This is an optimization exercise on Yosys and OpenROAD, whose aim is small area, not a production implementation. In this exercise RTL edits were held to simulation tests only and were not proved equivalent to the original. Not every run is shown, and edits may drop behaviour that the tests do not exercise. The clock port is modelled as an ideal driver; clocking choices that lean on that would not hold on a real chip.

==> flow/design.v <==
`timescale 1ns/1ps
module register_sync #(
  parameter integer WIDTH                 = 8
) (
  input  wire                             clk,
  input  wire        [ WIDTH -1 : 0 ]     in,
  output wire        [ WIDTH -1 : 0 ]     out
);
  reg [ WIDTH -1 : 0 ] out_reg;
  always @(posedge clk)
  begin
      out_reg <= in;
  end
  assign out = out_reg;
endmodule
`timescale 1ns/1ps
module mem_data_sync
#(
  parameter integer DATA_WIDTH           = 8,
  parameter integer ARRAY                = 32,
  parameter integer MEM_DATA_WIDTH       = DATA_WIDTH*ARRAY
)
(
  input   wire                             clk,
  input   wire [ MEM_DATA_WIDTH  -1 : 0 ]  data_in,
  output  wire [ MEM_DATA_WIDTH  -1 : 0 ]  data_out
);
  genvar n, m;
  generate
    for (n = 0; n < ARRAY; n = n + 1)
    begin: SYNC_N
      for (m = 0; m <= n; m = m + 1)
      begin: SYNC_M
        wire [ DATA_WIDTH           -1 : 0 ]        a;
        wire [ DATA_WIDTH           -1 : 0 ]        a_dly;
        wire [ DATA_WIDTH           -1 : 0 ]        a_dly_fwd;
        assign a = data_in[n*DATA_WIDTH+:DATA_WIDTH];     
        if (m == 0)
          assign a_dly = a;
        else 
          assign a_dly = SYNC_N[n].SYNC_M[m-1].a_dly_fwd;
        if (m == n)
          assign data_out[n*DATA_WIDTH+:DATA_WIDTH] = SYNC_N[n].SYNC_M[m].a_dly_fwd; 
        register_sync #(DATA_WIDTH) read_addr_fwd (clk, a_dly, a_dly_fwd);
      end
    end
  endgenerate
  endmodule
`timescale 1ns/1ps
module mem_data_sync_out
#(
  parameter integer DATA_WIDTH           = 8,
  parameter integer ARRAY                = 32,
  parameter integer MEM_DATA_WIDTH       = DATA_WIDTH*ARRAY
)
(
  input   wire                             clk,
  input   wire [ MEM_DATA_WIDTH  -1 : 0 ]  data_in,
  output  wire [ MEM_DATA_WIDTH  -1 : 0 ]  data_out
);
  genvar n, m;
  generate
    for (n = 0; n < ARRAY; n = n + 1)
    begin: SYNC_N
      for (m = 0; m < (ARRAY - n); m = m + 1)
      begin: SYNC_M
        wire [ DATA_WIDTH           -1 : 0 ]        a;
        wire [ DATA_WIDTH           -1 : 0 ]        a_dly;
        wire [ DATA_WIDTH           -1 : 0 ]        a_dly_fwd;
        assign a = data_in[n*DATA_WIDTH+:DATA_WIDTH];     
        if (m == 0)
          assign a_dly = a;
        else 
          assign a_dly = SYNC_N[n].SYNC_M[m-1].a_dly_fwd;
        if (m == (ARRAY - 1 - n))
          assign data_out[n*DATA_WIDTH+:DATA_WIDTH] = SYNC_N[n].SYNC_M[m].a_dly_fwd; 
        register_sync #(DATA_WIDTH) read_addr_fwd (clk, a_dly, a_dly_fwd);
      end
  end
  endgenerate
  endmodule
`timescale 1ns/1ps
module pe #(
  parameter integer  INP_DATA_WIDTH                    = 8,
  parameter integer  WGT_DATA_WIDTH                    = 8,
  parameter integer  MULT_OUT_WIDTH               = INP_DATA_WIDTH + WGT_DATA_WIDTH,
  parameter integer  PE_OUT_WIDTH                 = MULT_OUT_WIDTH
) (
  input  wire                                         clk,
  input  wire  [ INP_DATA_WIDTH       -1 : 0 ]        a_in,
  output wire  [ INP_DATA_WIDTH       -1 : 0 ]        a_out,  
  input  wire                                         b_en_in,
  output wire                                         b_en_out,    
  input  wire  [ WGT_DATA_WIDTH       -1 : 0 ]        b_path_in,
  output wire  [ WGT_DATA_WIDTH       -1 : 0 ]        b_path_out, 
  input  wire                                         b_path_en_in,
  output wire                                         b_path_en_out,   
  input wire  signed  [ PE_OUT_WIDTH         -1 : 0 ]        c_in,
  output wire signed  [ PE_OUT_WIDTH         -1 : 0 ]        c_out
);
  reg signed [ PE_OUT_WIDTH       -1 : 0 ]            mult_out_reg;
  reg signed [ PE_OUT_WIDTH       -1 : 0 ]            mult_add_out;
  reg signed [ INP_DATA_WIDTH            -1 : 0 ]            a_reg;
  reg signed [ WGT_DATA_WIDTH            -1 : 0 ]            b_reg;
  reg [ WGT_DATA_WIDTH            -1 : 0 ]            b_path_reg;
  reg                                                 b_en_reg;
  reg                                                 b_path_en_reg;
  assign a_out = a_reg;
  assign b_en_out = b_en_reg;
  assign b_path_en_out = b_path_en_reg;
  assign b_path_out = b_path_reg;
  assign c_out = mult_add_out;  
  always @(posedge clk)
  begin
    a_reg <= a_in;
    b_en_reg <= b_en_in;
    b_path_en_reg <= b_path_en_in;
  end
  always @(posedge clk)
  begin
    if (b_path_en_reg)
      b_path_reg <= b_path_in;
    else
      b_path_reg <= b_path_reg;
  end
  always @(posedge clk)
  begin
    if (b_en_reg)
        b_reg <= b_path_reg;
    else
      b_reg <= b_reg;
  end
  always @(posedge clk)
  begin
    mult_out_reg <= a_reg * b_reg;
    mult_add_out <= mult_out_reg + c_in;
  end
endmodule
`timescale 1ns/1ps
module systolic_array #(
  parameter integer  ARRAY_M                      = 16,
  parameter integer  ARRAY_N                      = 16,
  parameter integer  INP_DATA_WIDTH               = 8,
  parameter integer  WGT_DATA_WIDTH               = 8,
  parameter integer  MULT_OUT_WIDTH               = INP_DATA_WIDTH + WGT_DATA_WIDTH,
  parameter integer  PE_OUT_WIDTH                 = INP_DATA_WIDTH + WGT_DATA_WIDTH + $clog2(ARRAY_N),
  parameter integer  INP_MEM_DATA_WIDTH           = ARRAY_N * INP_DATA_WIDTH,
  parameter integer  WGT_MEM_DATA_WIDTH           = ARRAY_N * WGT_DATA_WIDTH,
  parameter integer  PE_OUT_DATA_WIDTH            = ARRAY_N * PE_OUT_WIDTH 
) (
  input  wire                                         clk,
  input  wire  [ INP_MEM_DATA_WIDTH             -1 : 0 ]        a,
  input  wire  [ WGT_MEM_DATA_WIDTH             -1 : 0 ]        b,  
  input  wire  [ ARRAY_N                        -1 : 0 ]        b_en,
  input  wire  [ ARRAY_N                        -1 : 0 ]        b_path_en,  
  output wire  [ PE_OUT_DATA_WIDTH              -1 : 0 ]        systolic_out
);
genvar n, m;
generate
for (m=0; m<ARRAY_M; m=m+1)
begin: LOOP_INPUT_FORWARD
for (n=0; n<ARRAY_N; n=n+1)
begin: LOOP_OUTPUT_FORWARD
  wire [ INP_DATA_WIDTH       -1 : 0 ]        a_in;   
  wire [ INP_DATA_WIDTH       -1 : 0 ]        a_out;     
  wire                                        b_en_in;      
  wire                                        b_en_out;  
  wire [ WGT_DATA_WIDTH       -1 : 0 ]        b_path_in;
  wire [ WGT_DATA_WIDTH       -1 : 0 ]        b_path_out; 
  wire                                        b_path_en_in;   
  wire                                        b_path_en_out;   
  wire [ PE_OUT_WIDTH         -1 : 0 ]        c_in;  
  wire [ PE_OUT_WIDTH         -1 : 0 ]        c_out;     
  if (m == 0)
  begin
    assign a_in = a[n*INP_DATA_WIDTH+:INP_DATA_WIDTH];
    assign b_path_in = b[n*WGT_DATA_WIDTH+:WGT_DATA_WIDTH];
  end
  else
  begin
    assign a_in = LOOP_INPUT_FORWARD[m-1].LOOP_OUTPUT_FORWARD[n].a_out;
    assign b_path_in = LOOP_INPUT_FORWARD[m-1].LOOP_OUTPUT_FORWARD[n].b_path_out;
  end
  if (n == 0)
  begin
    assign c_in = 'd0;
    assign b_en_in = b_en[m+:1];
    assign b_path_en_in = b_path_en[m+:1];    
  end
  else
  begin
    assign c_in = LOOP_INPUT_FORWARD[m].LOOP_OUTPUT_FORWARD[n-1].c_out; 
    assign b_en_in = LOOP_INPUT_FORWARD[m].LOOP_OUTPUT_FORWARD[n-1].b_en_out;
    assign b_path_en_in = LOOP_INPUT_FORWARD[m].LOOP_OUTPUT_FORWARD[n-1].b_path_en_out;    
  end
  pe #(
    .INP_DATA_WIDTH                 ( INP_DATA_WIDTH                 ),
    .WGT_DATA_WIDTH                 ( WGT_DATA_WIDTH                 ),
    .PE_OUT_WIDTH                   ( PE_OUT_WIDTH                   )
  ) pe_inst (
    .clk                            ( clk                            ),  
    .a_in                           ( a_in                           ),  
    .a_out                          ( a_out                          ),  
    .b_en_in                        ( b_en_in                        ),  
    .b_en_out                       ( b_en_out                       ),  
    .b_path_in                      ( b_path_in                      ),  
    .b_path_out                     ( b_path_out                     ),  
    .b_path_en_in                   ( b_path_en_in                   ),  
    .b_path_en_out                  ( b_path_en_out                  ),  
    .c_in                           ( c_in                           ),  
    .c_out                          ( c_out                          )  
    );
  if (n == ARRAY_N - 1)
  begin
    assign systolic_out[m*PE_OUT_WIDTH+:PE_OUT_WIDTH] = c_out;
  end
end
end
endgenerate
endmodule
`timescale 1ns/1ps
module gemm_datapath #(
    parameter integer  ARRAY_N                            = 8,
    parameter integer  ARRAY_M                            = 8,
    parameter integer  INP_DATA_WIDTH                     = 8,
    parameter integer  WGT_DATA_WIDTH                     = 8,
    parameter integer  ACC_DATA_WIDTH                     = 32,
    parameter integer  PE_OUT_WIDTH                       = INP_DATA_WIDTH + WGT_DATA_WIDTH + $clog2(ARRAY_N),
    parameter integer  INP_MEM_DATA_WIDTH                 = ARRAY_N * INP_DATA_WIDTH,
    parameter integer  WGT_MEM_DATA_WIDTH                 = ARRAY_N * WGT_DATA_WIDTH,
    parameter integer  ACC_MEM_DATA_WIDTH                 = ARRAY_N * ACC_DATA_WIDTH,
    parameter integer  PE_OUT_DATA_WIDTH                  = ARRAY_N * PE_OUT_WIDTH
) (
    input   wire                                                      clk,
    input   wire                                                      reset_n,
    input   wire  [ INP_MEM_DATA_WIDTH              -1 : 0 ]          inp_mem_read_DOUT,
    input   wire  [ WGT_MEM_DATA_WIDTH              -1 : 0 ]          wgt_mem_read_DOUT,
    input   wire  [ ARRAY_N                         -1 : 0 ]          b_en,
    input   wire  [ ARRAY_N                         -1 : 0 ]          b_path_en,
    input   wire  [ ACC_MEM_DATA_WIDTH              -1 : 0 ]          acc_mem_read_DOUT,
    output  wire  [ ACC_MEM_DATA_WIDTH              -1 : 0 ]          acc_mem_write_DIN
);
  wire  [ INP_MEM_DATA_WIDTH        -1 : 0 ]        inp_mem_DOUT_dly;
  wire  [ WGT_MEM_DATA_WIDTH        -1 : 0 ]        wgt_mem_read_DOUT_dly;
  wire  [ PE_OUT_DATA_WIDTH         -1 : 0 ]        systolic_out;
  wire  [ PE_OUT_DATA_WIDTH         -1 : 0 ]        systolic_out_dly;
  mem_data_sync #(
    .DATA_WIDTH                       ( INP_DATA_WIDTH                ),
    .ARRAY                            ( ARRAY_M                       )
  ) inp_sync (
    .clk                              ( clk                           ),
    .data_in                          ( inp_mem_read_DOUT             ),
    .data_out                         ( inp_mem_DOUT_dly              )
    );
  mem_data_sync #(
    .DATA_WIDTH                       ( WGT_DATA_WIDTH                ),
    .ARRAY                            ( ARRAY_M                       )
  ) wgt_sync (
    .clk                              ( clk                           ),
    .data_in                          ( wgt_mem_read_DOUT             ),
    .data_out                         ( wgt_mem_read_DOUT_dly         )
    );
  mem_data_sync_out #(
    .DATA_WIDTH                       ( PE_OUT_WIDTH                  ),
    .ARRAY                            ( ARRAY_M                       )
  ) acc_sync (
    .clk                              ( clk                           ),
    .data_in                          ( systolic_out                  ),
    .data_out                         ( systolic_out_dly              )
    );
  systolic_array #(
    .ARRAY_M                          ( ARRAY_M                       ),
    .ARRAY_N                          ( ARRAY_N                       ),
    .INP_DATA_WIDTH                   ( INP_DATA_WIDTH                ),
    .WGT_DATA_WIDTH                   ( WGT_DATA_WIDTH                )
  ) systolic_array (
    .clk                              ( clk                           ),
    .a                                ( inp_mem_DOUT_dly              ),
    .b                                ( wgt_mem_read_DOUT_dly         ),
    .b_en                             ( b_en                          ),
    .b_path_en                        ( b_path_en                     ),
    .systolic_out                     ( systolic_out                  )
    );
genvar p;
generate
for (p=0; p<ARRAY_M; p=p+1)
begin: ADD
  wire signed [ ACC_DATA_WIDTH                 -1 : 0 ]        acc_in;
  reg  signed [ ACC_DATA_WIDTH                 -1 : 0 ]        acc_out;
  wire signed [ PE_OUT_WIDTH                   -1 : 0 ]        acc_systolic;
  assign acc_systolic = systolic_out_dly[p*PE_OUT_WIDTH+:PE_OUT_WIDTH];
  assign acc_in = acc_mem_read_DOUT[p*ACC_DATA_WIDTH+:ACC_DATA_WIDTH];
  always @(posedge clk)
  begin
    if(!reset_n)
      acc_out <= 'd0;
    else
      acc_out <= acc_in + acc_systolic;
  end
  assign acc_mem_write_DIN[p*ACC_DATA_WIDTH+:ACC_DATA_WIDTH] = acc_out;
end
endgenerate
endmodule
==> flow/run.sh <==
#!/bin/bash
# synth_recipe.tcl (not shown) runs the flow's synth.tcl, then flattens the netlist and writes it again
# the make line also repeats each setting of config.mk as NAME=value (left out here)
make -C /OpenROAD-flow-scripts/flow DESIGN_CONFIG=/design/flow/config.mk WORK_HOME=/design/flow/orfs CLKGATE_MAP_FILE= SYNTH_SCRIPT=/design/flow/synth_recipe.tcl finish
==> flow/config.mk <==
export PLATFORM = sky130hd
export DESIGN_NAME = gemm_datapath
export DESIGN_NICKNAME = gemm_datapath
export VERILOG_FILES = /design/flow/design.v
export SDC_FILE = /design/flow/constraint.sdc
export NUM_CORES = 4
export LEC_CHECK = 0
export CAP_MARGIN = 20
export CORE_MARGIN = 2
export CORE_UTILIZATION = 40
export SLEW_MARGIN = 20
==> flow/constraint.sdc <==
create_clock -name core_clock -period 7.0 [get_ports {clk}]
set_input_delay 1.4000 -clock core_clock [delete_from_list [all_inputs] [get_ports {clk}]]
set_output_delay 1.4000 -clock core_clock [all_outputs]
set_load 0.01 [all_outputs]
==> run_1/layer_met1.png <==
Scale bar: 200 um. Supply wires on this layer in grey.
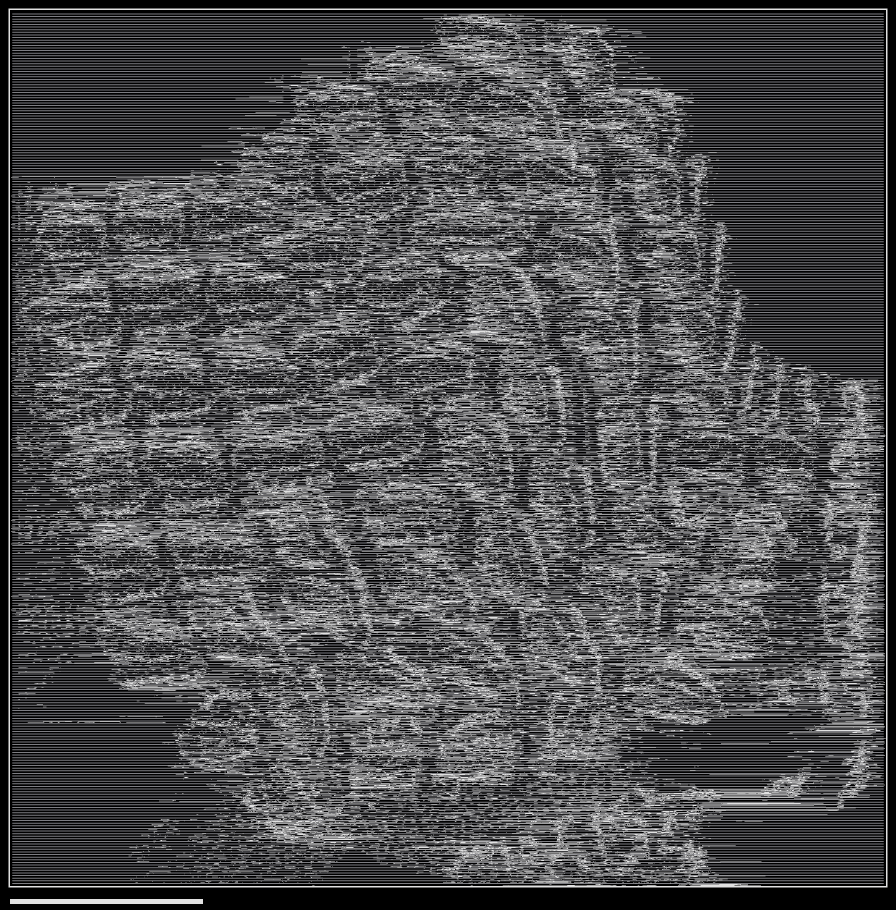
longest straight run: 142 um
share of all routed wire: 45%

==> run_1/layer_met2.png <==
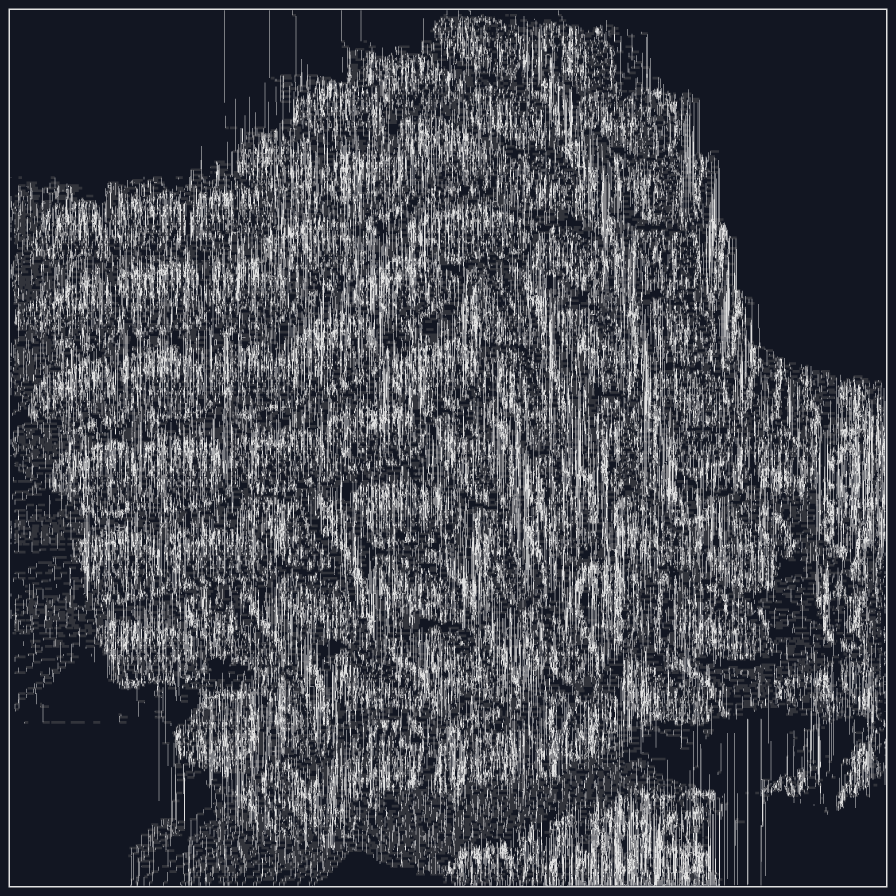
share of all routed wire: 49%
wire length on this layer: 346 mm

==> results.tsv, run 1 <==
stage	metric	value	unit
status	outcome	finished clean	
cells_and_area	Area Overhead vs Synth	12.7	%
worst_setup_path	Max FO, Critical Path	8	
synthesis	most common cell in the netlist	inv_1	
cells_and_area	fraction of area in multi-input gates	50.8	%
drt	vias per cell	4.69	
worst_setup_path	Critical path buffers and inverters	4	
cts	Worst-path clk slew	0.06	ns
cells_and_area	share of post-route cells with drive strength above 1	3.58	%
synthesis	Netlist cell types	84	
drt	TritonRoute pass-1 iters	6	
cells_and_area	FF+latch area	118000	um^2
cts	Worst-Skew Late Latency	1.14	ns
drt	WL per Instance	16.4	um
synthesis	#FFs+latches synth	5396	
synthesis	EDFF count, synth	1024	
cells_and_area	nonclk buf count	661	
cells_and_area	most frequent cells in the layout	5837 x inv_1, 4372 x dfxtp_1, 3584 x fa_1	
drt	Met2 Wirelength	346	mm
cells_and_area	number of clock buffers in the layout	778	
synthesis	ys flop type	dfxtp_1	
die	Die Y-Extent	910	um
hold_path	hold path cells	0	
cts	CTS root buf	clkbuf_16	
cells_and_area	Ant. Diodes	28	
cells_and_area	Multi-input gate area	188000	um^2
worst_setup_path	CP startpoint kind	register	
cts	total CTS buffers	600	
timing	Slew headroom	38.1	%
timing	Tcrit/Tclk final	69.5	%
timing	Final setup viols	0	
cells_and_area	Final nets	38948	
cells_and_area	Layout non-clock buf frac	1.79	%
global_routing	total congestion overflow	0	
global_routing	largest net degree at the start of global routing	110	
cells_and_area	most common cell after layout, fill and taps aside	inv_1	
drt	highest metal layer with signal wires	met5	
place	DP HPWL	586	mm
timing	RSZ-0062 raised after global routing	false	
cells_and_area	ClkCell Share	5.80	%
synthesis	dominant cells by area after synthesis	dfxtp_1 27%, fa_1 22%, ha_1 12%	
cells_and_area	non-clock inverter count	5839	
==> run_1/layer_met3.png <==
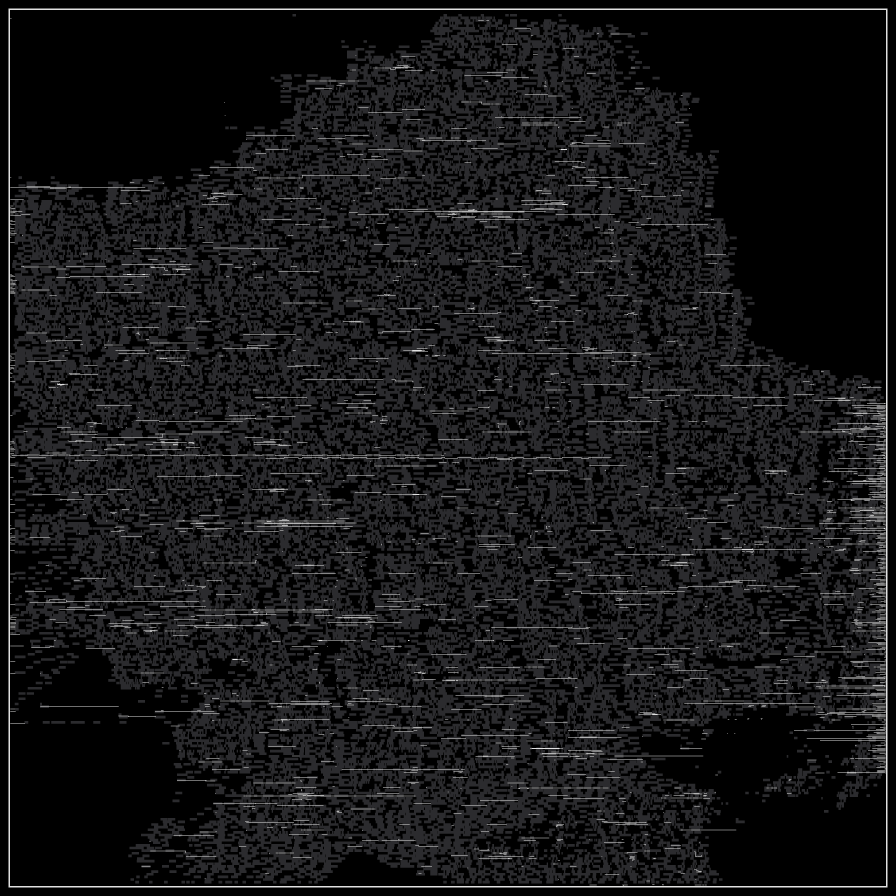
wire length on this layer: 25.4 mm
share of all routed wire: 3.6%
nets with wire on the layer: 1290
main direction: horizontal
longest straight run: 179 um

==> run_1/layer_met4.png <==
Supply wires on this layer in grey.
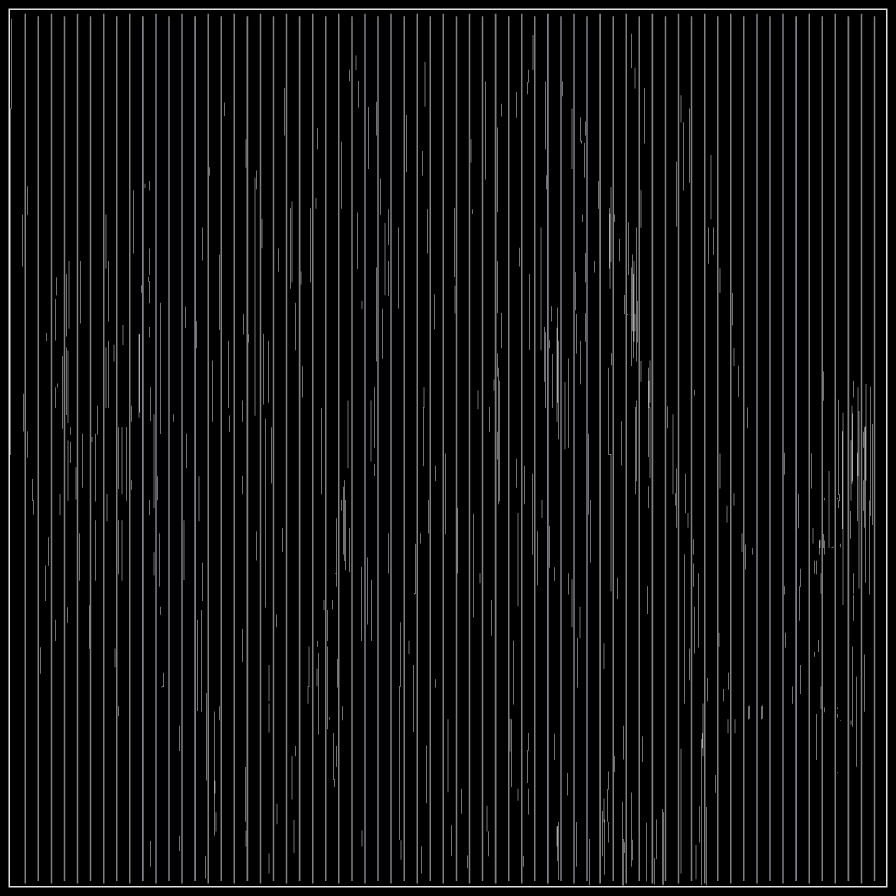
nets with wire on the layer: 245
wire length on this layer: 19900 um

## run 1: cell families after synthesis
kind of cell / count (synthesis) / synth area share, %
xor+xnor: 2026 / 5.41
fa+ha+maj: 6680 / 33.7
buf+inv: 5889 / 6.73
mux: 70 / 0.236
simple gates: 7263 / 11.5
flops: 5396 / 36.0
compound gates: 3329 / 6.42
## run 1: per-layer routing
layer	vias to the layer above	track usage, %
li1	98912	-
met1	99876	22.6
met2	3051	30.0
met3	998	2.00
met4	20	4.61
met5	-	0
## run 1: stage by stage
| step | utilization (%) | setup slack, ns | hold slack (ns) | area (um^2) | std cells |
|---|---|---|---|---|---|
| 2_1_floorplan | - | 2.64 | 0.310 | 328000 | 30653 |
| 3_3_place_gp | 42.6 | 1.76 | 0.310 | 348000 | 42119 |
| 3_5_place_dp | 42.6 | 1.76 | 0.312 | 348000 | 42119 |
| 4_1_cts | 45.2 | 2.13 | 0.261 | 370000 | 43235 |
| 5_1_grt | 45.2 | 1.77 | 0.265 | 370000 | 43251 |
| 6_report | 45.2 | 2.14 | 0.264 | 370000 | 43263 |
--- run 2: outline of the changes from run 1 ---
flow/design.v: 303 -> 985 lines; modules unchanged: 0
  gemm_dot8: new, 850 lines
  gemm_negsum: new, 46 lines
  gemm_fa: new, 4 lines
  gemm_datapath: edited, 82 -> 84 lines
  removed: register_sync, mem_data_sync, mem_data_sync_out, pe, systolic_array
==> module gemm_negsum as of run 2 <==
module gemm_negsum (
  input  wire [31:0] neg,
  output wire [ 9:0] nsum
);
  wire n0, n1;
  gemm_fa u0 (.a(neg[0]), .b(neg[4]), .c(neg[8]), .s(n0), .co(n1));
  wire n2, n3;
  gemm_fa u1 (.a(neg[12]), .b(neg[16]), .c(neg[20]), .s(n2), .co(n3));
  wire n4, n5;
  gemm_fa u2 (.a(neg[24]), .b(neg[28]), .c(n0), .s(n4), .co(n5));
  wire n6, n7;
  gemm_fa u3 (.a(n1), .b(n3), .c(n5), .s(n6), .co(n7));
  wire n8, n9;
  gemm_fa u4 (.a(neg[1]), .b(neg[5]), .c(neg[9]), .s(n8), .co(n9));
  wire n10, n11;
  gemm_fa u5 (.a(neg[13]), .b(neg[17]), .c(neg[21]), .s(n10), .co(n11));
  wire n12, n13;
  gemm_fa u6 (.a(neg[25]), .b(neg[29]), .c(n8), .s(n12), .co(n13));
  wire n14, n15;
  gemm_fa u7 (.a(n10), .b(n12), .c(n7), .s(n14), .co(n15));
  wire n16, n17;
  gemm_fa u8 (.a(n9), .b(n11), .c(n13), .s(n16), .co(n17));
  wire n18, n19;
  gemm_fa u9 (.a(neg[2]), .b(neg[6]), .c(neg[10]), .s(n18), .co(n19));
  wire n20, n21;
  gemm_fa u10 (.a(neg[14]), .b(neg[18]), .c(neg[22]), .s(n20), .co(n21));
  wire n22, n23;
  gemm_fa u11 (.a(neg[26]), .b(neg[30]), .c(n18), .s(n22), .co(n23));
  wire n24, n25;
  gemm_fa u12 (.a(n20), .b(n22), .c(n17), .s(n24), .co(n25));
  wire n26, n27;
  gemm_fa u13 (.a(n19), .b(n21), .c(n23), .s(n26), .co(n27));
  wire n28, n29;
  gemm_fa u14 (.a(neg[3]), .b(neg[7]), .c(neg[11]), .s(n28), .co(n29));
  wire n30, n31;
  gemm_fa u15 (.a(neg[15]), .b(neg[19]), .c(neg[23]), .s(n30), .co(n31));
  wire n32, n33;
  gemm_fa u16 (.a(neg[27]), .b(neg[31]), .c(n28), .s(n32), .co(n33));
  wire n34, n35;
  gemm_fa u17 (.a(n30), .b(n32), .c(n27), .s(n34), .co(n35));
  wire n36, n37;
  gemm_fa u18 (.a(n29), .b(n31), .c(n33), .s(n36), .co(n37));
  wire [9:0] ra = {1'b0, n37, n35, n34, n25, n24, n15, n14, n6, n2};
  wire [9:0] rb = {1'b0, 1'b0, n36, 1'b0, n26, 1'b0, n16, 1'b0, 1'b0, n4};
  assign nsum = ra + rb;
endmodule
==> module gemm_fa as of run 2 <==
module gemm_fa (input wire a, b, c, output wire s, co);
  assign s  = a ^ b ^ c;
  assign co = (a & b) | (c & (a ^ b));
endmodule
==> module gemm_datapath as of run 2 <==
module gemm_datapath (
    input   wire              clk,
    input   wire              reset_n,
    input   wire  [ 63 : 0 ]  inp_mem_read_DOUT,
    input   wire  [ 63 : 0 ]  wgt_mem_read_DOUT,
    input   wire  [  7 : 0 ]  b_en,
    input   wire  [  7 : 0 ]  b_path_en,
    input   wire  [255 : 0 ]  acc_mem_read_DOUT,
    output  wire  [255 : 0 ]  acc_mem_write_DIN
);
  localparam integer XD = 18;    
  localparam integer WD = 17;    
  localparam integer ED = 17;    
  genvar k, m, j;
  wire [63:0] xl [0:XD-1];
  assign xl[0] = inp_mem_read_DOUT;
  generate for (k = 1; k < XD; k = k + 1) begin: XLINE
    reg [63:0] r;
    always @(posedge clk) r <= xl[k-1];
    assign xl[k] = r;
  end endgenerate
  wire [63:0] wl [0:WD];
  assign wl[0] = wgt_mem_read_DOUT;
  generate for (k = 1; k <= WD; k = k + 1) begin: WLINE
    reg [63:0] r;
    always @(posedge clk) r <= wl[k-1];
    assign wl[k] = r;
  end endgenerate
  wire [7:0] bel [0:ED];
  wire [7:0] pel [0:ED];
  assign bel[0] = b_en;
  assign pel[0] = b_path_en;
  generate for (k = 1; k <= ED; k = k + 1) begin: ELINE
    reg [7:0] b, p;
    always @(posedge clk) begin
      b <= bel[k-1];
      p <= pel[k-1];
    end
    assign bel[k] = b;
    assign pel[k] = p;
  end endgenerate
  wire [31:0] one_d, two_d, neg_d;
  generate for (j = 0; j < 8; j = j + 1) begin: ENC
    wire [8:0] xe = {xl[XD-1][8*j+:8], 1'b0};
    for (k = 0; k < 4; k = k + 1) begin: DIG
      wire b2 = xe[2*k+2], b1 = xe[2*k+1], b0 = xe[2*k];
      assign one_d[4*j+k] = b1 ^ b0;
      assign two_d[4*j+k] = (b2 & ~b1 & ~b0) | (~b2 & b1 & b0);
      assign neg_d[4*j+k] = b2;
    end
  end endgenerate
  wire [9:0] nsum_d;
  gemm_negsum negsum (.neg(neg_d), .nsum(nsum_d));
  reg [31:0] one, two, neg;
  reg [ 9:0] nsum;
  always @(posedge clk) begin
    one  <= one_d;
    two  <= two_d;
    neg  <= neg_d;
    nsum <= nsum_d;
  end
  wire [63:0] sw_d [0:8];
  assign sw_d[0] = wl[WD];
  generate for (m = 0; m < 8; m = m + 1) begin: ROW
    wire pen = pel[ED-m][m];
    wire ben = bel[ED-m][m];
    reg  [63:0] sw;    
    reg  [63:0] aw;    
    assign sw_d[m+1] = pen ? sw_d[m] : sw;
    always @(posedge clk) begin
      sw <= sw_d[m+1];
      if (ben) aw <= sw;
    end
    wire [18:0] dot;
    gemm_dot8 dot8 (.one(one), .two(two), .neg(neg), .nsum(nsum), .w(aw), .s(dot));
    reg  [18:0] sum;
    always @(posedge clk) sum <= dot;
    reg [31:0] acc_out;
    always @(posedge clk)
      if (!reset_n) acc_out <= 32'd0;
      else          acc_out <= acc_mem_read_DOUT[32*m+:32] + {{13{sum[18]}}, sum};
    assign acc_mem_write_DIN[32*m+:32] = acc_out;
  end endgenerate
endmodule
--- a/flow/config.mk
+++ b/flow/config.mk
@@ -8,4 +8,7 @@
 export CAP_MARGIN = 20
 export CORE_MARGIN = 2
-export CORE_UTILIZATION = 40
+export CORE_UTILIZATION = 55
+export PLACE_DENSITY = 0.65
 export SLEW_MARGIN = 20
+export SYNTH_HIERARCHICAL = 1
+export SYNTH_MINIMUM_KEEP_SIZE = 0
==> run_2/layer_met1.png <==
Scale bar: 200 um. Supply wires on this layer in grey.
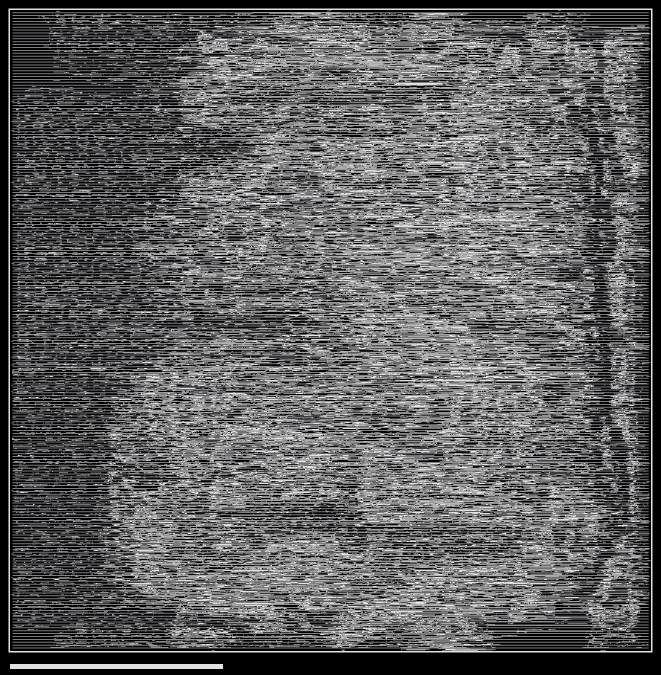
longest straight run: 121 um
nets with wire on the layer: 17191

==> run_2/routing.png <==
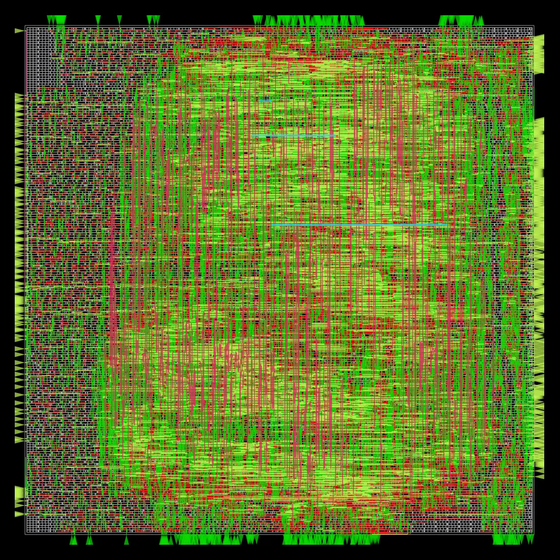
Met2 Wirelength: 277 mm
met3 routed WL: 79.0 mm

==> run 2 against run 1 <==
- still clean on timing, DRC and antenna
- die area decreased by 56%
- design area decreased by 39%
- sequential share of layout area increased by 5.7 points
- global-route usage increased by 18 points
- critical path depth decreased by 1
- synthesized cell count decreased by 50%
- cell count decreased by 52%
- routed wire length decreased by 7.2%
- largest cell class unchanged
==> results.tsv, run 2 <==
stage	metric	value	unit	change
status	outcome	finished clean		unchanged
cells_and_area	fraction of area in multi-input gates	47.2	%	was 50.8%
cells_and_area	Seq/total area	37.7	%	was 32.0%
synthesis	asr flop ratio synth	0	%	unchanged
synthesis	share of the synthesized area in the top cell type	34.3	%	was 26.7%
die	FP Rows	219		was 332
die	CORE AREA	355000	um^2	was 818000 um^2
die	Die Y-Extent	601	um	was 910 um
timing	RSZ-0062 raised after global routing	true		was false
synthesis	sequential share of the synthesized area	43.1	%	was 36.0%
global_routing	initial antenna violation count	29		was 53
timing	Max Freq	145	MHz	was 206 MHz
cells_and_area	Multi-input gate area	106000	um^2	was 188000 um^2
die	IO Pins	658		unchanged
timing	Slew headroom	27.6	%	was 38.1%
cells_and_area	post-layout util	63.3	%	was 45.2%
cells_and_area	Largest regs	WLINE.r x1088, XLINE.r x1088		
cells_and_area	Design Area, Final	225000	um^2	was 370000 um^2
worst_setup_path	Critical path buffers and inverters	2		was 4
worst_setup_path	CP startpoint kind	register		unchanged
place	DP HPWL	501	mm	was 586 mm
drt	vias per cell	6.07		was 4.69
worst_setup_path	critical path class	register to register		unchanged
synthesis	Post-synth top cells	3354 x dfxtp_1, 2243 x fa_1, 2210 x xnor2_1		was 5837 x inv_1, 4372 x dfxtp_1, 3584 x fa_1
cells_and_area	share of post-route cells with drive strength above 1	12.2	%	was 3.58%
global_routing	GRT Total Usage	35.4	%	was 17.2%
place	GPL Wtd Cong	1.03		was 0.874
global_routing	total congestion overflow	0		unchanged
worst_setup_path	CP most frequent cell	fa_1		
timing	Final setup viols	0		unchanged
timing	post-layout min period	6.87	ns	was 4.86 ns
synthesis	#FFs+latches synth	3930		was 5396
worst_setup_path	r2r startpoint	two[16]		
worst_setup_path	CP startpoint	two[16]		
cells_and_area	FF+latch area	84700	um^2	was 118000 um^2
global_routing	routing usage on met2	51.4	%	was 30.0%
worst_setup_path	Worst Path Arrival	7.68	ns	was 5.85 ns
cells_and_area	fin cells	20802		was 43.3k
drt	Total Wirelength	658	mm	was 709 mm
cts	H-Tree Depth	5		was 6
cells_and_area	Leading cell kind	multi-input combinational cells		unchanged
place	placed cell count	20069		was 42.1k
global_routing	largest net degree at the start of global routing	90		was 110
cells_and_area	most frequent cells in the layout	3240 x dfxtp_1, 2237 x fa_1, 2201 x xnor2_1		was 5837 x inv_1, 4372 x dfxtp_1, 3584 x fa_1
global_routing	vias in the first global route	126745		was 212k
cells_and_area	nonclk buf count	1375		was 661
drt	via count	126250		was 203k
drt	post-route ant nets	0		unchanged
drt	highest metal layer with signal wires	met5		unchanged
cells_and_area	non-clock inverter count	71		was 5839
cells_and_area	Multi-Input Combinational	9974		was 19.4k
drt	WL per Instance	31.6	um	was 16.4 um
cts	CTS tree	built		unchanged
timing	final hold violation count	0		unchanged
cts	# clock sinks	3930		was 5396
global_routing	met1 GRT Util	47.1	%	was 22.6%
synthesis	YS warnings	7		was 4
drt	TritonRoute pass-1 iters	7		was 6
cells_and_area	number of clock buffers in the layout	525		was 778
worst_setup_path	Crit path depth	18		was 19
synthesis	dominant cells by area after synthesis	dfxtp_1 34%, fa_1 23%, xnor2_1 9.9%		was dfxtp_1 27%, fa_1 22%, ha_1 12%
cts	total CTS buffers	372		was 600
synthesis	ys flop type	dfxtp_1		unchanged
place	port bufs	657		unchanged
cts	CTS root buf	clkbuf_16		unchanged
cells_and_area	Area Overhead vs Synth	14.8	%	was 12.7%
worst_setup_path	Max FO, Critical Path	27		was 8
timing	Min Hold Slack	0.289	ns	was 0.264 ns
cts	Worst-path clk slew	0.07	ns	was 0.06 ns
worst_setup_path	R2R depth	18		was 19
place	dpl ws	0.0467	ns	was 1.76 ns
synthesis	EDFF count, synth	576		was 1024
cts	Worst-Skew Late Latency	0.98	ns	was 1.14 ns
place	Post-DP Area	211000	um^2	was 348000 um^2
die	TAP cells	4751		was 10.9k
global_routing	gr busiest metal	met2		unchanged
cells_and_area	most common cell after layout, fill and taps aside	dfxtp_1		was inv_1
timing	skew final	0.0896	ns	was 0.0779 ns
cts	clk buf depth	4		unchanged
synthesis	most common cell in the netlist	dfxtp_1		was inv_1
die	die width	601	um	was 910 um
die	die area	361000	um^2	was 828000 um^2
drt	WL met1	250	mm	was 318 mm
die	initial cell density of the core	55.1	%	was 40.2%
cells_and_area	Final nets	18686		was 38.9k
global_routing	GR Layer Usage met3	9.26	%	was 2.00%
cells_and_area	Layout non-clock buf frac	6.68	%	was 1.79%
cells_and_area	ClkCell Share	5.73	%	was 5.80%
synthesis	Netlist cell types	83		was 84
timing	Tcrit/Tclk final	98.2	%	was 69.5%
cts	Resize count post-CTS	0		unchanged
cells_and_area	Ant. Diodes	14		was 28
timing	final worst setup slack	0.126	ns	was 2.14 ns
==> run_2/layer_met4.png <==
Supply wires on this layer in grey.
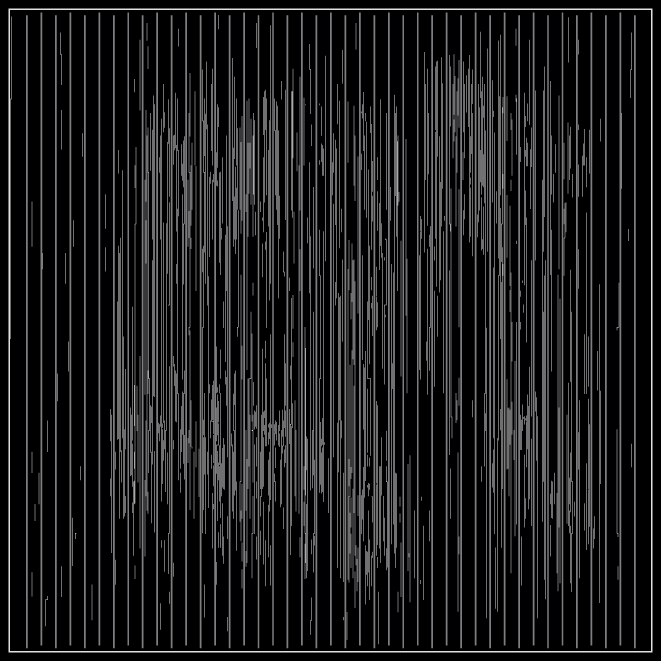
nets with wire on the layer: 543
wire length on this layer: 52.0 mm
longest straight run: 430 um
share of all routed wire: 7.9%

-- run 2: cell count changes after synthesis, moves of 501 or more --
cell	delta
fa_1	-1341
xnor2_1	+501
dfxtp_1	-1018
nand2_1	-1124
ha_1	-2779
inv_1	-5767
nor2b_1	-525
a22oi_1	+1793
and2_1	-2700
nor2_1	-962
clkbuf_1	+1257
a21oi_1	-811
-- run 2: cells by family (layout without fill, tap and decap cells) --
group           Yosys count  count (layout)  share of synthesized area [%]
compound gates         3029            3029                           10.8
mux                     457             457                           3.42
flops                  3930            3930                           43.1
other cells               8              46                         0.0153
fa+ha+maj              2560            2560                           24.9
xor+xnor               2614            2614                           11.7
buf+inv                1449            2133                           2.88
simple gates           1282            1282                           3.20
-- run 2: how the worst min path moves through the flow --
stage	from	end	slack, ns	cells past startpoint
6_report	ELINE[14].b[2]	ELINE[15].b[2]	0.29	0
5_1_grt	ELINE[9].b[4]	ELINE[10].b[4]	0.29	0
4_1_cts	XLINE[3].r[55]	XLINE[4].r[55]	0.29	0
3_5_place_dp	ELINE[13].p[3]	ELINE[14].p[3]	0.31	0
3_3_place_gp	ELINE[1].p[1]	ELINE[2].p[1]	0.31	0
2_1_floorplan	ELINE[9].b[0]	ELINE[10].b[0]	0.31	0
## Run 3: what changed since run 2
--- a/flow/design.v
+++ b/flow/design.v
@@ -896,2 +896,93 @@
 endmodule
+module gemm_acc (
+  input  wire        rst_n,
+  input  wire [31:0] a,
+  input  wire [18:0] s,
+  output wire [31:0] y
+);
+  wire k0 = a[0] ^ s[0];
+  wire k1 = a[0] & s[0];
+  wire k2, k3;
+  gemm_fa u0 (.a(a[1]), .b(s[1]), .c(k1), .s(k2), .co(k3));
+  wire k4, k5;
+  gemm_fa u1 (.a(a[2]), .b(s[2]), .c(k3), .s(k4), .co(k5));
+  wire k6, k7;
+  gemm_fa u2 (.a(a[3]), .b(s[3]), .c(k5), .s(k6), .co(k7));
+  wire k8, k9;
+  gemm_fa u3 (.a(a[4]), .b(s[4]), .c(k7), .s(k8), .co(k9));
+  wire k10, k11;
+  gemm_fa u4 (.a(a[5]), .b(s[5]), .c(k9), .s(k10), .co(k11));
+  wire k12, k13;
+  gemm_fa u5 (.a(a[6]), .b(s[6]), .c(k11), .s(k12), .co(k13));
+  wire k14 = a[7] ^ s[7];
+  wire k15 = a[7] & s[7];
+  wire k16, k17;
+  gemm_fa u6 (.a(a[8]), .b(s[8]), .c(k15), .s(k16), .co(k17));
+  wire k18, k19;
+  gemm_fa u7 (.a(a[9]), .b(s[9]), .c(k17), .s(k18), .co(k19));
+  wire k20, k21;
+  gemm_fa u8 (.a(a[10]), .b(s[10]), .c(k19), .s(k20), .co(k21));
+  wire k22, k23;
+  gemm_fa u9 (.a(a[11]), .b(s[11]), .c(k21), .s(k22), .co(k23));
+  wire k24, k25;
+  gemm_fa u10 (.a(a[12]), .b(s[12]), .c(k23), .s(k24), .co(k25));
+  wire k26 = ~(a[7] ^ s[7]);
+  wire k27 = a[7] | s[7];
+  wire k28, k29;
+  gemm_fa u11 (.a(a[8]), .b(s[8]), .c(k27), .s(k28), .co(k29));
+  wire k30, k31;
+  gemm_fa u12 (.a(a[9]), .b(s[9]), .c(k29), .s(k30), .co(k31));
+  wire k32, k33;
+  gemm_fa u13 (.a(a[10]), .b(s[10]), .c(k31), .s(k32), .co(k33));
+  wire k34, k35;
+  gemm_fa u14 (.a(a[11]), .b(s[11]), .c(k33), .s(k34), .co(k35));
+  wire k36, k37;
+  gemm_fa u15 (.a(a[12]), .b(s[12]), .c(k35), .s(k36), .co(k37));
+  wire k38 = a[13] ^ s[13];
+  wire k39 = a[13] & s[13];
+  wire k40, k41;
+  gemm_fa u16 (.a(a[14]), .b(s[14]), .c(k39), .s(k40), .co(k41));
+  wire k42, k43;
+  gemm_fa u17 (.a(a[15]), .b(s[15]), .c(k41), .s(k42), .co(k43));
+  wire k44, k45;
+  gemm_fa u18 (.a(a[16]), .b(s[16]), .c(k43), .s(k44), .co(k45));
+  wire k46, k47;
+  gemm_fa u19 (.a(a[17]), .b(s[17]), .c(k45), .s(k46), .co(k47));
+  wire k48, k49;
+  gemm_fa u20 (.a(a[18]), .b(s[18]), .c(k47), .s(k48), .co(k49));
+  wire k50 = ~(a[13] ^ s[13]);
+  wire k51 = a[13] | s[13];
+  wire k52, k53;
+  gemm_fa u21 (.a(a[14]), .b(s[14]), .c(k51), .s(k52), .co(k53));
+  wire k54, k55;
+  gemm_fa u22 (.a(a[15]), .b(s[15]), .c(k53), .s(k54), .co(k55));
+  wire k56, k57;
+  gemm_fa u23 (.a(a[16]), .b(s[16]), .c(k55), .s(k56), .co(k57));
+  wire k58, k59;
+  gemm_fa u24 (.a(a[17]), .b(s[17]), .c(k57), .s(k58), .co(k59));
+  wire k60, k61;
+  gemm_fa u25 (.a(a[18]), .b(s[18]), .c(k59), .s(k60), .co(k61));
+  wire c7 = k13;
+  wire [6:0] lo0 = {k12, k10, k8, k6, k4, k2, k0};
+  wire [5:0] lo1 = c7 ? {k36, k34, k32, k30, k28, k26} : {k24, k22, k20, k18, k16, k14};
+  wire c13 = c7 ? k37 : k25;
+  wire [5:0] lo2 = c13 ? {k60, k58, k56, k54, k52, k50} : {k48, k46, k44, k42, k40, k38};
+  wire c19 = c13 ? k61 : k49;
+  wire [12:0] ah = a[31:19];
+  wire [12:0] allone, allzero;    
+  assign allone[0] = 1'b1;
+  assign allzero[0] = 1'b1;
+  genvar i;
+  generate for (i = 1; i < 13; i = i + 1) begin: P
+    assign allone[i]  = allone[i-1] & ah[i-1];
+    assign allzero[i] = allzero[i-1] & ~ah[i-1];
+  end endgenerate
+  wire inc = c19 & ~s[18];
+  wire dec = ~c19 & s[18];
+  wire [12:0] hi = ah ^ (({13{inc}} & allone) | ({13{dec}} & allzero));
+  assign y = {32{rst_n}} & {hi, lo2, lo1, lo0};
+endmodule
+module gemm_mux64 (input wire s, input wire [63:0] a, b, output wire [63:0] y);
+  assign y = s ? a : b;
+endmodule
 module gemm_fa (input wire a, b, c, output wire s, co);
@@ -969,3 +1060,3 @@
     reg  [63:0] aw;    
-    assign sw_d[m+1] = pen ? sw_d[m] : sw;
+    gemm_mux64 swmux (.s(pen), .a(sw_d[m]), .b(sw), .y(sw_d[m+1]));
     always @(posedge clk) begin
@@ -978,6 +1069,6 @@
     always @(posedge clk) sum <= dot;
+    wire [31:0] acc_d;    
+    gemm_acc acc (.rst_n(reset_n), .a(acc_mem_read_DOUT[32*m+:32]), .s(sum), .y(acc_d));
     reg [31:0] acc_out;
-    always @(posedge clk)
-      if (!reset_n) acc_out <= 32'd0;
-      else          acc_out <= acc_mem_read_DOUT[32*m+:32] + {{13{sum[18]}}, sum};
+    always @(posedge clk) acc_out <= acc_d;
     assign acc_mem_write_DIN[32*m+:32] = acc_out;
--- a/flow/config.mk
+++ b/flow/config.mk
@@ -10,2 +10,4 @@
 export CORE_UTILIZATION = 55
+export CTS_CLUSTER_DIAMETER = 60
+export CTS_CLUSTER_SIZE = 30
 export PLACE_DENSITY = 0.65
==> run_3/routing.png <==
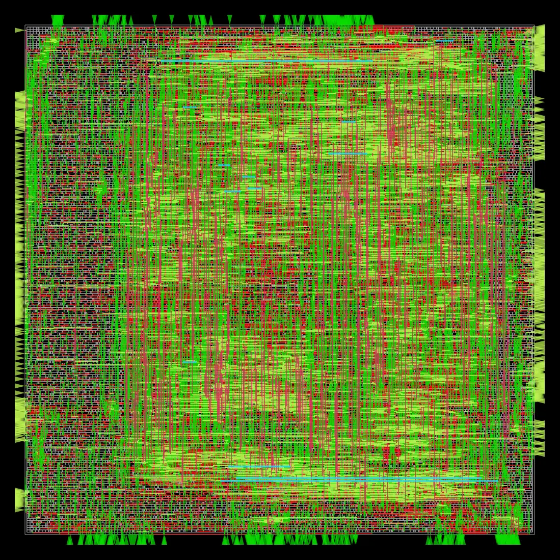
Total Wirelength: 656 mm
via count: 119k
met3 routed WL: 78.8 mm
highest metal layer with signal wires: met5

==> run_3/layer_met1.png <==
Scale bar: 200 um. Supply wires on this layer in grey.
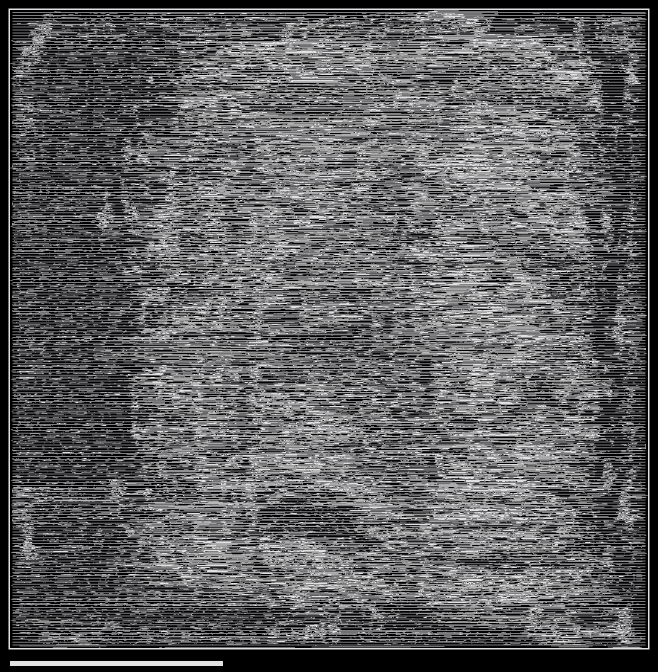
share of all routed wire: 38%
wire length on this layer: 248 mm
longest straight run: 181 um

==> run 3 against run 2 <==
- still clean on timing, DRC and antenna
- maximum frequency increased by 0.38%
- global-route usage increased by 1.1 points
- first-iteration DRC count shrank 12%
- cell count is 6.4% lower
- critical endpoint is now ROW[6].sum[15]
- largest cell class unchanged
==> results.tsv, run 3 <==
stage	metric	value	unit	change
cells_and_area	most frequent cells in the layout	3297 x dfxtp_1, 2443 x fa_1, 2161 x xnor2_1		was 3240 x dfxtp_1, 2237 x fa_1, 2201 x xnor2_1
drt	post-route ant nets	0		unchanged
synthesis	#FFs+latches synth	3930		unchanged
place	placed cell count	18954		was 20.1k
status	outcome	finished clean		unchanged
global_routing	largest net degree at the start of global routing	65		was 90
timing	Max Freq	146	MHz	was 145 MHz
cells_and_area	Ant. Diodes	27		was 14
drt	WL per Instance	33.7	um	was 31.6 um
global_routing	GRT Total Usage	36.5	%	was 35.4%
synthesis	Synth Area in XOR/XNOR	11.2	%	was 11.7%
cts	total CTS buffers	265		was 372
synthesis	Synth Area in Compound Gates	8.58	%	was 10.8%
synthesis	dominant cells by area after synthesis	dfxtp_1 35%, fa_1 25%, xnor2_1 9.8%		was dfxtp_1 34%, fa_1 23%, xnor2_1 9.9%
place	GPL Wtd Cong	1.02		was 1.03
cells_and_area	Seq/total area	38.8	%	was 37.7%
cells_and_area	Leading cell kind	multi-input combinational cells		unchanged
synthesis	ys flop type	dfxtp_1		unchanged
cts	Worst-Skew Late Latency	0.97	ns	was 0.98 ns
drt	WL met1	248	mm	was 250 mm
drt	vias per cell	6.12		was 6.07
worst_setup_path	Worst Path Arrival	7.64	ns	was 7.68 ns
cells_and_area	post-layout util	61.6	%	was 63.3%
drt	TritonRoute pass-1 iters	7		unchanged
die	IO Pins	658		unchanged
cells_and_area	Multi-Input Combinational	9079		was 9974
cells_and_area	Design Area, Final	217000	um^2	was 225000 um^2
global_routing	routing usage on met2	54.4	%	was 51.4%
global_routing	GR Layer Usage met3	12.1	%	was 9.26%
global_routing	vias in the first global route	124863		was 127k
cells_and_area	fraction of area in multi-input gates	47.7	%	was 47.2%
cells_and_area	nonclk buf count	1200		was 1375
synthesis	share of the synthesized area in the top cell type	35.2	%	was 34.3%
cts	# clock sinks	3930		unchanged
die	initial cell density of the core	55.2	%	was 55.1%
global_routing	met1 GRT Util	46.8	%	was 47.1%
global_routing	total congestion overflow	0		unchanged
die	die width	598	um	was 601 um
worst_setup_path	critical path class	register to register		unchanged
place	dpl ws	0.0955	ns	was 0.0467 ns
die	die area	358000	um^2	was 361000 um^2
cells_and_area	Multi-input gate area	103000	um^2	was 106000 um^2
synthesis	EDFF count, synth	512		was 576
cells_and_area	share of post-route cells with drive strength above 1	11.9	%	was 12.2%
synthesis	YS warnings	7		unchanged
global_routing	initial antenna violation count	39		was 29
worst_setup_path	Max FO, Critical Path	18		was 27
timing	Min Hold Slack	0.286	ns	was 0.289 ns
synthesis	most common cell in the netlist	dfxtp_1		unchanged
place	Post-DP Area	207000	um^2	was 211000 um^2
die	Die Y-Extent	598	um	was 601 um
cts	CTS root buf	clkbuf_16		unchanged
==> run_3/layer_met4.png <==
Supply wires on this layer in grey.
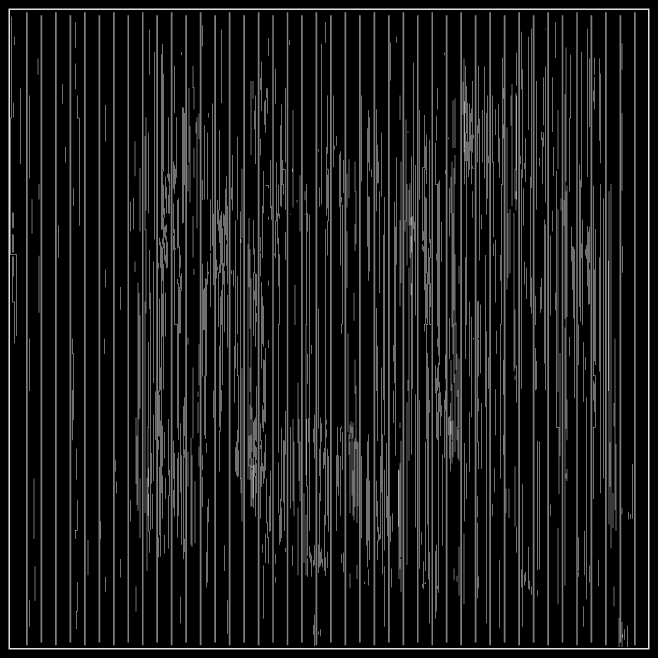
wire length on this layer: 43.9 mm
main direction: vertical
longest straight run: 341 um
share of all routed wire: 6.7%

## run 3: cell types whose count changed after synthesis, sizes merged, moves of 80 or more
cell,delta
xor2,-80
ha,-192
mux2i,+119
o21ai,-149
buf,+288
fa,+200
nor2,-98
nand2,-112
a21o,-157
a21oi,-202
clkbuf,-306
## run 3: worst paths after layout
kind | slack, ns | start | depth (start not counted) | endpoint
min reg2reg | 0.29 | WLINE[6].r[5] | 0 | WLINE[7].r[5]
min | 0.29 | WLINE[6].r[5] | 0 | WLINE[7].r[5]
max | 0.15 | one[12] | 20 | ROW[6].sum[15]
max reg2reg | 0.15 | one[12] | 20 | ROW[6].sum[15]
## run 3: critical path, cell delays in order (launching register included)
cell and delay, ns:
dfxtp_2 0.39, buf_12 0.20, buf_12 0.20, buf_4 0.20, a22oi_1 0.09, xnor2_1 0.23, fa_1 0.50, fa_1 0.47
fa_1 0.41, fa_1 0.46, fa_1 0.45, fa_1 0.46, fa_1 0.47, fa_1 0.42, fa_1 0.43, ha_1 0.35
nand3_1 0.12, nor2_1 0.07, buf_4 0.15, a211o_2 0.32, o2111ai_1 0.21
## Run 4: what changed since run 3
--- a/flow/design.v
+++ b/flow/design.v
@@ -4,3 +4,5 @@
   input  wire [63:0] w,
-  output wire [18:0] s
+  output wire [9:0] lo,      
+  output wire         co,      
+  output wire [18:10] ha, hb   
 );
@@ -848,3 +850,5 @@
   wire [18:0] rb = {1'b0, t839, 1'b0, t834, 1'b0, t806, 1'b0, t746, 1'b0, 1'b0, t602, 1'b0, t484, 1'b0, t390, t354, 1'b0, 1'b0, 1'b0};
-  assign s = ra + rb;
+  assign {co, lo} = ra[9:0] + rb[9:0];
+  assign ha = ra[18:10];
+  assign hb = rb[18:10];
 endmodule
@@ -899,5 +903,9 @@
   input  wire [31:0] a,
-  input  wire [18:0] s,
+  input  wire [9:0] slo,         
+  input  wire        sc,
+  input  wire [18:10] sha, shb,
   output wire [31:0] y
 );
+  wire [18:10] shi = sha + shb + {8'd0, sc};
+  wire [18:0] s = {shi, slo};
   wire k0 = a[0] ^ s[0];
@@ -1053,3 +1061,3 @@
   end
-  wire [63:0] sw_d [0:8];
+  wire [63:0] sw_d [0:7];
   assign sw_d[0] = wl[WD];
@@ -1060,13 +1068,26 @@
     reg  [63:0] aw;    
-    gemm_mux64 swmux (.s(pen), .a(sw_d[m]), .b(sw), .y(sw_d[m+1]));
+    if (m < 7) begin: CHAIN
+      gemm_mux64 swmux (.s(pen), .a(sw_d[m]), .b(sw), .y(sw_d[m+1]));
+      always @(posedge clk) sw <= sw_d[m+1];
+    end else begin: LAST
+      always @(posedge clk) if (pen) sw <= sw_d[m];
+    end
+    always @(posedge clk) if (ben) aw <= sw;
+    wire [9:0]  dlo;
+    wire        dco;
+    wire [18:10] dha, dhb;
+    gemm_dot8 dot8 (.one(one), .two(two), .neg(neg), .nsum(nsum), .w(aw),
+                    .lo(dlo), .co(dco), .ha(dha), .hb(dhb));
+    reg  [9:0]  slo;
+    reg         sc;
+    reg  [18:10] sha, shb;
     always @(posedge clk) begin
-      sw <= sw_d[m+1];
-      if (ben) aw <= sw;
+      slo <= dlo;
+      sc  <= dco;
+      sha <= dha;
+      shb <= dhb;
     end
-    wire [18:0] dot;
-    gemm_dot8 dot8 (.one(one), .two(two), .neg(neg), .nsum(nsum), .w(aw), .s(dot));
-    reg  [18:0] sum;
-    always @(posedge clk) sum <= dot;
     wire [31:0] acc_d;    
-    gemm_acc acc (.rst_n(reset_n), .a(acc_mem_read_DOUT[32*m+:32]), .s(sum), .y(acc_d));
+    gemm_acc acc (.rst_n(reset_n), .a(acc_mem_read_DOUT[32*m+:32]),
+                  .slo(slo), .sc(sc), .sha(sha), .shb(shb), .y(acc_d));
     reg [31:0] acc_out;
==> flow/flow/run.sh (new file) <==
#!/bin/bash
# Layout flow: the standard flow (standard.sh, ORFS from synthesis to the
# final layout) with the standard synthesis unchanged and three changes to the
# layout steps, made through ORFS's own hooks:
#  - the port buffers are buf_1 cells (BUFFER_PORTS_ARGS);
#  - clock tree synthesis inserts no dummy loads and may use smaller clock
#    buffers (CTS_ARGS);
#  - after clock tree synthesis, cells on paths with timing slack are
#    downsized and the placement legalized again (post_cts.tcl).
# Every tool's full output goes to ORFS's logs (orfs/logs/...) and this
# script's own output to flow.log, in the folder it runs in.
set -euo pipefail
here=$(pwd)
export BUFFER_PORTS_ARGS="-buffer_cell sky130_fd_sc_hd__buf_1"
export CTS_ARGS="-sink_clustering_enable -repair_clock_nets -dont_use_dummy_load -sink_clustering_size 30 -sink_clustering_max_diameter 60 -buf_list {sky130_fd_sc_hd__clkbuf_4 sky130_fd_sc_hd__clkbuf_8 sky130_fd_sc_hd__clkbuf_16}"
export POST_CTS_TCL="$here/flow/post_cts.tcl"
bash standard.sh > "$here/flow.log" 2>&1
==> flow/flow/post_cts.tcl (new file) <==
# Downsize cells on paths with slack (keeping 0.15 ns of setup margin), then
# legalize the placement again.
repair_timing -recover_power 100 -setup_margin 0.15 -verbose
detailed_placement
check_placement -verbose
==> flow/standard.sh (new file) <==
#!/bin/bash
# synth_recipe.tcl (not shown) runs the flow's synth.tcl, then flattens the netlist and writes it again
# the make line also repeats each setting of config.mk as NAME=value (left out here)
make -C /OpenROAD-flow-scripts/flow DESIGN_CONFIG=/design/flow/config.mk WORK_HOME=/design/flow/orfs CLKGATE_MAP_FILE= SYNTH_SCRIPT=/design/flow/synth_recipe.tcl "${@:-finish}"
--- a/flow/config.mk
+++ b/flow/config.mk
@@ -10,4 +10,2 @@
 export CORE_UTILIZATION = 55
-export CTS_CLUSTER_DIAMETER = 60
-export CTS_CLUSTER_SIZE = 30
 export PLACE_DENSITY = 0.65
removed: flow/run.sh
==> run_4/layer_met2.png <==
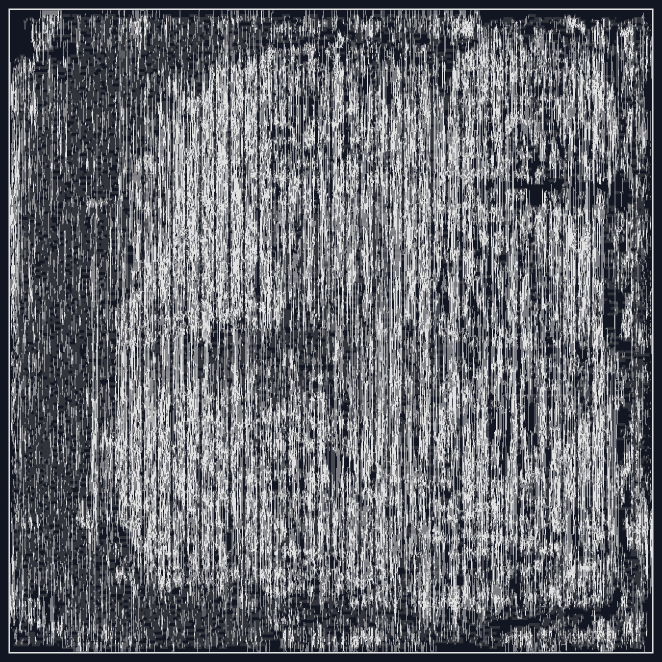
wire length on this layer: 291 mm
longest straight run: 278 um
main direction: vertical

==> run_4/layer_met1.png <==
Scale bar: 200 um. Supply wires on this layer in grey.
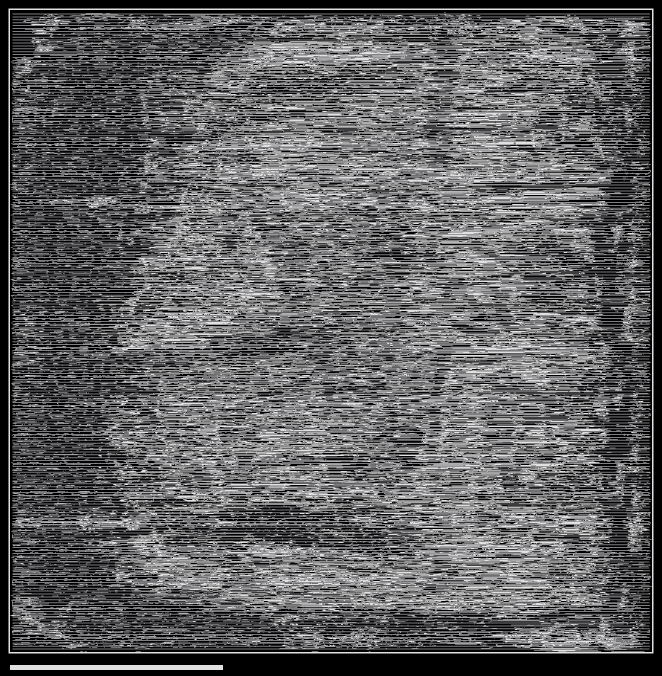
main direction: horizontal
wire length on this layer: 259 mm
share of all routed wire: 38%

==> run 4 against run 3 <==
- cell count decreased by 1.2%
- setup slack better by 0.17 ns
- maximum frequency grew 2.6%
- via count decreased by 0.68%
- non-clock buffer count down 165
- still clean
- critical path depth shrank 6
- largest cell class unchanged
- die area rose by 1.4%
==> results.tsv, run 4 <==
stage	metric	value	unit	change
drt	TritonRoute pass-1 iters	9		was 7
timing	post-layout min period	6.68	ns	was 6.85 ns
timing	RSZ-0062 raised after global routing	false		unchanged
place	DP HPWL	512	mm	was 507 mm
cells_and_area	Largest regs	WLINE.r x1088, XLINE.r x1088		unchanged
global_routing	gr busiest metal	met2		unchanged
place	placed cell count	18969		about the same
synthesis	ys flop type	dfxtp_1		unchanged
die	die width	602	um	was 598 um
global_routing	largest net degree at the start of global routing	149		was 65
drt	WL per Instance	35.0	um	was 33.7 um
worst_setup_path	Worst Path Arrival	7.44	ns	was 7.64 ns
drt	met3 routed WL	77.5	mm	was 78.8 mm
synthesis	sequential share of the synthesized area	43.7	%	was 43.2%
worst_setup_path	CP max stage cell	dfxtp_1		was fa_1
synthesis	Post-synth top cells	3434 x dfxtp_1, 2459 x fa_1, 2195 x xnor2_1		was 3418 x dfxtp_1, 2443 x fa_1, 2163 x xnor2_1
cells_and_area	post-layout util	58.4	%	was 61.6%
drt	post-route ant nets	0		unchanged
synthesis	Simple-Gate Fraction of Synth Area	2.69	%	was 2.82%
timing	final hold violation count	0		unchanged
timing	Final setup viols	0		unchanged
synthesis	dominant cells by area after synthesis	dfxtp_1 35%, fa_1 25%, xnor2_1 9.8%		unchanged
timing	Tcrit/Tclk final	95.4	%	was 97.8%
cells_and_area	most frequent cells in the layout	3319 x dfxtp_1, 2459 x fa_1, 2195 x xnor2_1		was 3297 x dfxtp_1, 2443 x fa_1, 2161 x xnor2_1
global_routing	total congestion overflow	0		unchanged
die	initial cell density of the core	55.3	%	was 55.2%
worst_setup_path	critical path's largest stage delay	1.22	ns	was 0.50 ns
cells_and_area	Final nets	17492		was 17.6k
synthesis	largest family of logic cells by synthesized area	adder cells		unchanged
synthesis	asr flop ratio synth	0	%	unchanged
global_routing	routing usage on met2	55.0	%	was 54.4%
synthesis	EDFF count, synth	576		was 512
die	FP Rows	219		was 218
place	port bufs	657		unchanged
die	die area	363000	um^2	was 358000 um^2
global_routing	met1 GRT Util	48.3	%	was 46.8%
place	dpl ws	0.323	ns	was 0.0955 ns
synthesis	Synth Area in XOR/XNOR	11.3	%	was 11.2%
timing	Max Freq	150	MHz	was 146 MHz
cells_and_area	Area Overhead vs Synth	5.55	%	was 11.6%
cells_and_area	most common cell after layout, fill and taps aside	dfxtp_1		unchanged
drt	via count	118396		was 119k
cts	# clock sinks	4010		was 3930
timing	skew final	0.167	ns	was 0.0734 ns
cells_and_area	Design Area, Final	208000	um^2	was 217000 um^2
timing	Min Hold Slack	0.257	ns	was 0.286 ns
global_routing	GR Layer Usage met3	11.2	%	was 12.1%
worst_setup_path	CP most frequent cell	fa_1		unchanged
worst_setup_path	crit-path cells	clkbuf_1, nand2_1, xnor2_1, fa_1, fa_1, fa_1, fa_1, fa_1, fa_1, fa_1, fa_1, and4b_1, a31oi_1, nand4_1		was buf_12, buf_12, buf_4, a22oi_1, xnor2_1, fa_1, fa_1, fa_1, fa_1, fa_1, fa_1, fa_1, fa_1, fa_1, ha_1, nand3_1, nor2_1, buf_4, a211o_2, o2111ai_1
cts	Worst-path clk slew	0.10	ns	about the same
synthesis	share of the synthesized area in the top cell type	34.9	%	was 35.2%
drt	highest metal layer with signal wires	met5		unchanged
die	CORE AREA	356000	um^2	was 352000 um^2
drt	WL met1	259	mm	was 248 mm
die	IO Pins	658		unchanged
drt	vias per cell	6.16		was 6.12
synthesis	Netlist cell types	61		unchanged
cells_and_area	share of post-route cells with drive strength above 1	5.24	%	was 11.9%
global_routing	vias in the first global route	123245		was 125k
synthesis	post-synthesis mux area share	4.03	%	was 4.57%
synthesis	#FFs+latches synth	4010		was 3930
global_routing	initial antenna violation count	38		was 39
status	outcome	finished clean		unchanged
cts	Worst-Skew Late Latency	1.02	ns	was 0.97 ns
synthesis	most common cell in the netlist	dfxtp_1		unchanged
synthesis	YS warnings	7		unchanged
worst_setup_path	critical path class	register to register		unchanged
synthesis	area share of fa/ha/maj cells after synthesis	26.0	%	about the same
==> run_4/layer_met3.png <==
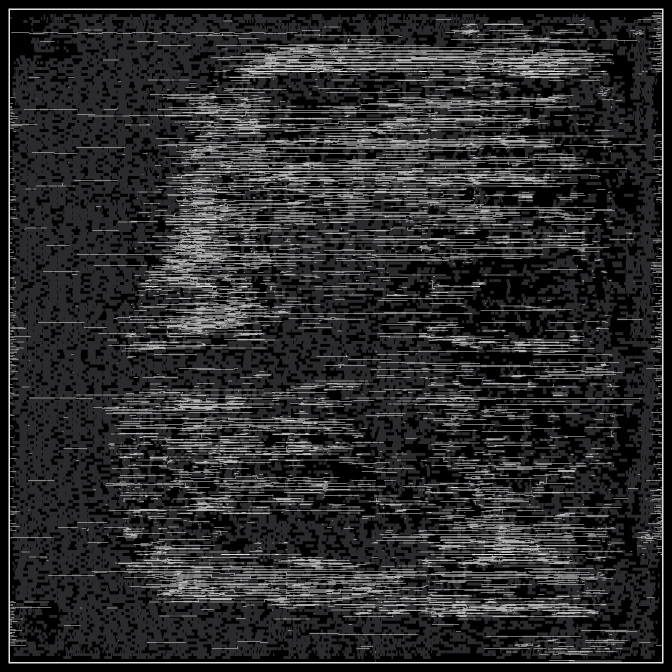
main direction: horizontal
nets with wire on the layer: 1882
share of all routed wire: 12%

==> run 4: cell types whose count changed after synthesis, sizes merged, moves of 72 or more <==
cell   change
nor2     -152
buf      +121
and2     +104
nor2b     +72
nor3      -72
==> run 4: cell type report <==
type	count	area (um^2)
clock buffers	243	6080
inverters	153	574
well taps	4751	5940
fillers	28358	148000
flip-flops and latches	4010	86400
multi-input cells	9031	101000
repair buffers	1035	7190
diodes	11	27.5
==> run 4: worst paths after layout <==
kind | slack (ns) | startpoint | endpoint | cells past startpoint
hold reg to reg | 0.26 | WLINE[4].r[63] | WLINE[5].r[63] | 0
hold / removal | 0.26 | WLINE[4].r[63] | WLINE[5].r[63] | 0
setup / recovery | 0.32 | one[7] | ROW[5].slo[9] | 14
setup reg to reg | 0.32 | one[7] | ROW[5].slo[9] | 14
==> run 4: worst max-delay path: cells and delay by family, from the launching register on <==
family | cells | cell delay, ns
XOR/XNOR | 1 | 0.21
buffers and inverters | 1 | 0.48
AO/OA/AOI/OAI | 1 | 0.16
flip-flops | 1 | 1.22
adder cells (fa/ha/maj) | 8 | 3.96
AND/OR/NAND/NOR | 3 | 0.48
## Run 5: what changed since run 4
==> flow/flow/post_cts.tcl (replaced) <==
# Downsize cells on paths with slack (keeping 0.1 ns of setup margin), then
# legalize the placement again.
repair_timing -recover_power 100 -setup_margin 0.1 -verbose
detailed_placement
check_placement -verbose
--- a/flow/config.mk
+++ b/flow/config.mk
@@ -7,3 +7,3 @@
 export LEC_CHECK = 0
-export CAP_MARGIN = 20
+export CAP_MARGIN = 5
 export CORE_MARGIN = 2
@@ -11,3 +11,3 @@
 export PLACE_DENSITY = 0.65
-export SLEW_MARGIN = 20
+export SLEW_MARGIN = 5
 export SYNTH_HIERARCHICAL = 1
==> run_5/layer_met1.png <==
Scale bar: 200 um. Supply wires on this layer in grey.
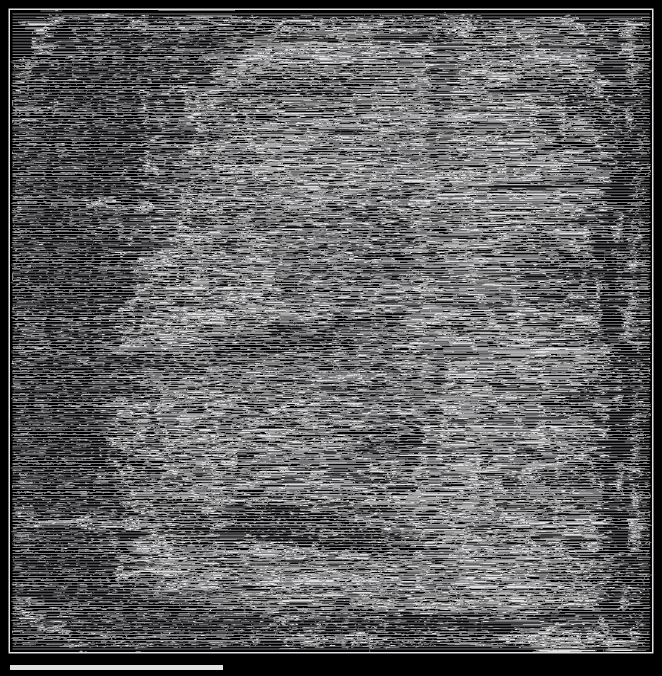
longest straight run: 148 um
share of all routed wire: 38%
nets with wire on the layer: 16058

==> run_5/routing.png <==
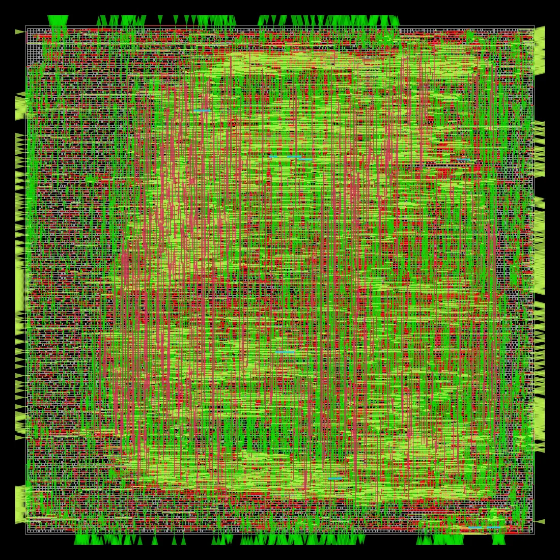
via count: 119k
Total Wirelength: 673 mm
WL per Instance: 34.9 um

==> run 5 against run 4 <==
- still clean
- maximum frequency up 0.34%
- non-clock buffer count unchanged
- utilization up 0.15 points
==> results.tsv, run 5 <==
stage	metric	value	unit	change
cells_and_area	most frequent cells in the layout	3320 x dfxtp_1, 2459 x fa_1, 2195 x xnor2_1		was 3319 x dfxtp_1, 2459 x fa_1, 2195 x xnor2_1
synthesis	most common cell in the netlist	dfxtp_1		unchanged
worst_setup_path	Max FO, Critical Path	11		unchanged
die	die area	363000	um^2	unchanged
cells_and_area	number of fill cells	28270		was 28.4k
hold_path	hold path cells	0		unchanged
synthesis	ys flop type	dfxtp_1		unchanged
cts	# clock sinks	4010		unchanged
worst_setup_path	Critical path buffers and inverters	1		unchanged
worst_setup_path	r2r startpoint	one[7]		unchanged
worst_setup_path	crit-path cells	clkbuf_1, nand2_1, xnor2_1, fa_1, fa_1, fa_1, fa_1, fa_1, fa_1, fa_1, fa_1, or4b_1, nand4_1		was clkbuf_1, nand2_1, xnor2_1, fa_1, fa_1, fa_1, fa_1, fa_1, fa_1, fa_1, fa_1, and4b_1, a31oi_1, nand4_1
cells_and_area	Multi-Input Combinational	9031		unchanged
worst_setup_path	CP startpoint kind	register		unchanged
timing	final hold violation count	0		unchanged
die	TAP cells	4751		unchanged
synthesis	share of the synthesized area in the top cell type	34.9	%	unchanged
global_routing	met1 GRT Util	48.1	%	was 48.3%
place	port bufs	657		unchanged
synthesis	Netlist cell types	61		unchanged
die	initial cell density of the core	55.3	%	unchanged
global_routing	vias in the first global route	123679		was 123k
cts	Worst-path clk slew	0.10	ns	about the same
die	IO Pins	658		unchanged
worst_setup_path	Reg2Reg Setup Slack	0.35	ns	was 0.32 ns
cells_and_area	most common cell after layout, fill and taps aside	dfxtp_1		unchanged
cells_and_area	Layout non-clock buf frac	3.44	%	was 3.46%
cells_and_area	Design Area, Final	208000	um^2	about the same
timing	Min Hold Slack	0.268	ns	was 0.257 ns
place	GPL Wtd Cong	1.00		unchanged
cells_and_area	non-clock inverter count	153		unchanged
synthesis	YS warnings	7		unchanged
global_routing	GR Layer Usage met3	11.8	%	was 11.2%
drt	Met2 Wirelength	289	mm	was 291 mm
status	outcome	finished clean		unchanged
synthesis	Post-synth top cells	3434 x dfxtp_1, 2459 x fa_1, 2195 x xnor2_1		unchanged
worst_setup_path	CP max stage cell	dfxtp_1		unchanged
cts	Worst-Skew Late Latency	0.94	ns	was 1.02 ns
cells_and_area	fin cells	19269		was 19.2k
worst_setup_path	R2R depth	13		was 14
hold_path	min-delay src	ELINE[10].b[5]		was WLINE[4].r[63]
die	Die Y-Extent	602	um	unchanged
place	placed cell count	18969		unchanged
drt	TritonRoute pass-1 iters	8		was 9
cells_and_area	ClkCell Share	3.16	%	was 2.93%
cells_and_area	Ant. Diodes	26		was 11
global_routing	routing usage on met2	54.6	%	was 55.0%
synthesis	sequential share of the synthesized area	43.7	%	unchanged
synthesis	asr flop ratio synth	0	%	unchanged
global_routing	gr busiest metal	met2		unchanged
drt	met3 routed WL	80.8	mm	was 77.5 mm
==> run_5/layer_met2.png <==
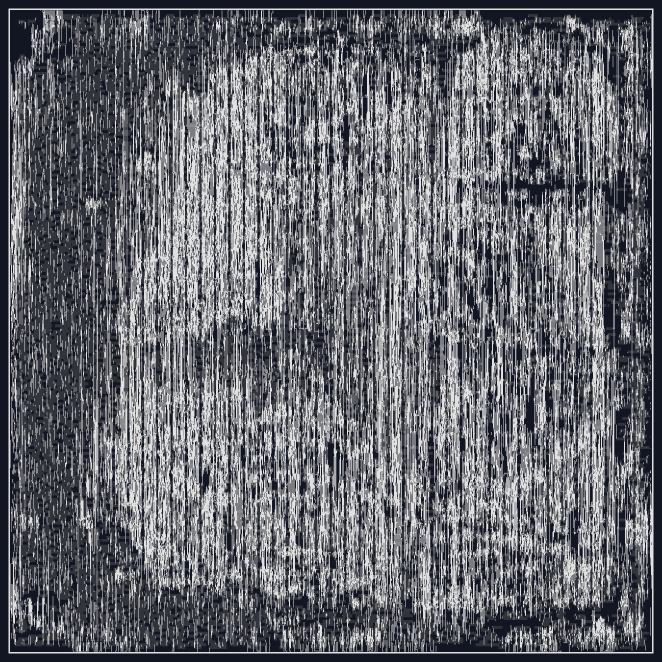
nets with wire on the layer: 15169
wire length on this layer: 289 mm
share of all routed wire: 43%

-- run 5: cell families (layout without fill, tap and decap cells) --
logic type      count (synthesis)  count (layout)  synth area share (%)
flops                        4010            4010                  43.7
fa+ha+maj                    2616            2616                  26.0
xor+xnor                     2535            2535                  11.3
compound gates               2265            2265                  8.24
buf+inv                      1642            1451                  3.99
simple gates                  959             959                  2.69
mux                           576             576                  4.03
other cells                    16             106                0.0305
-- run 5: worst max path at each step --
| stage | endpoint | depth (start not counted) | start | slack, ns |
|---|---|---|---|---|
| floorplan | ROW[0].acc_out[27] | 16 | acc_mem_read_DOUT[0] | 0.71 |
| global placement | ROW[6].acc_out[27] | 16 | acc_mem_read_DOUT[192] | 0.43 |
| detailed placement | ROW[1].acc_out[27] | 17 | acc_mem_read_DOUT[32] | 0.33 |
| global route | ROW[1].acc_out[27] | 17 | acc_mem_read_DOUT[32] | 0.14 |
| finish | ROW[5].slo[9] | 13 | one[7] | 0.35 |
## Run 6: what changed since run 5
--- a/flow/design.v
+++ b/flow/design.v
@@ -900,9 +900,10 @@
 endmodule
-module gemm_acc (
-  input  wire        rst_n,
-  input  wire [31:0] a,
-  input  wire [9:0] slo,         
+module gemm_acci (
+  input  wire [14:0] a,
+  input  wire [9:0] slo,
   input  wire        sc,
   input  wire [18:10] sha, shb,
-  output wire [31:0] y
+  output wire [14:0] y,       
+  output wire        co,      
+  output wire [18:15] sh       
 );
@@ -924,57 +925,40 @@
   gemm_fa u5 (.a(a[6]), .b(s[6]), .c(k11), .s(k12), .co(k13));
-  wire k14 = a[7] ^ s[7];
-  wire k15 = a[7] & s[7];
+  wire k14, k15;
+  gemm_fa u6 (.a(a[7]), .b(s[7]), .c(k13), .s(k14), .co(k15));
   wire k16, k17;
-  gemm_fa u6 (.a(a[8]), .b(s[8]), .c(k15), .s(k16), .co(k17));
+  gemm_fa u7 (.a(a[8]), .b(s[8]), .c(k15), .s(k16), .co(k17));
   wire k18, k19;
-  gemm_fa u7 (.a(a[9]), .b(s[9]), .c(k17), .s(k18), .co(k19));
+  gemm_fa u8 (.a(a[9]), .b(s[9]), .c(k17), .s(k18), .co(k19));
   wire k20, k21;
-  gemm_fa u8 (.a(a[10]), .b(s[10]), .c(k19), .s(k20), .co(k21));
+  gemm_fa u9 (.a(a[10]), .b(s[10]), .c(k19), .s(k20), .co(k21));
   wire k22, k23;
-  gemm_fa u9 (.a(a[11]), .b(s[11]), .c(k21), .s(k22), .co(k23));
+  gemm_fa u10 (.a(a[11]), .b(s[11]), .c(k21), .s(k22), .co(k23));
   wire k24, k25;
-  gemm_fa u10 (.a(a[12]), .b(s[12]), .c(k23), .s(k24), .co(k25));
-  wire k26 = ~(a[7] ^ s[7]);
-  wire k27 = a[7] | s[7];
+  gemm_fa u11 (.a(a[12]), .b(s[12]), .c(k23), .s(k24), .co(k25));
+  wire k26, k27;
+  gemm_fa u12 (.a(a[13]), .b(s[13]), .c(k25), .s(k26), .co(k27));
   wire k28, k29;
-  gemm_fa u11 (.a(a[8]), .b(s[8]), .c(k27), .s(k28), .co(k29));
-  wire k30, k31;
-  gemm_fa u12 (.a(a[9]), .b(s[9]), .c(k29), .s(k30), .co(k31));
-  wire k32, k33;
-  gemm_fa u13 (.a(a[10]), .b(s[10]), .c(k31), .s(k32), .co(k33));
-  wire k34, k35;
-  gemm_fa u14 (.a(a[11]), .b(s[11]), .c(k33), .s(k34), .co(k35));
-  wire k36, k37;
-  gemm_fa u15 (.a(a[12]), .b(s[12]), .c(k35), .s(k36), .co(k37));
-  wire k38 = a[13] ^ s[13];
-  wire k39 = a[13] & s[13];
-  wire k40, k41;
-  gemm_fa u16 (.a(a[14]), .b(s[14]), .c(k39), .s(k40), .co(k41));
-  wire k42, k43;
-  gemm_fa u17 (.a(a[15]), .b(s[15]), .c(k41), .s(k42), .co(k43));
-  wire k44, k45;
-  gemm_fa u18 (.a(a[16]), .b(s[16]), .c(k43), .s(k44), .co(k45));
-  wire k46, k47;
-  gemm_fa u19 (.a(a[17]), .b(s[17]), .c(k45), .s(k46), .co(k47));
-  wire k48, k49;
-  gemm_fa u20 (.a(a[18]), .b(s[18]), .c(k47), .s(k48), .co(k49));
-  wire k50 = ~(a[13] ^ s[13]);
-  wire k51 = a[13] | s[13];
-  wire k52, k53;
-  gemm_fa u21 (.a(a[14]), .b(s[14]), .c(k51), .s(k52), .co(k53));
-  wire k54, k55;
-  gemm_fa u22 (.a(a[15]), .b(s[15]), .c(k53), .s(k54), .co(k55));
-  wire k56, k57;
-  gemm_fa u23 (.a(a[16]), .b(s[16]), .c(k55), .s(k56), .co(k57));
-  wire k58, k59;
-  gemm_fa u24 (.a(a[17]), .b(s[17]), .c(k57), .s(k58), .co(k59));
-  wire k60, k61;
-  gemm_fa u25 (.a(a[18]), .b(s[18]), .c(k59), .s(k60), .co(k61));
-  wire c7 = k13;
-  wire [6:0] lo0 = {k12, k10, k8, k6, k4, k2, k0};
-  wire [5:0] lo1 = c7 ? {k36, k34, k32, k30, k28, k26} : {k24, k22, k20, k18, k16, k14};
-  wire c13 = c7 ? k37 : k25;
-  wire [5:0] lo2 = c13 ? {k60, k58, k56, k54, k52, k50} : {k48, k46, k44, k42, k40, k38};
-  wire c19 = c13 ? k61 : k49;
-  wire [12:0] ah = a[31:19];
+  gemm_fa u13 (.a(a[14]), .b(s[14]), .c(k27), .s(k28), .co(k29));
+  assign y = {k28, k26, k24, k22, k20, k18, k16, k14, k12, k10, k8, k6, k4, k2, k0};
+  assign co = k29;
+  assign sh = s[18:15];
+endmodule
+module gemm_acco (
+  input  wire        rst,
+  input  wire [14:0] y,
+  input  wire        ci,
+  input  wire [31:15] ah,
+  input  wire [18:15] sh,
+  output wire [31:0] o
+);
+  wire k0, k1;
+  gemm_fa u0 (.a(ah[15]), .b(sh[15]), .c(ci), .s(k0), .co(k1));
+  wire k2, k3;
+  gemm_fa u1 (.a(ah[16]), .b(sh[16]), .c(k1), .s(k2), .co(k3));
+  wire k4, k5;
+  gemm_fa u2 (.a(ah[17]), .b(sh[17]), .c(k3), .s(k4), .co(k5));
+  wire k6, k7;
+  gemm_fa u3 (.a(ah[18]), .b(sh[18]), .c(k5), .s(k6), .co(k7));
+  wire c19 = k7;
+  wire [12:0] ahi = ah[31:19];
   wire [12:0] allone, allzero;    
@@ -984,9 +968,9 @@
   generate for (i = 1; i < 13; i = i + 1) begin: P
-    assign allone[i]  = allone[i-1] & ah[i-1];
-    assign allzero[i] = allzero[i-1] & ~ah[i-1];
+    assign allone[i]  = allone[i-1] & ahi[i-1];
+    assign allzero[i] = allzero[i-1] & ~ahi[i-1];
   end endgenerate
-  wire inc = c19 & ~s[18];
-  wire dec = ~c19 & s[18];
-  wire [12:0] hi = ah ^ (({13{inc}} & allone) | ({13{dec}} & allzero));
-  assign y = {32{rst_n}} & {hi, lo2, lo1, lo0};
+  wire inc = c19 & ~sh[18];
+  wire dec = ~c19 & sh[18];
+  wire [12:0] hi = ahi ^ (({13{inc}} & allone) | ({13{dec}} & allzero));
+  assign o = {32{~rst}} & {hi, k6, k4, k2, k0, y};
 endmodule
@@ -1061,2 +1045,4 @@
   end
+  reg rst_q;
+  always @(posedge clk) rst_q <= ~reset_n;
   wire [63:0] sw_d [0:7];
@@ -1089,8 +1075,19 @@
     end
-    wire [31:0] acc_d;    
-    gemm_acc acc (.rst_n(reset_n), .a(acc_mem_read_DOUT[32*m+:32]),
-                  .slo(slo), .sc(sc), .sha(sha), .shb(shb), .y(acc_d));
-    reg [31:0] acc_out;
-    always @(posedge clk) acc_out <= acc_d;
-    assign acc_mem_write_DIN[32*m+:32] = acc_out;
+    wire [14:0] accl_d;
+    wire        accc_d;
+    wire [18:15] accs_d;
+    gemm_acci acci (.a(acc_mem_read_DOUT[32*m+:15]), .slo(slo), .sc(sc), .sha(sha), .shb(shb),
+                    .y(accl_d), .co(accc_d), .sh(accs_d));
+    reg  [14:0] accl;
+    reg         accc;
+    reg  [31:15] acch;
+    reg  [18:15] accs;
+    always @(posedge clk) begin
+      accl <= accl_d;
+      accc <= accc_d;
+      acch <= acc_mem_read_DOUT[32*m+15+:17];
+      accs <= accs_d;
+    end
+    gemm_acco acco (.rst(rst_q), .y(accl), .ci(accc), .ah(acch), .sh(accs),
+                    .o(acc_mem_write_DIN[32*m+:32]));
   end endgenerate
==> flow/flow/post_cts.tcl (replaced) <==
# Downsize cells on paths with slack (keeping 0.15 ns of setup margin), then
# legalize the placement again.
repair_timing -recover_power 100 -setup_margin 0.15 -verbose
detailed_placement
check_placement -verbose
--- a/flow/config.mk
+++ b/flow/config.mk
@@ -7,3 +7,3 @@
 export LEC_CHECK = 0
-export CAP_MARGIN = 5
+export CAP_MARGIN = 20
 export CORE_MARGIN = 2
@@ -11,3 +11,3 @@
 export PLACE_DENSITY = 0.65
-export SLEW_MARGIN = 5
+export SLEW_MARGIN = 20
 export SYNTH_HIERARCHICAL = 1
==> run_6/layer_met4.png <==
Supply wires on this layer in grey.
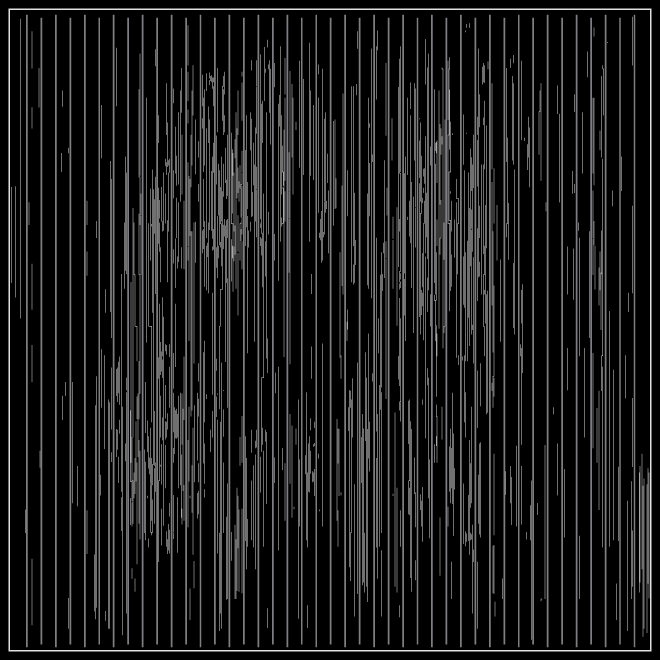
wire length on this layer: 46.9 mm
main direction: vertical
nets with wire on the layer: 484

==> run_6/layer_met2.png <==
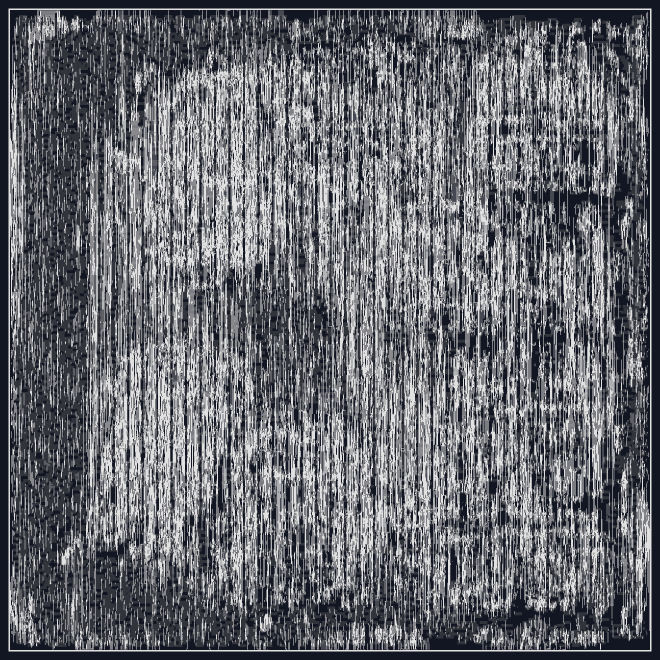
share of all routed wire: 43%
nets with wire on the layer: 14899
main direction: vertical
longest straight run: 239 um

==> run 6 against run 5 <==
- still clean on timing, DRC and antenna
- area after synthesis fell by 0.60%
- clock-buffer cell count down 21
- synthesized cell count fell by 0.48%
- routed wire length grew 0.79%
- flip-flop and latch count up 41
- first-iteration DRC count down 4.7%
- cell count down 1.4%
- maximum frequency fell by 1.1%
- critical path depth increased by 2
==> results.tsv, run 6 <==
stage	metric	value	unit	change
worst_setup_path	Critical path buffers and inverters	2		was 1
drt	WL met1	261	mm	was 257 mm
global_routing	GRT Total Usage	37.4	%	was 37.0%
timing	Max Freq	149	MHz	was 150 MHz
drt	highest metal layer with signal wires	met5		unchanged
synthesis	Post-synth top cells	3475 x dfxtp_1, 2395 x fa_1, 2139 x xnor2_1		was 3434 x dfxtp_1, 2459 x fa_1, 2195 x xnor2_1
synthesis	sequential share of the synthesized area	44.4	%	was 43.7%
global_routing	met1 GRT Util	49.5	%	was 48.1%
synthesis	dominant cells by area after synthesis	dfxtp_1 36%, fa_1 25%, xnor2_1 9.6%		was dfxtp_1 35%, fa_1 25%, xnor2_1 9.8%
cells_and_area	fin cells	19006		was 19.3k
cts	Worst-path clk slew	0.10	ns	about the same
worst_setup_path	critical path's largest stage delay	1.11	ns	was 1.24 ns
drt	TritonRoute pass-1 iters	6		was 8
drt	post-route ant nets	0		unchanged
timing	Min Hold Slack	0.244	ns	was 0.268 ns
place	Post-DP Area	201000	um^2	was 203000 um^2
drt	WL per Instance	35.7	um	was 34.9 um
cells_and_area	Area Overhead vs Synth	4.98	%	was 5.82%
die	die width	600	um	was 602 um
worst_setup_path	crit-path cells	buf_12, clkbuf_1, xnor2_1, fa_1, fa_1, fa_1, fa_1, fa_1, fa_1, fa_1, fa_1, ha_1, nand2_1, or3b_1, nand4_1		was clkbuf_1, nand2_1, xnor2_1, fa_1, fa_1, fa_1, fa_1, fa_1, fa_1, fa_1, fa_1, or4b_1, nand4_1
synthesis	YS warnings	7		unchanged
synthesis	Netlist cell types	56		was 61
worst_setup_path	CP startpoint	neg[8]		was one[7]
timing	Slew headroom	20.1	%	was 9.44%
synthesis	EDFF count, synth	576		unchanged
cells_and_area	post-layout util	58.1	%	was 58.5%
global_routing	gr busiest metal	met2		unchanged
drt	Met2 Wirelength	290	mm	was 289 mm
cells_and_area	most frequent cells in the layout	3357 x dfxtp_1, 2395 x fa_1, 2139 x xnor2_1		was 3320 x dfxtp_1, 2459 x fa_1, 2195 x xnor2_1
synthesis	asr flop ratio synth	0	%	unchanged
drt	via count	117304		was 119k
place	DP HPWL	507	mm	was 512 mm
worst_setup_path	Crit path depth	15		was 13
worst_setup_path	CP max stage cell	dfxtp_1		unchanged
place	port bufs	657		unchanged
hold_path	hold path cells	0		unchanged
timing	final worst setup slack	0.270	ns	was 0.347 ns
worst_setup_path	Reg2Reg Setup Slack	0.27	ns	was 0.35 ns
worst_setup_path	critical path class	register to register		unchanged
timing	skew final	0.185	ns	was 0.0969 ns
synthesis	share of the synthesized area in the top cell type	35.6	%	was 34.9%
die	initial cell density of the core	55.4	%	was 55.3%
synthesis	ys flop type	dfxtp_1		unchanged
timing	final hold violation count	0		unchanged
cells_and_area	most common cell after layout, fill and taps aside	dfxtp_1		unchanged
hold_path	min-delay src	WLINE[3].r[27]		was ELINE[10].b[5]
place	placed cell count	18706		was 19.0k
worst_setup_path	Worst Path Arrival	7.65	ns	was 7.47 ns
die	CORE AREA	353000	um^2	was 356000 um^2
drt	Total Wirelength	679	mm	was 673 mm
global_routing	GR Layer Usage met3	11.4	%	was 11.8%
die	Die Y-Extent	600	um	was 602 um
timing	post-layout min period	6.73	ns	was 6.65 ns
worst_setup_path	r2r startpoint	neg[8]		was one[7]
worst_setup_path	Max FO, Critical Path	28		was 11
timing	RSZ-0062 raised after global routing	false		unchanged
place	dpl ws	-0.270	ns	was 0.330 ns
cells_and_area	Final nets	17146		was 17.5k
status	outcome	finished clean		unchanged
worst_setup_path	r2r endpoint	ROW[6].slo[9]		was ROW[5].slo[9]
cts	CTS tree	built		unchanged
worst_setup_path	Largest delay share family, worst path	adder cells		unchanged
global_routing	routing usage on met2	54.5	%	was 54.6%
die	die area	360000	um^2	was 363000 um^2
die	IO Pins	658		unchanged
timing	Final setup viols	0		unchanged
die	FP Rows	218		was 219
hold_path	Hold Path End	WLINE[4].r[27]		was ELINE[11].b[5]
cells_and_area	Design Area, Final	205000	um^2	was 208000 um^2
worst_setup_path	CP endpoint	ROW[6].slo[9]		was ROW[5].slo[9]
==> run_6/layer_met3.png <==
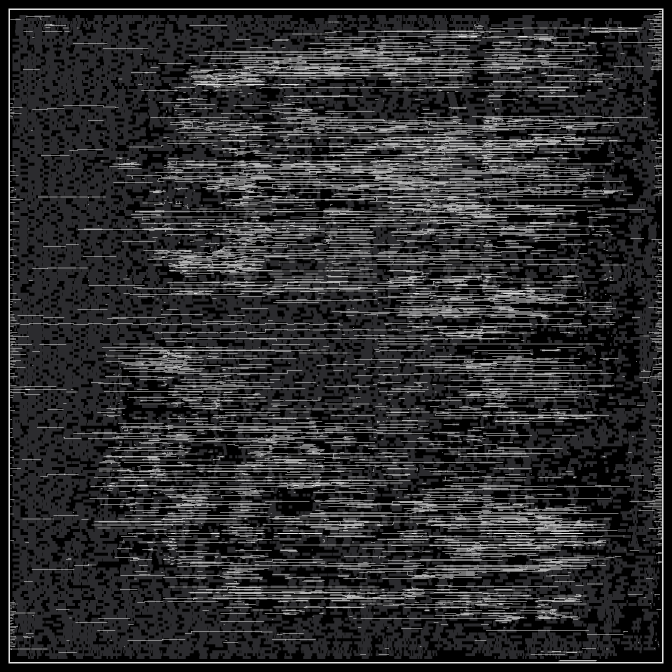
longest straight run: 330 um
wire length on this layer: 81.4 mm
main direction: horizontal
share of all routed wire: 12%
nets with wire on the layer: 1845

[run 6: Yosys stat by module, one instance, submodules excluded, a selection]
module | cell area, um^2 | flip-flops and latches | cells
gemm_acci | 508 | 0 | 61
gemm_acco | 598 | 0 | 95
gemm_dot8 | 5490 | 0 | 781
gemm_fa | 20.0 | 0 | 1
gemm_mux64 | 1080 | 0 | 71
gemm_negsum | 240 | 0 | 29
[run 6: cell families after synthesis]
kind of cell / after synthesis / synth area share (%)
compound gates: 2305 / 8.45
mux: 496 / 3.65
flops: 4051 / 44.4
fa+ha+maj: 2512 / 25.3
buf+inv: 1723 / 4.49
xor+xnor: 2471 / 11.1
simple gates: 975 / 2.65
other cells: 16 / 0.0307
[run 6: area by class of cell]
| cell class | instances | area, um^2 | area share [%] |
|---|---|---|---|
| clock buffers | 242 | 6060 | 2.95 |
| flip-flops and latches | 4051 | 87200 | 42.5 |
| well taps | 4730 | 5920 | 2.88 |
| diodes | 46 | 115 | 0.0561 |
| inverters | 90 | 338 | 0.165 |
| multi-input cells | 8839 | 98500 | 48.0 |
| repair buffers | 1008 | 7200 | 3.50 |

==> afterwards: timing with drivers on the ports <==
The results above use ideal ports. As a check the final layouts listed here were re-extracted and re-timed, cells and wires unchanged. Step 1 (the two cells are an assumption about what drives the block):
set clk [get_ports {clk}]
set_driving_cell -lib_cell sky130_fd_sc_hd__clkbuf_16 $clk
set_driving_cell -lib_cell sky130_fd_sc_hd__buf_2 [delete_from_list [all_inputs] $clk]
Step 2 times the ports against the registers' clock, not the clock port: input delays grow and output delays shrink by t, the midpoint of the rising clock arrivals with the driver on. Slacks: ideal ports / drivers / drivers and shift; pairs: ideal ports / drivers.
run | shift t [ns] | setup WS [ns] | hold slack, ns | latest minus earliest clock arrival (ns)
run 1 | 1.209 | 2.136 / 2.136 / 1.637 | 0.264 / 0.264 / 0.264 | 0.131 / 0.130
run 2 | 1.043 | 0.126 / 0.126 / 0.126 | 0.289 / 0.289 / 0.289 | 0.092 / 0.092
run 3 | 1.059 | 0.152 / 0.152 / 0.152 | 0.286 / 0.286 / 0.286 | 0.074 / 0.074
run 4 | 1.060 | 0.325 / 0.325 / -0.407 | 0.257 / 0.257 / 0.257 | 0.175 / 0.176
run 5 | 1.022 | 0.347 / 0.347 / -0.428 | 0.268 / 0.268 / 0.268 | 0.119 / 0.118
run 6 | 1.055 | 0.270 / 0.270 / -0.503 | 0.244 / 0.244 / 0.244 | 0.189 / 0.189
With both steps, setup timing fails in run 4, run 5 and run 6, where it was met with ideal ports. For run 5, which loses most, drivers alone change the setup slack by 0.000 ns; drivers and shift together by -0.775 ns.
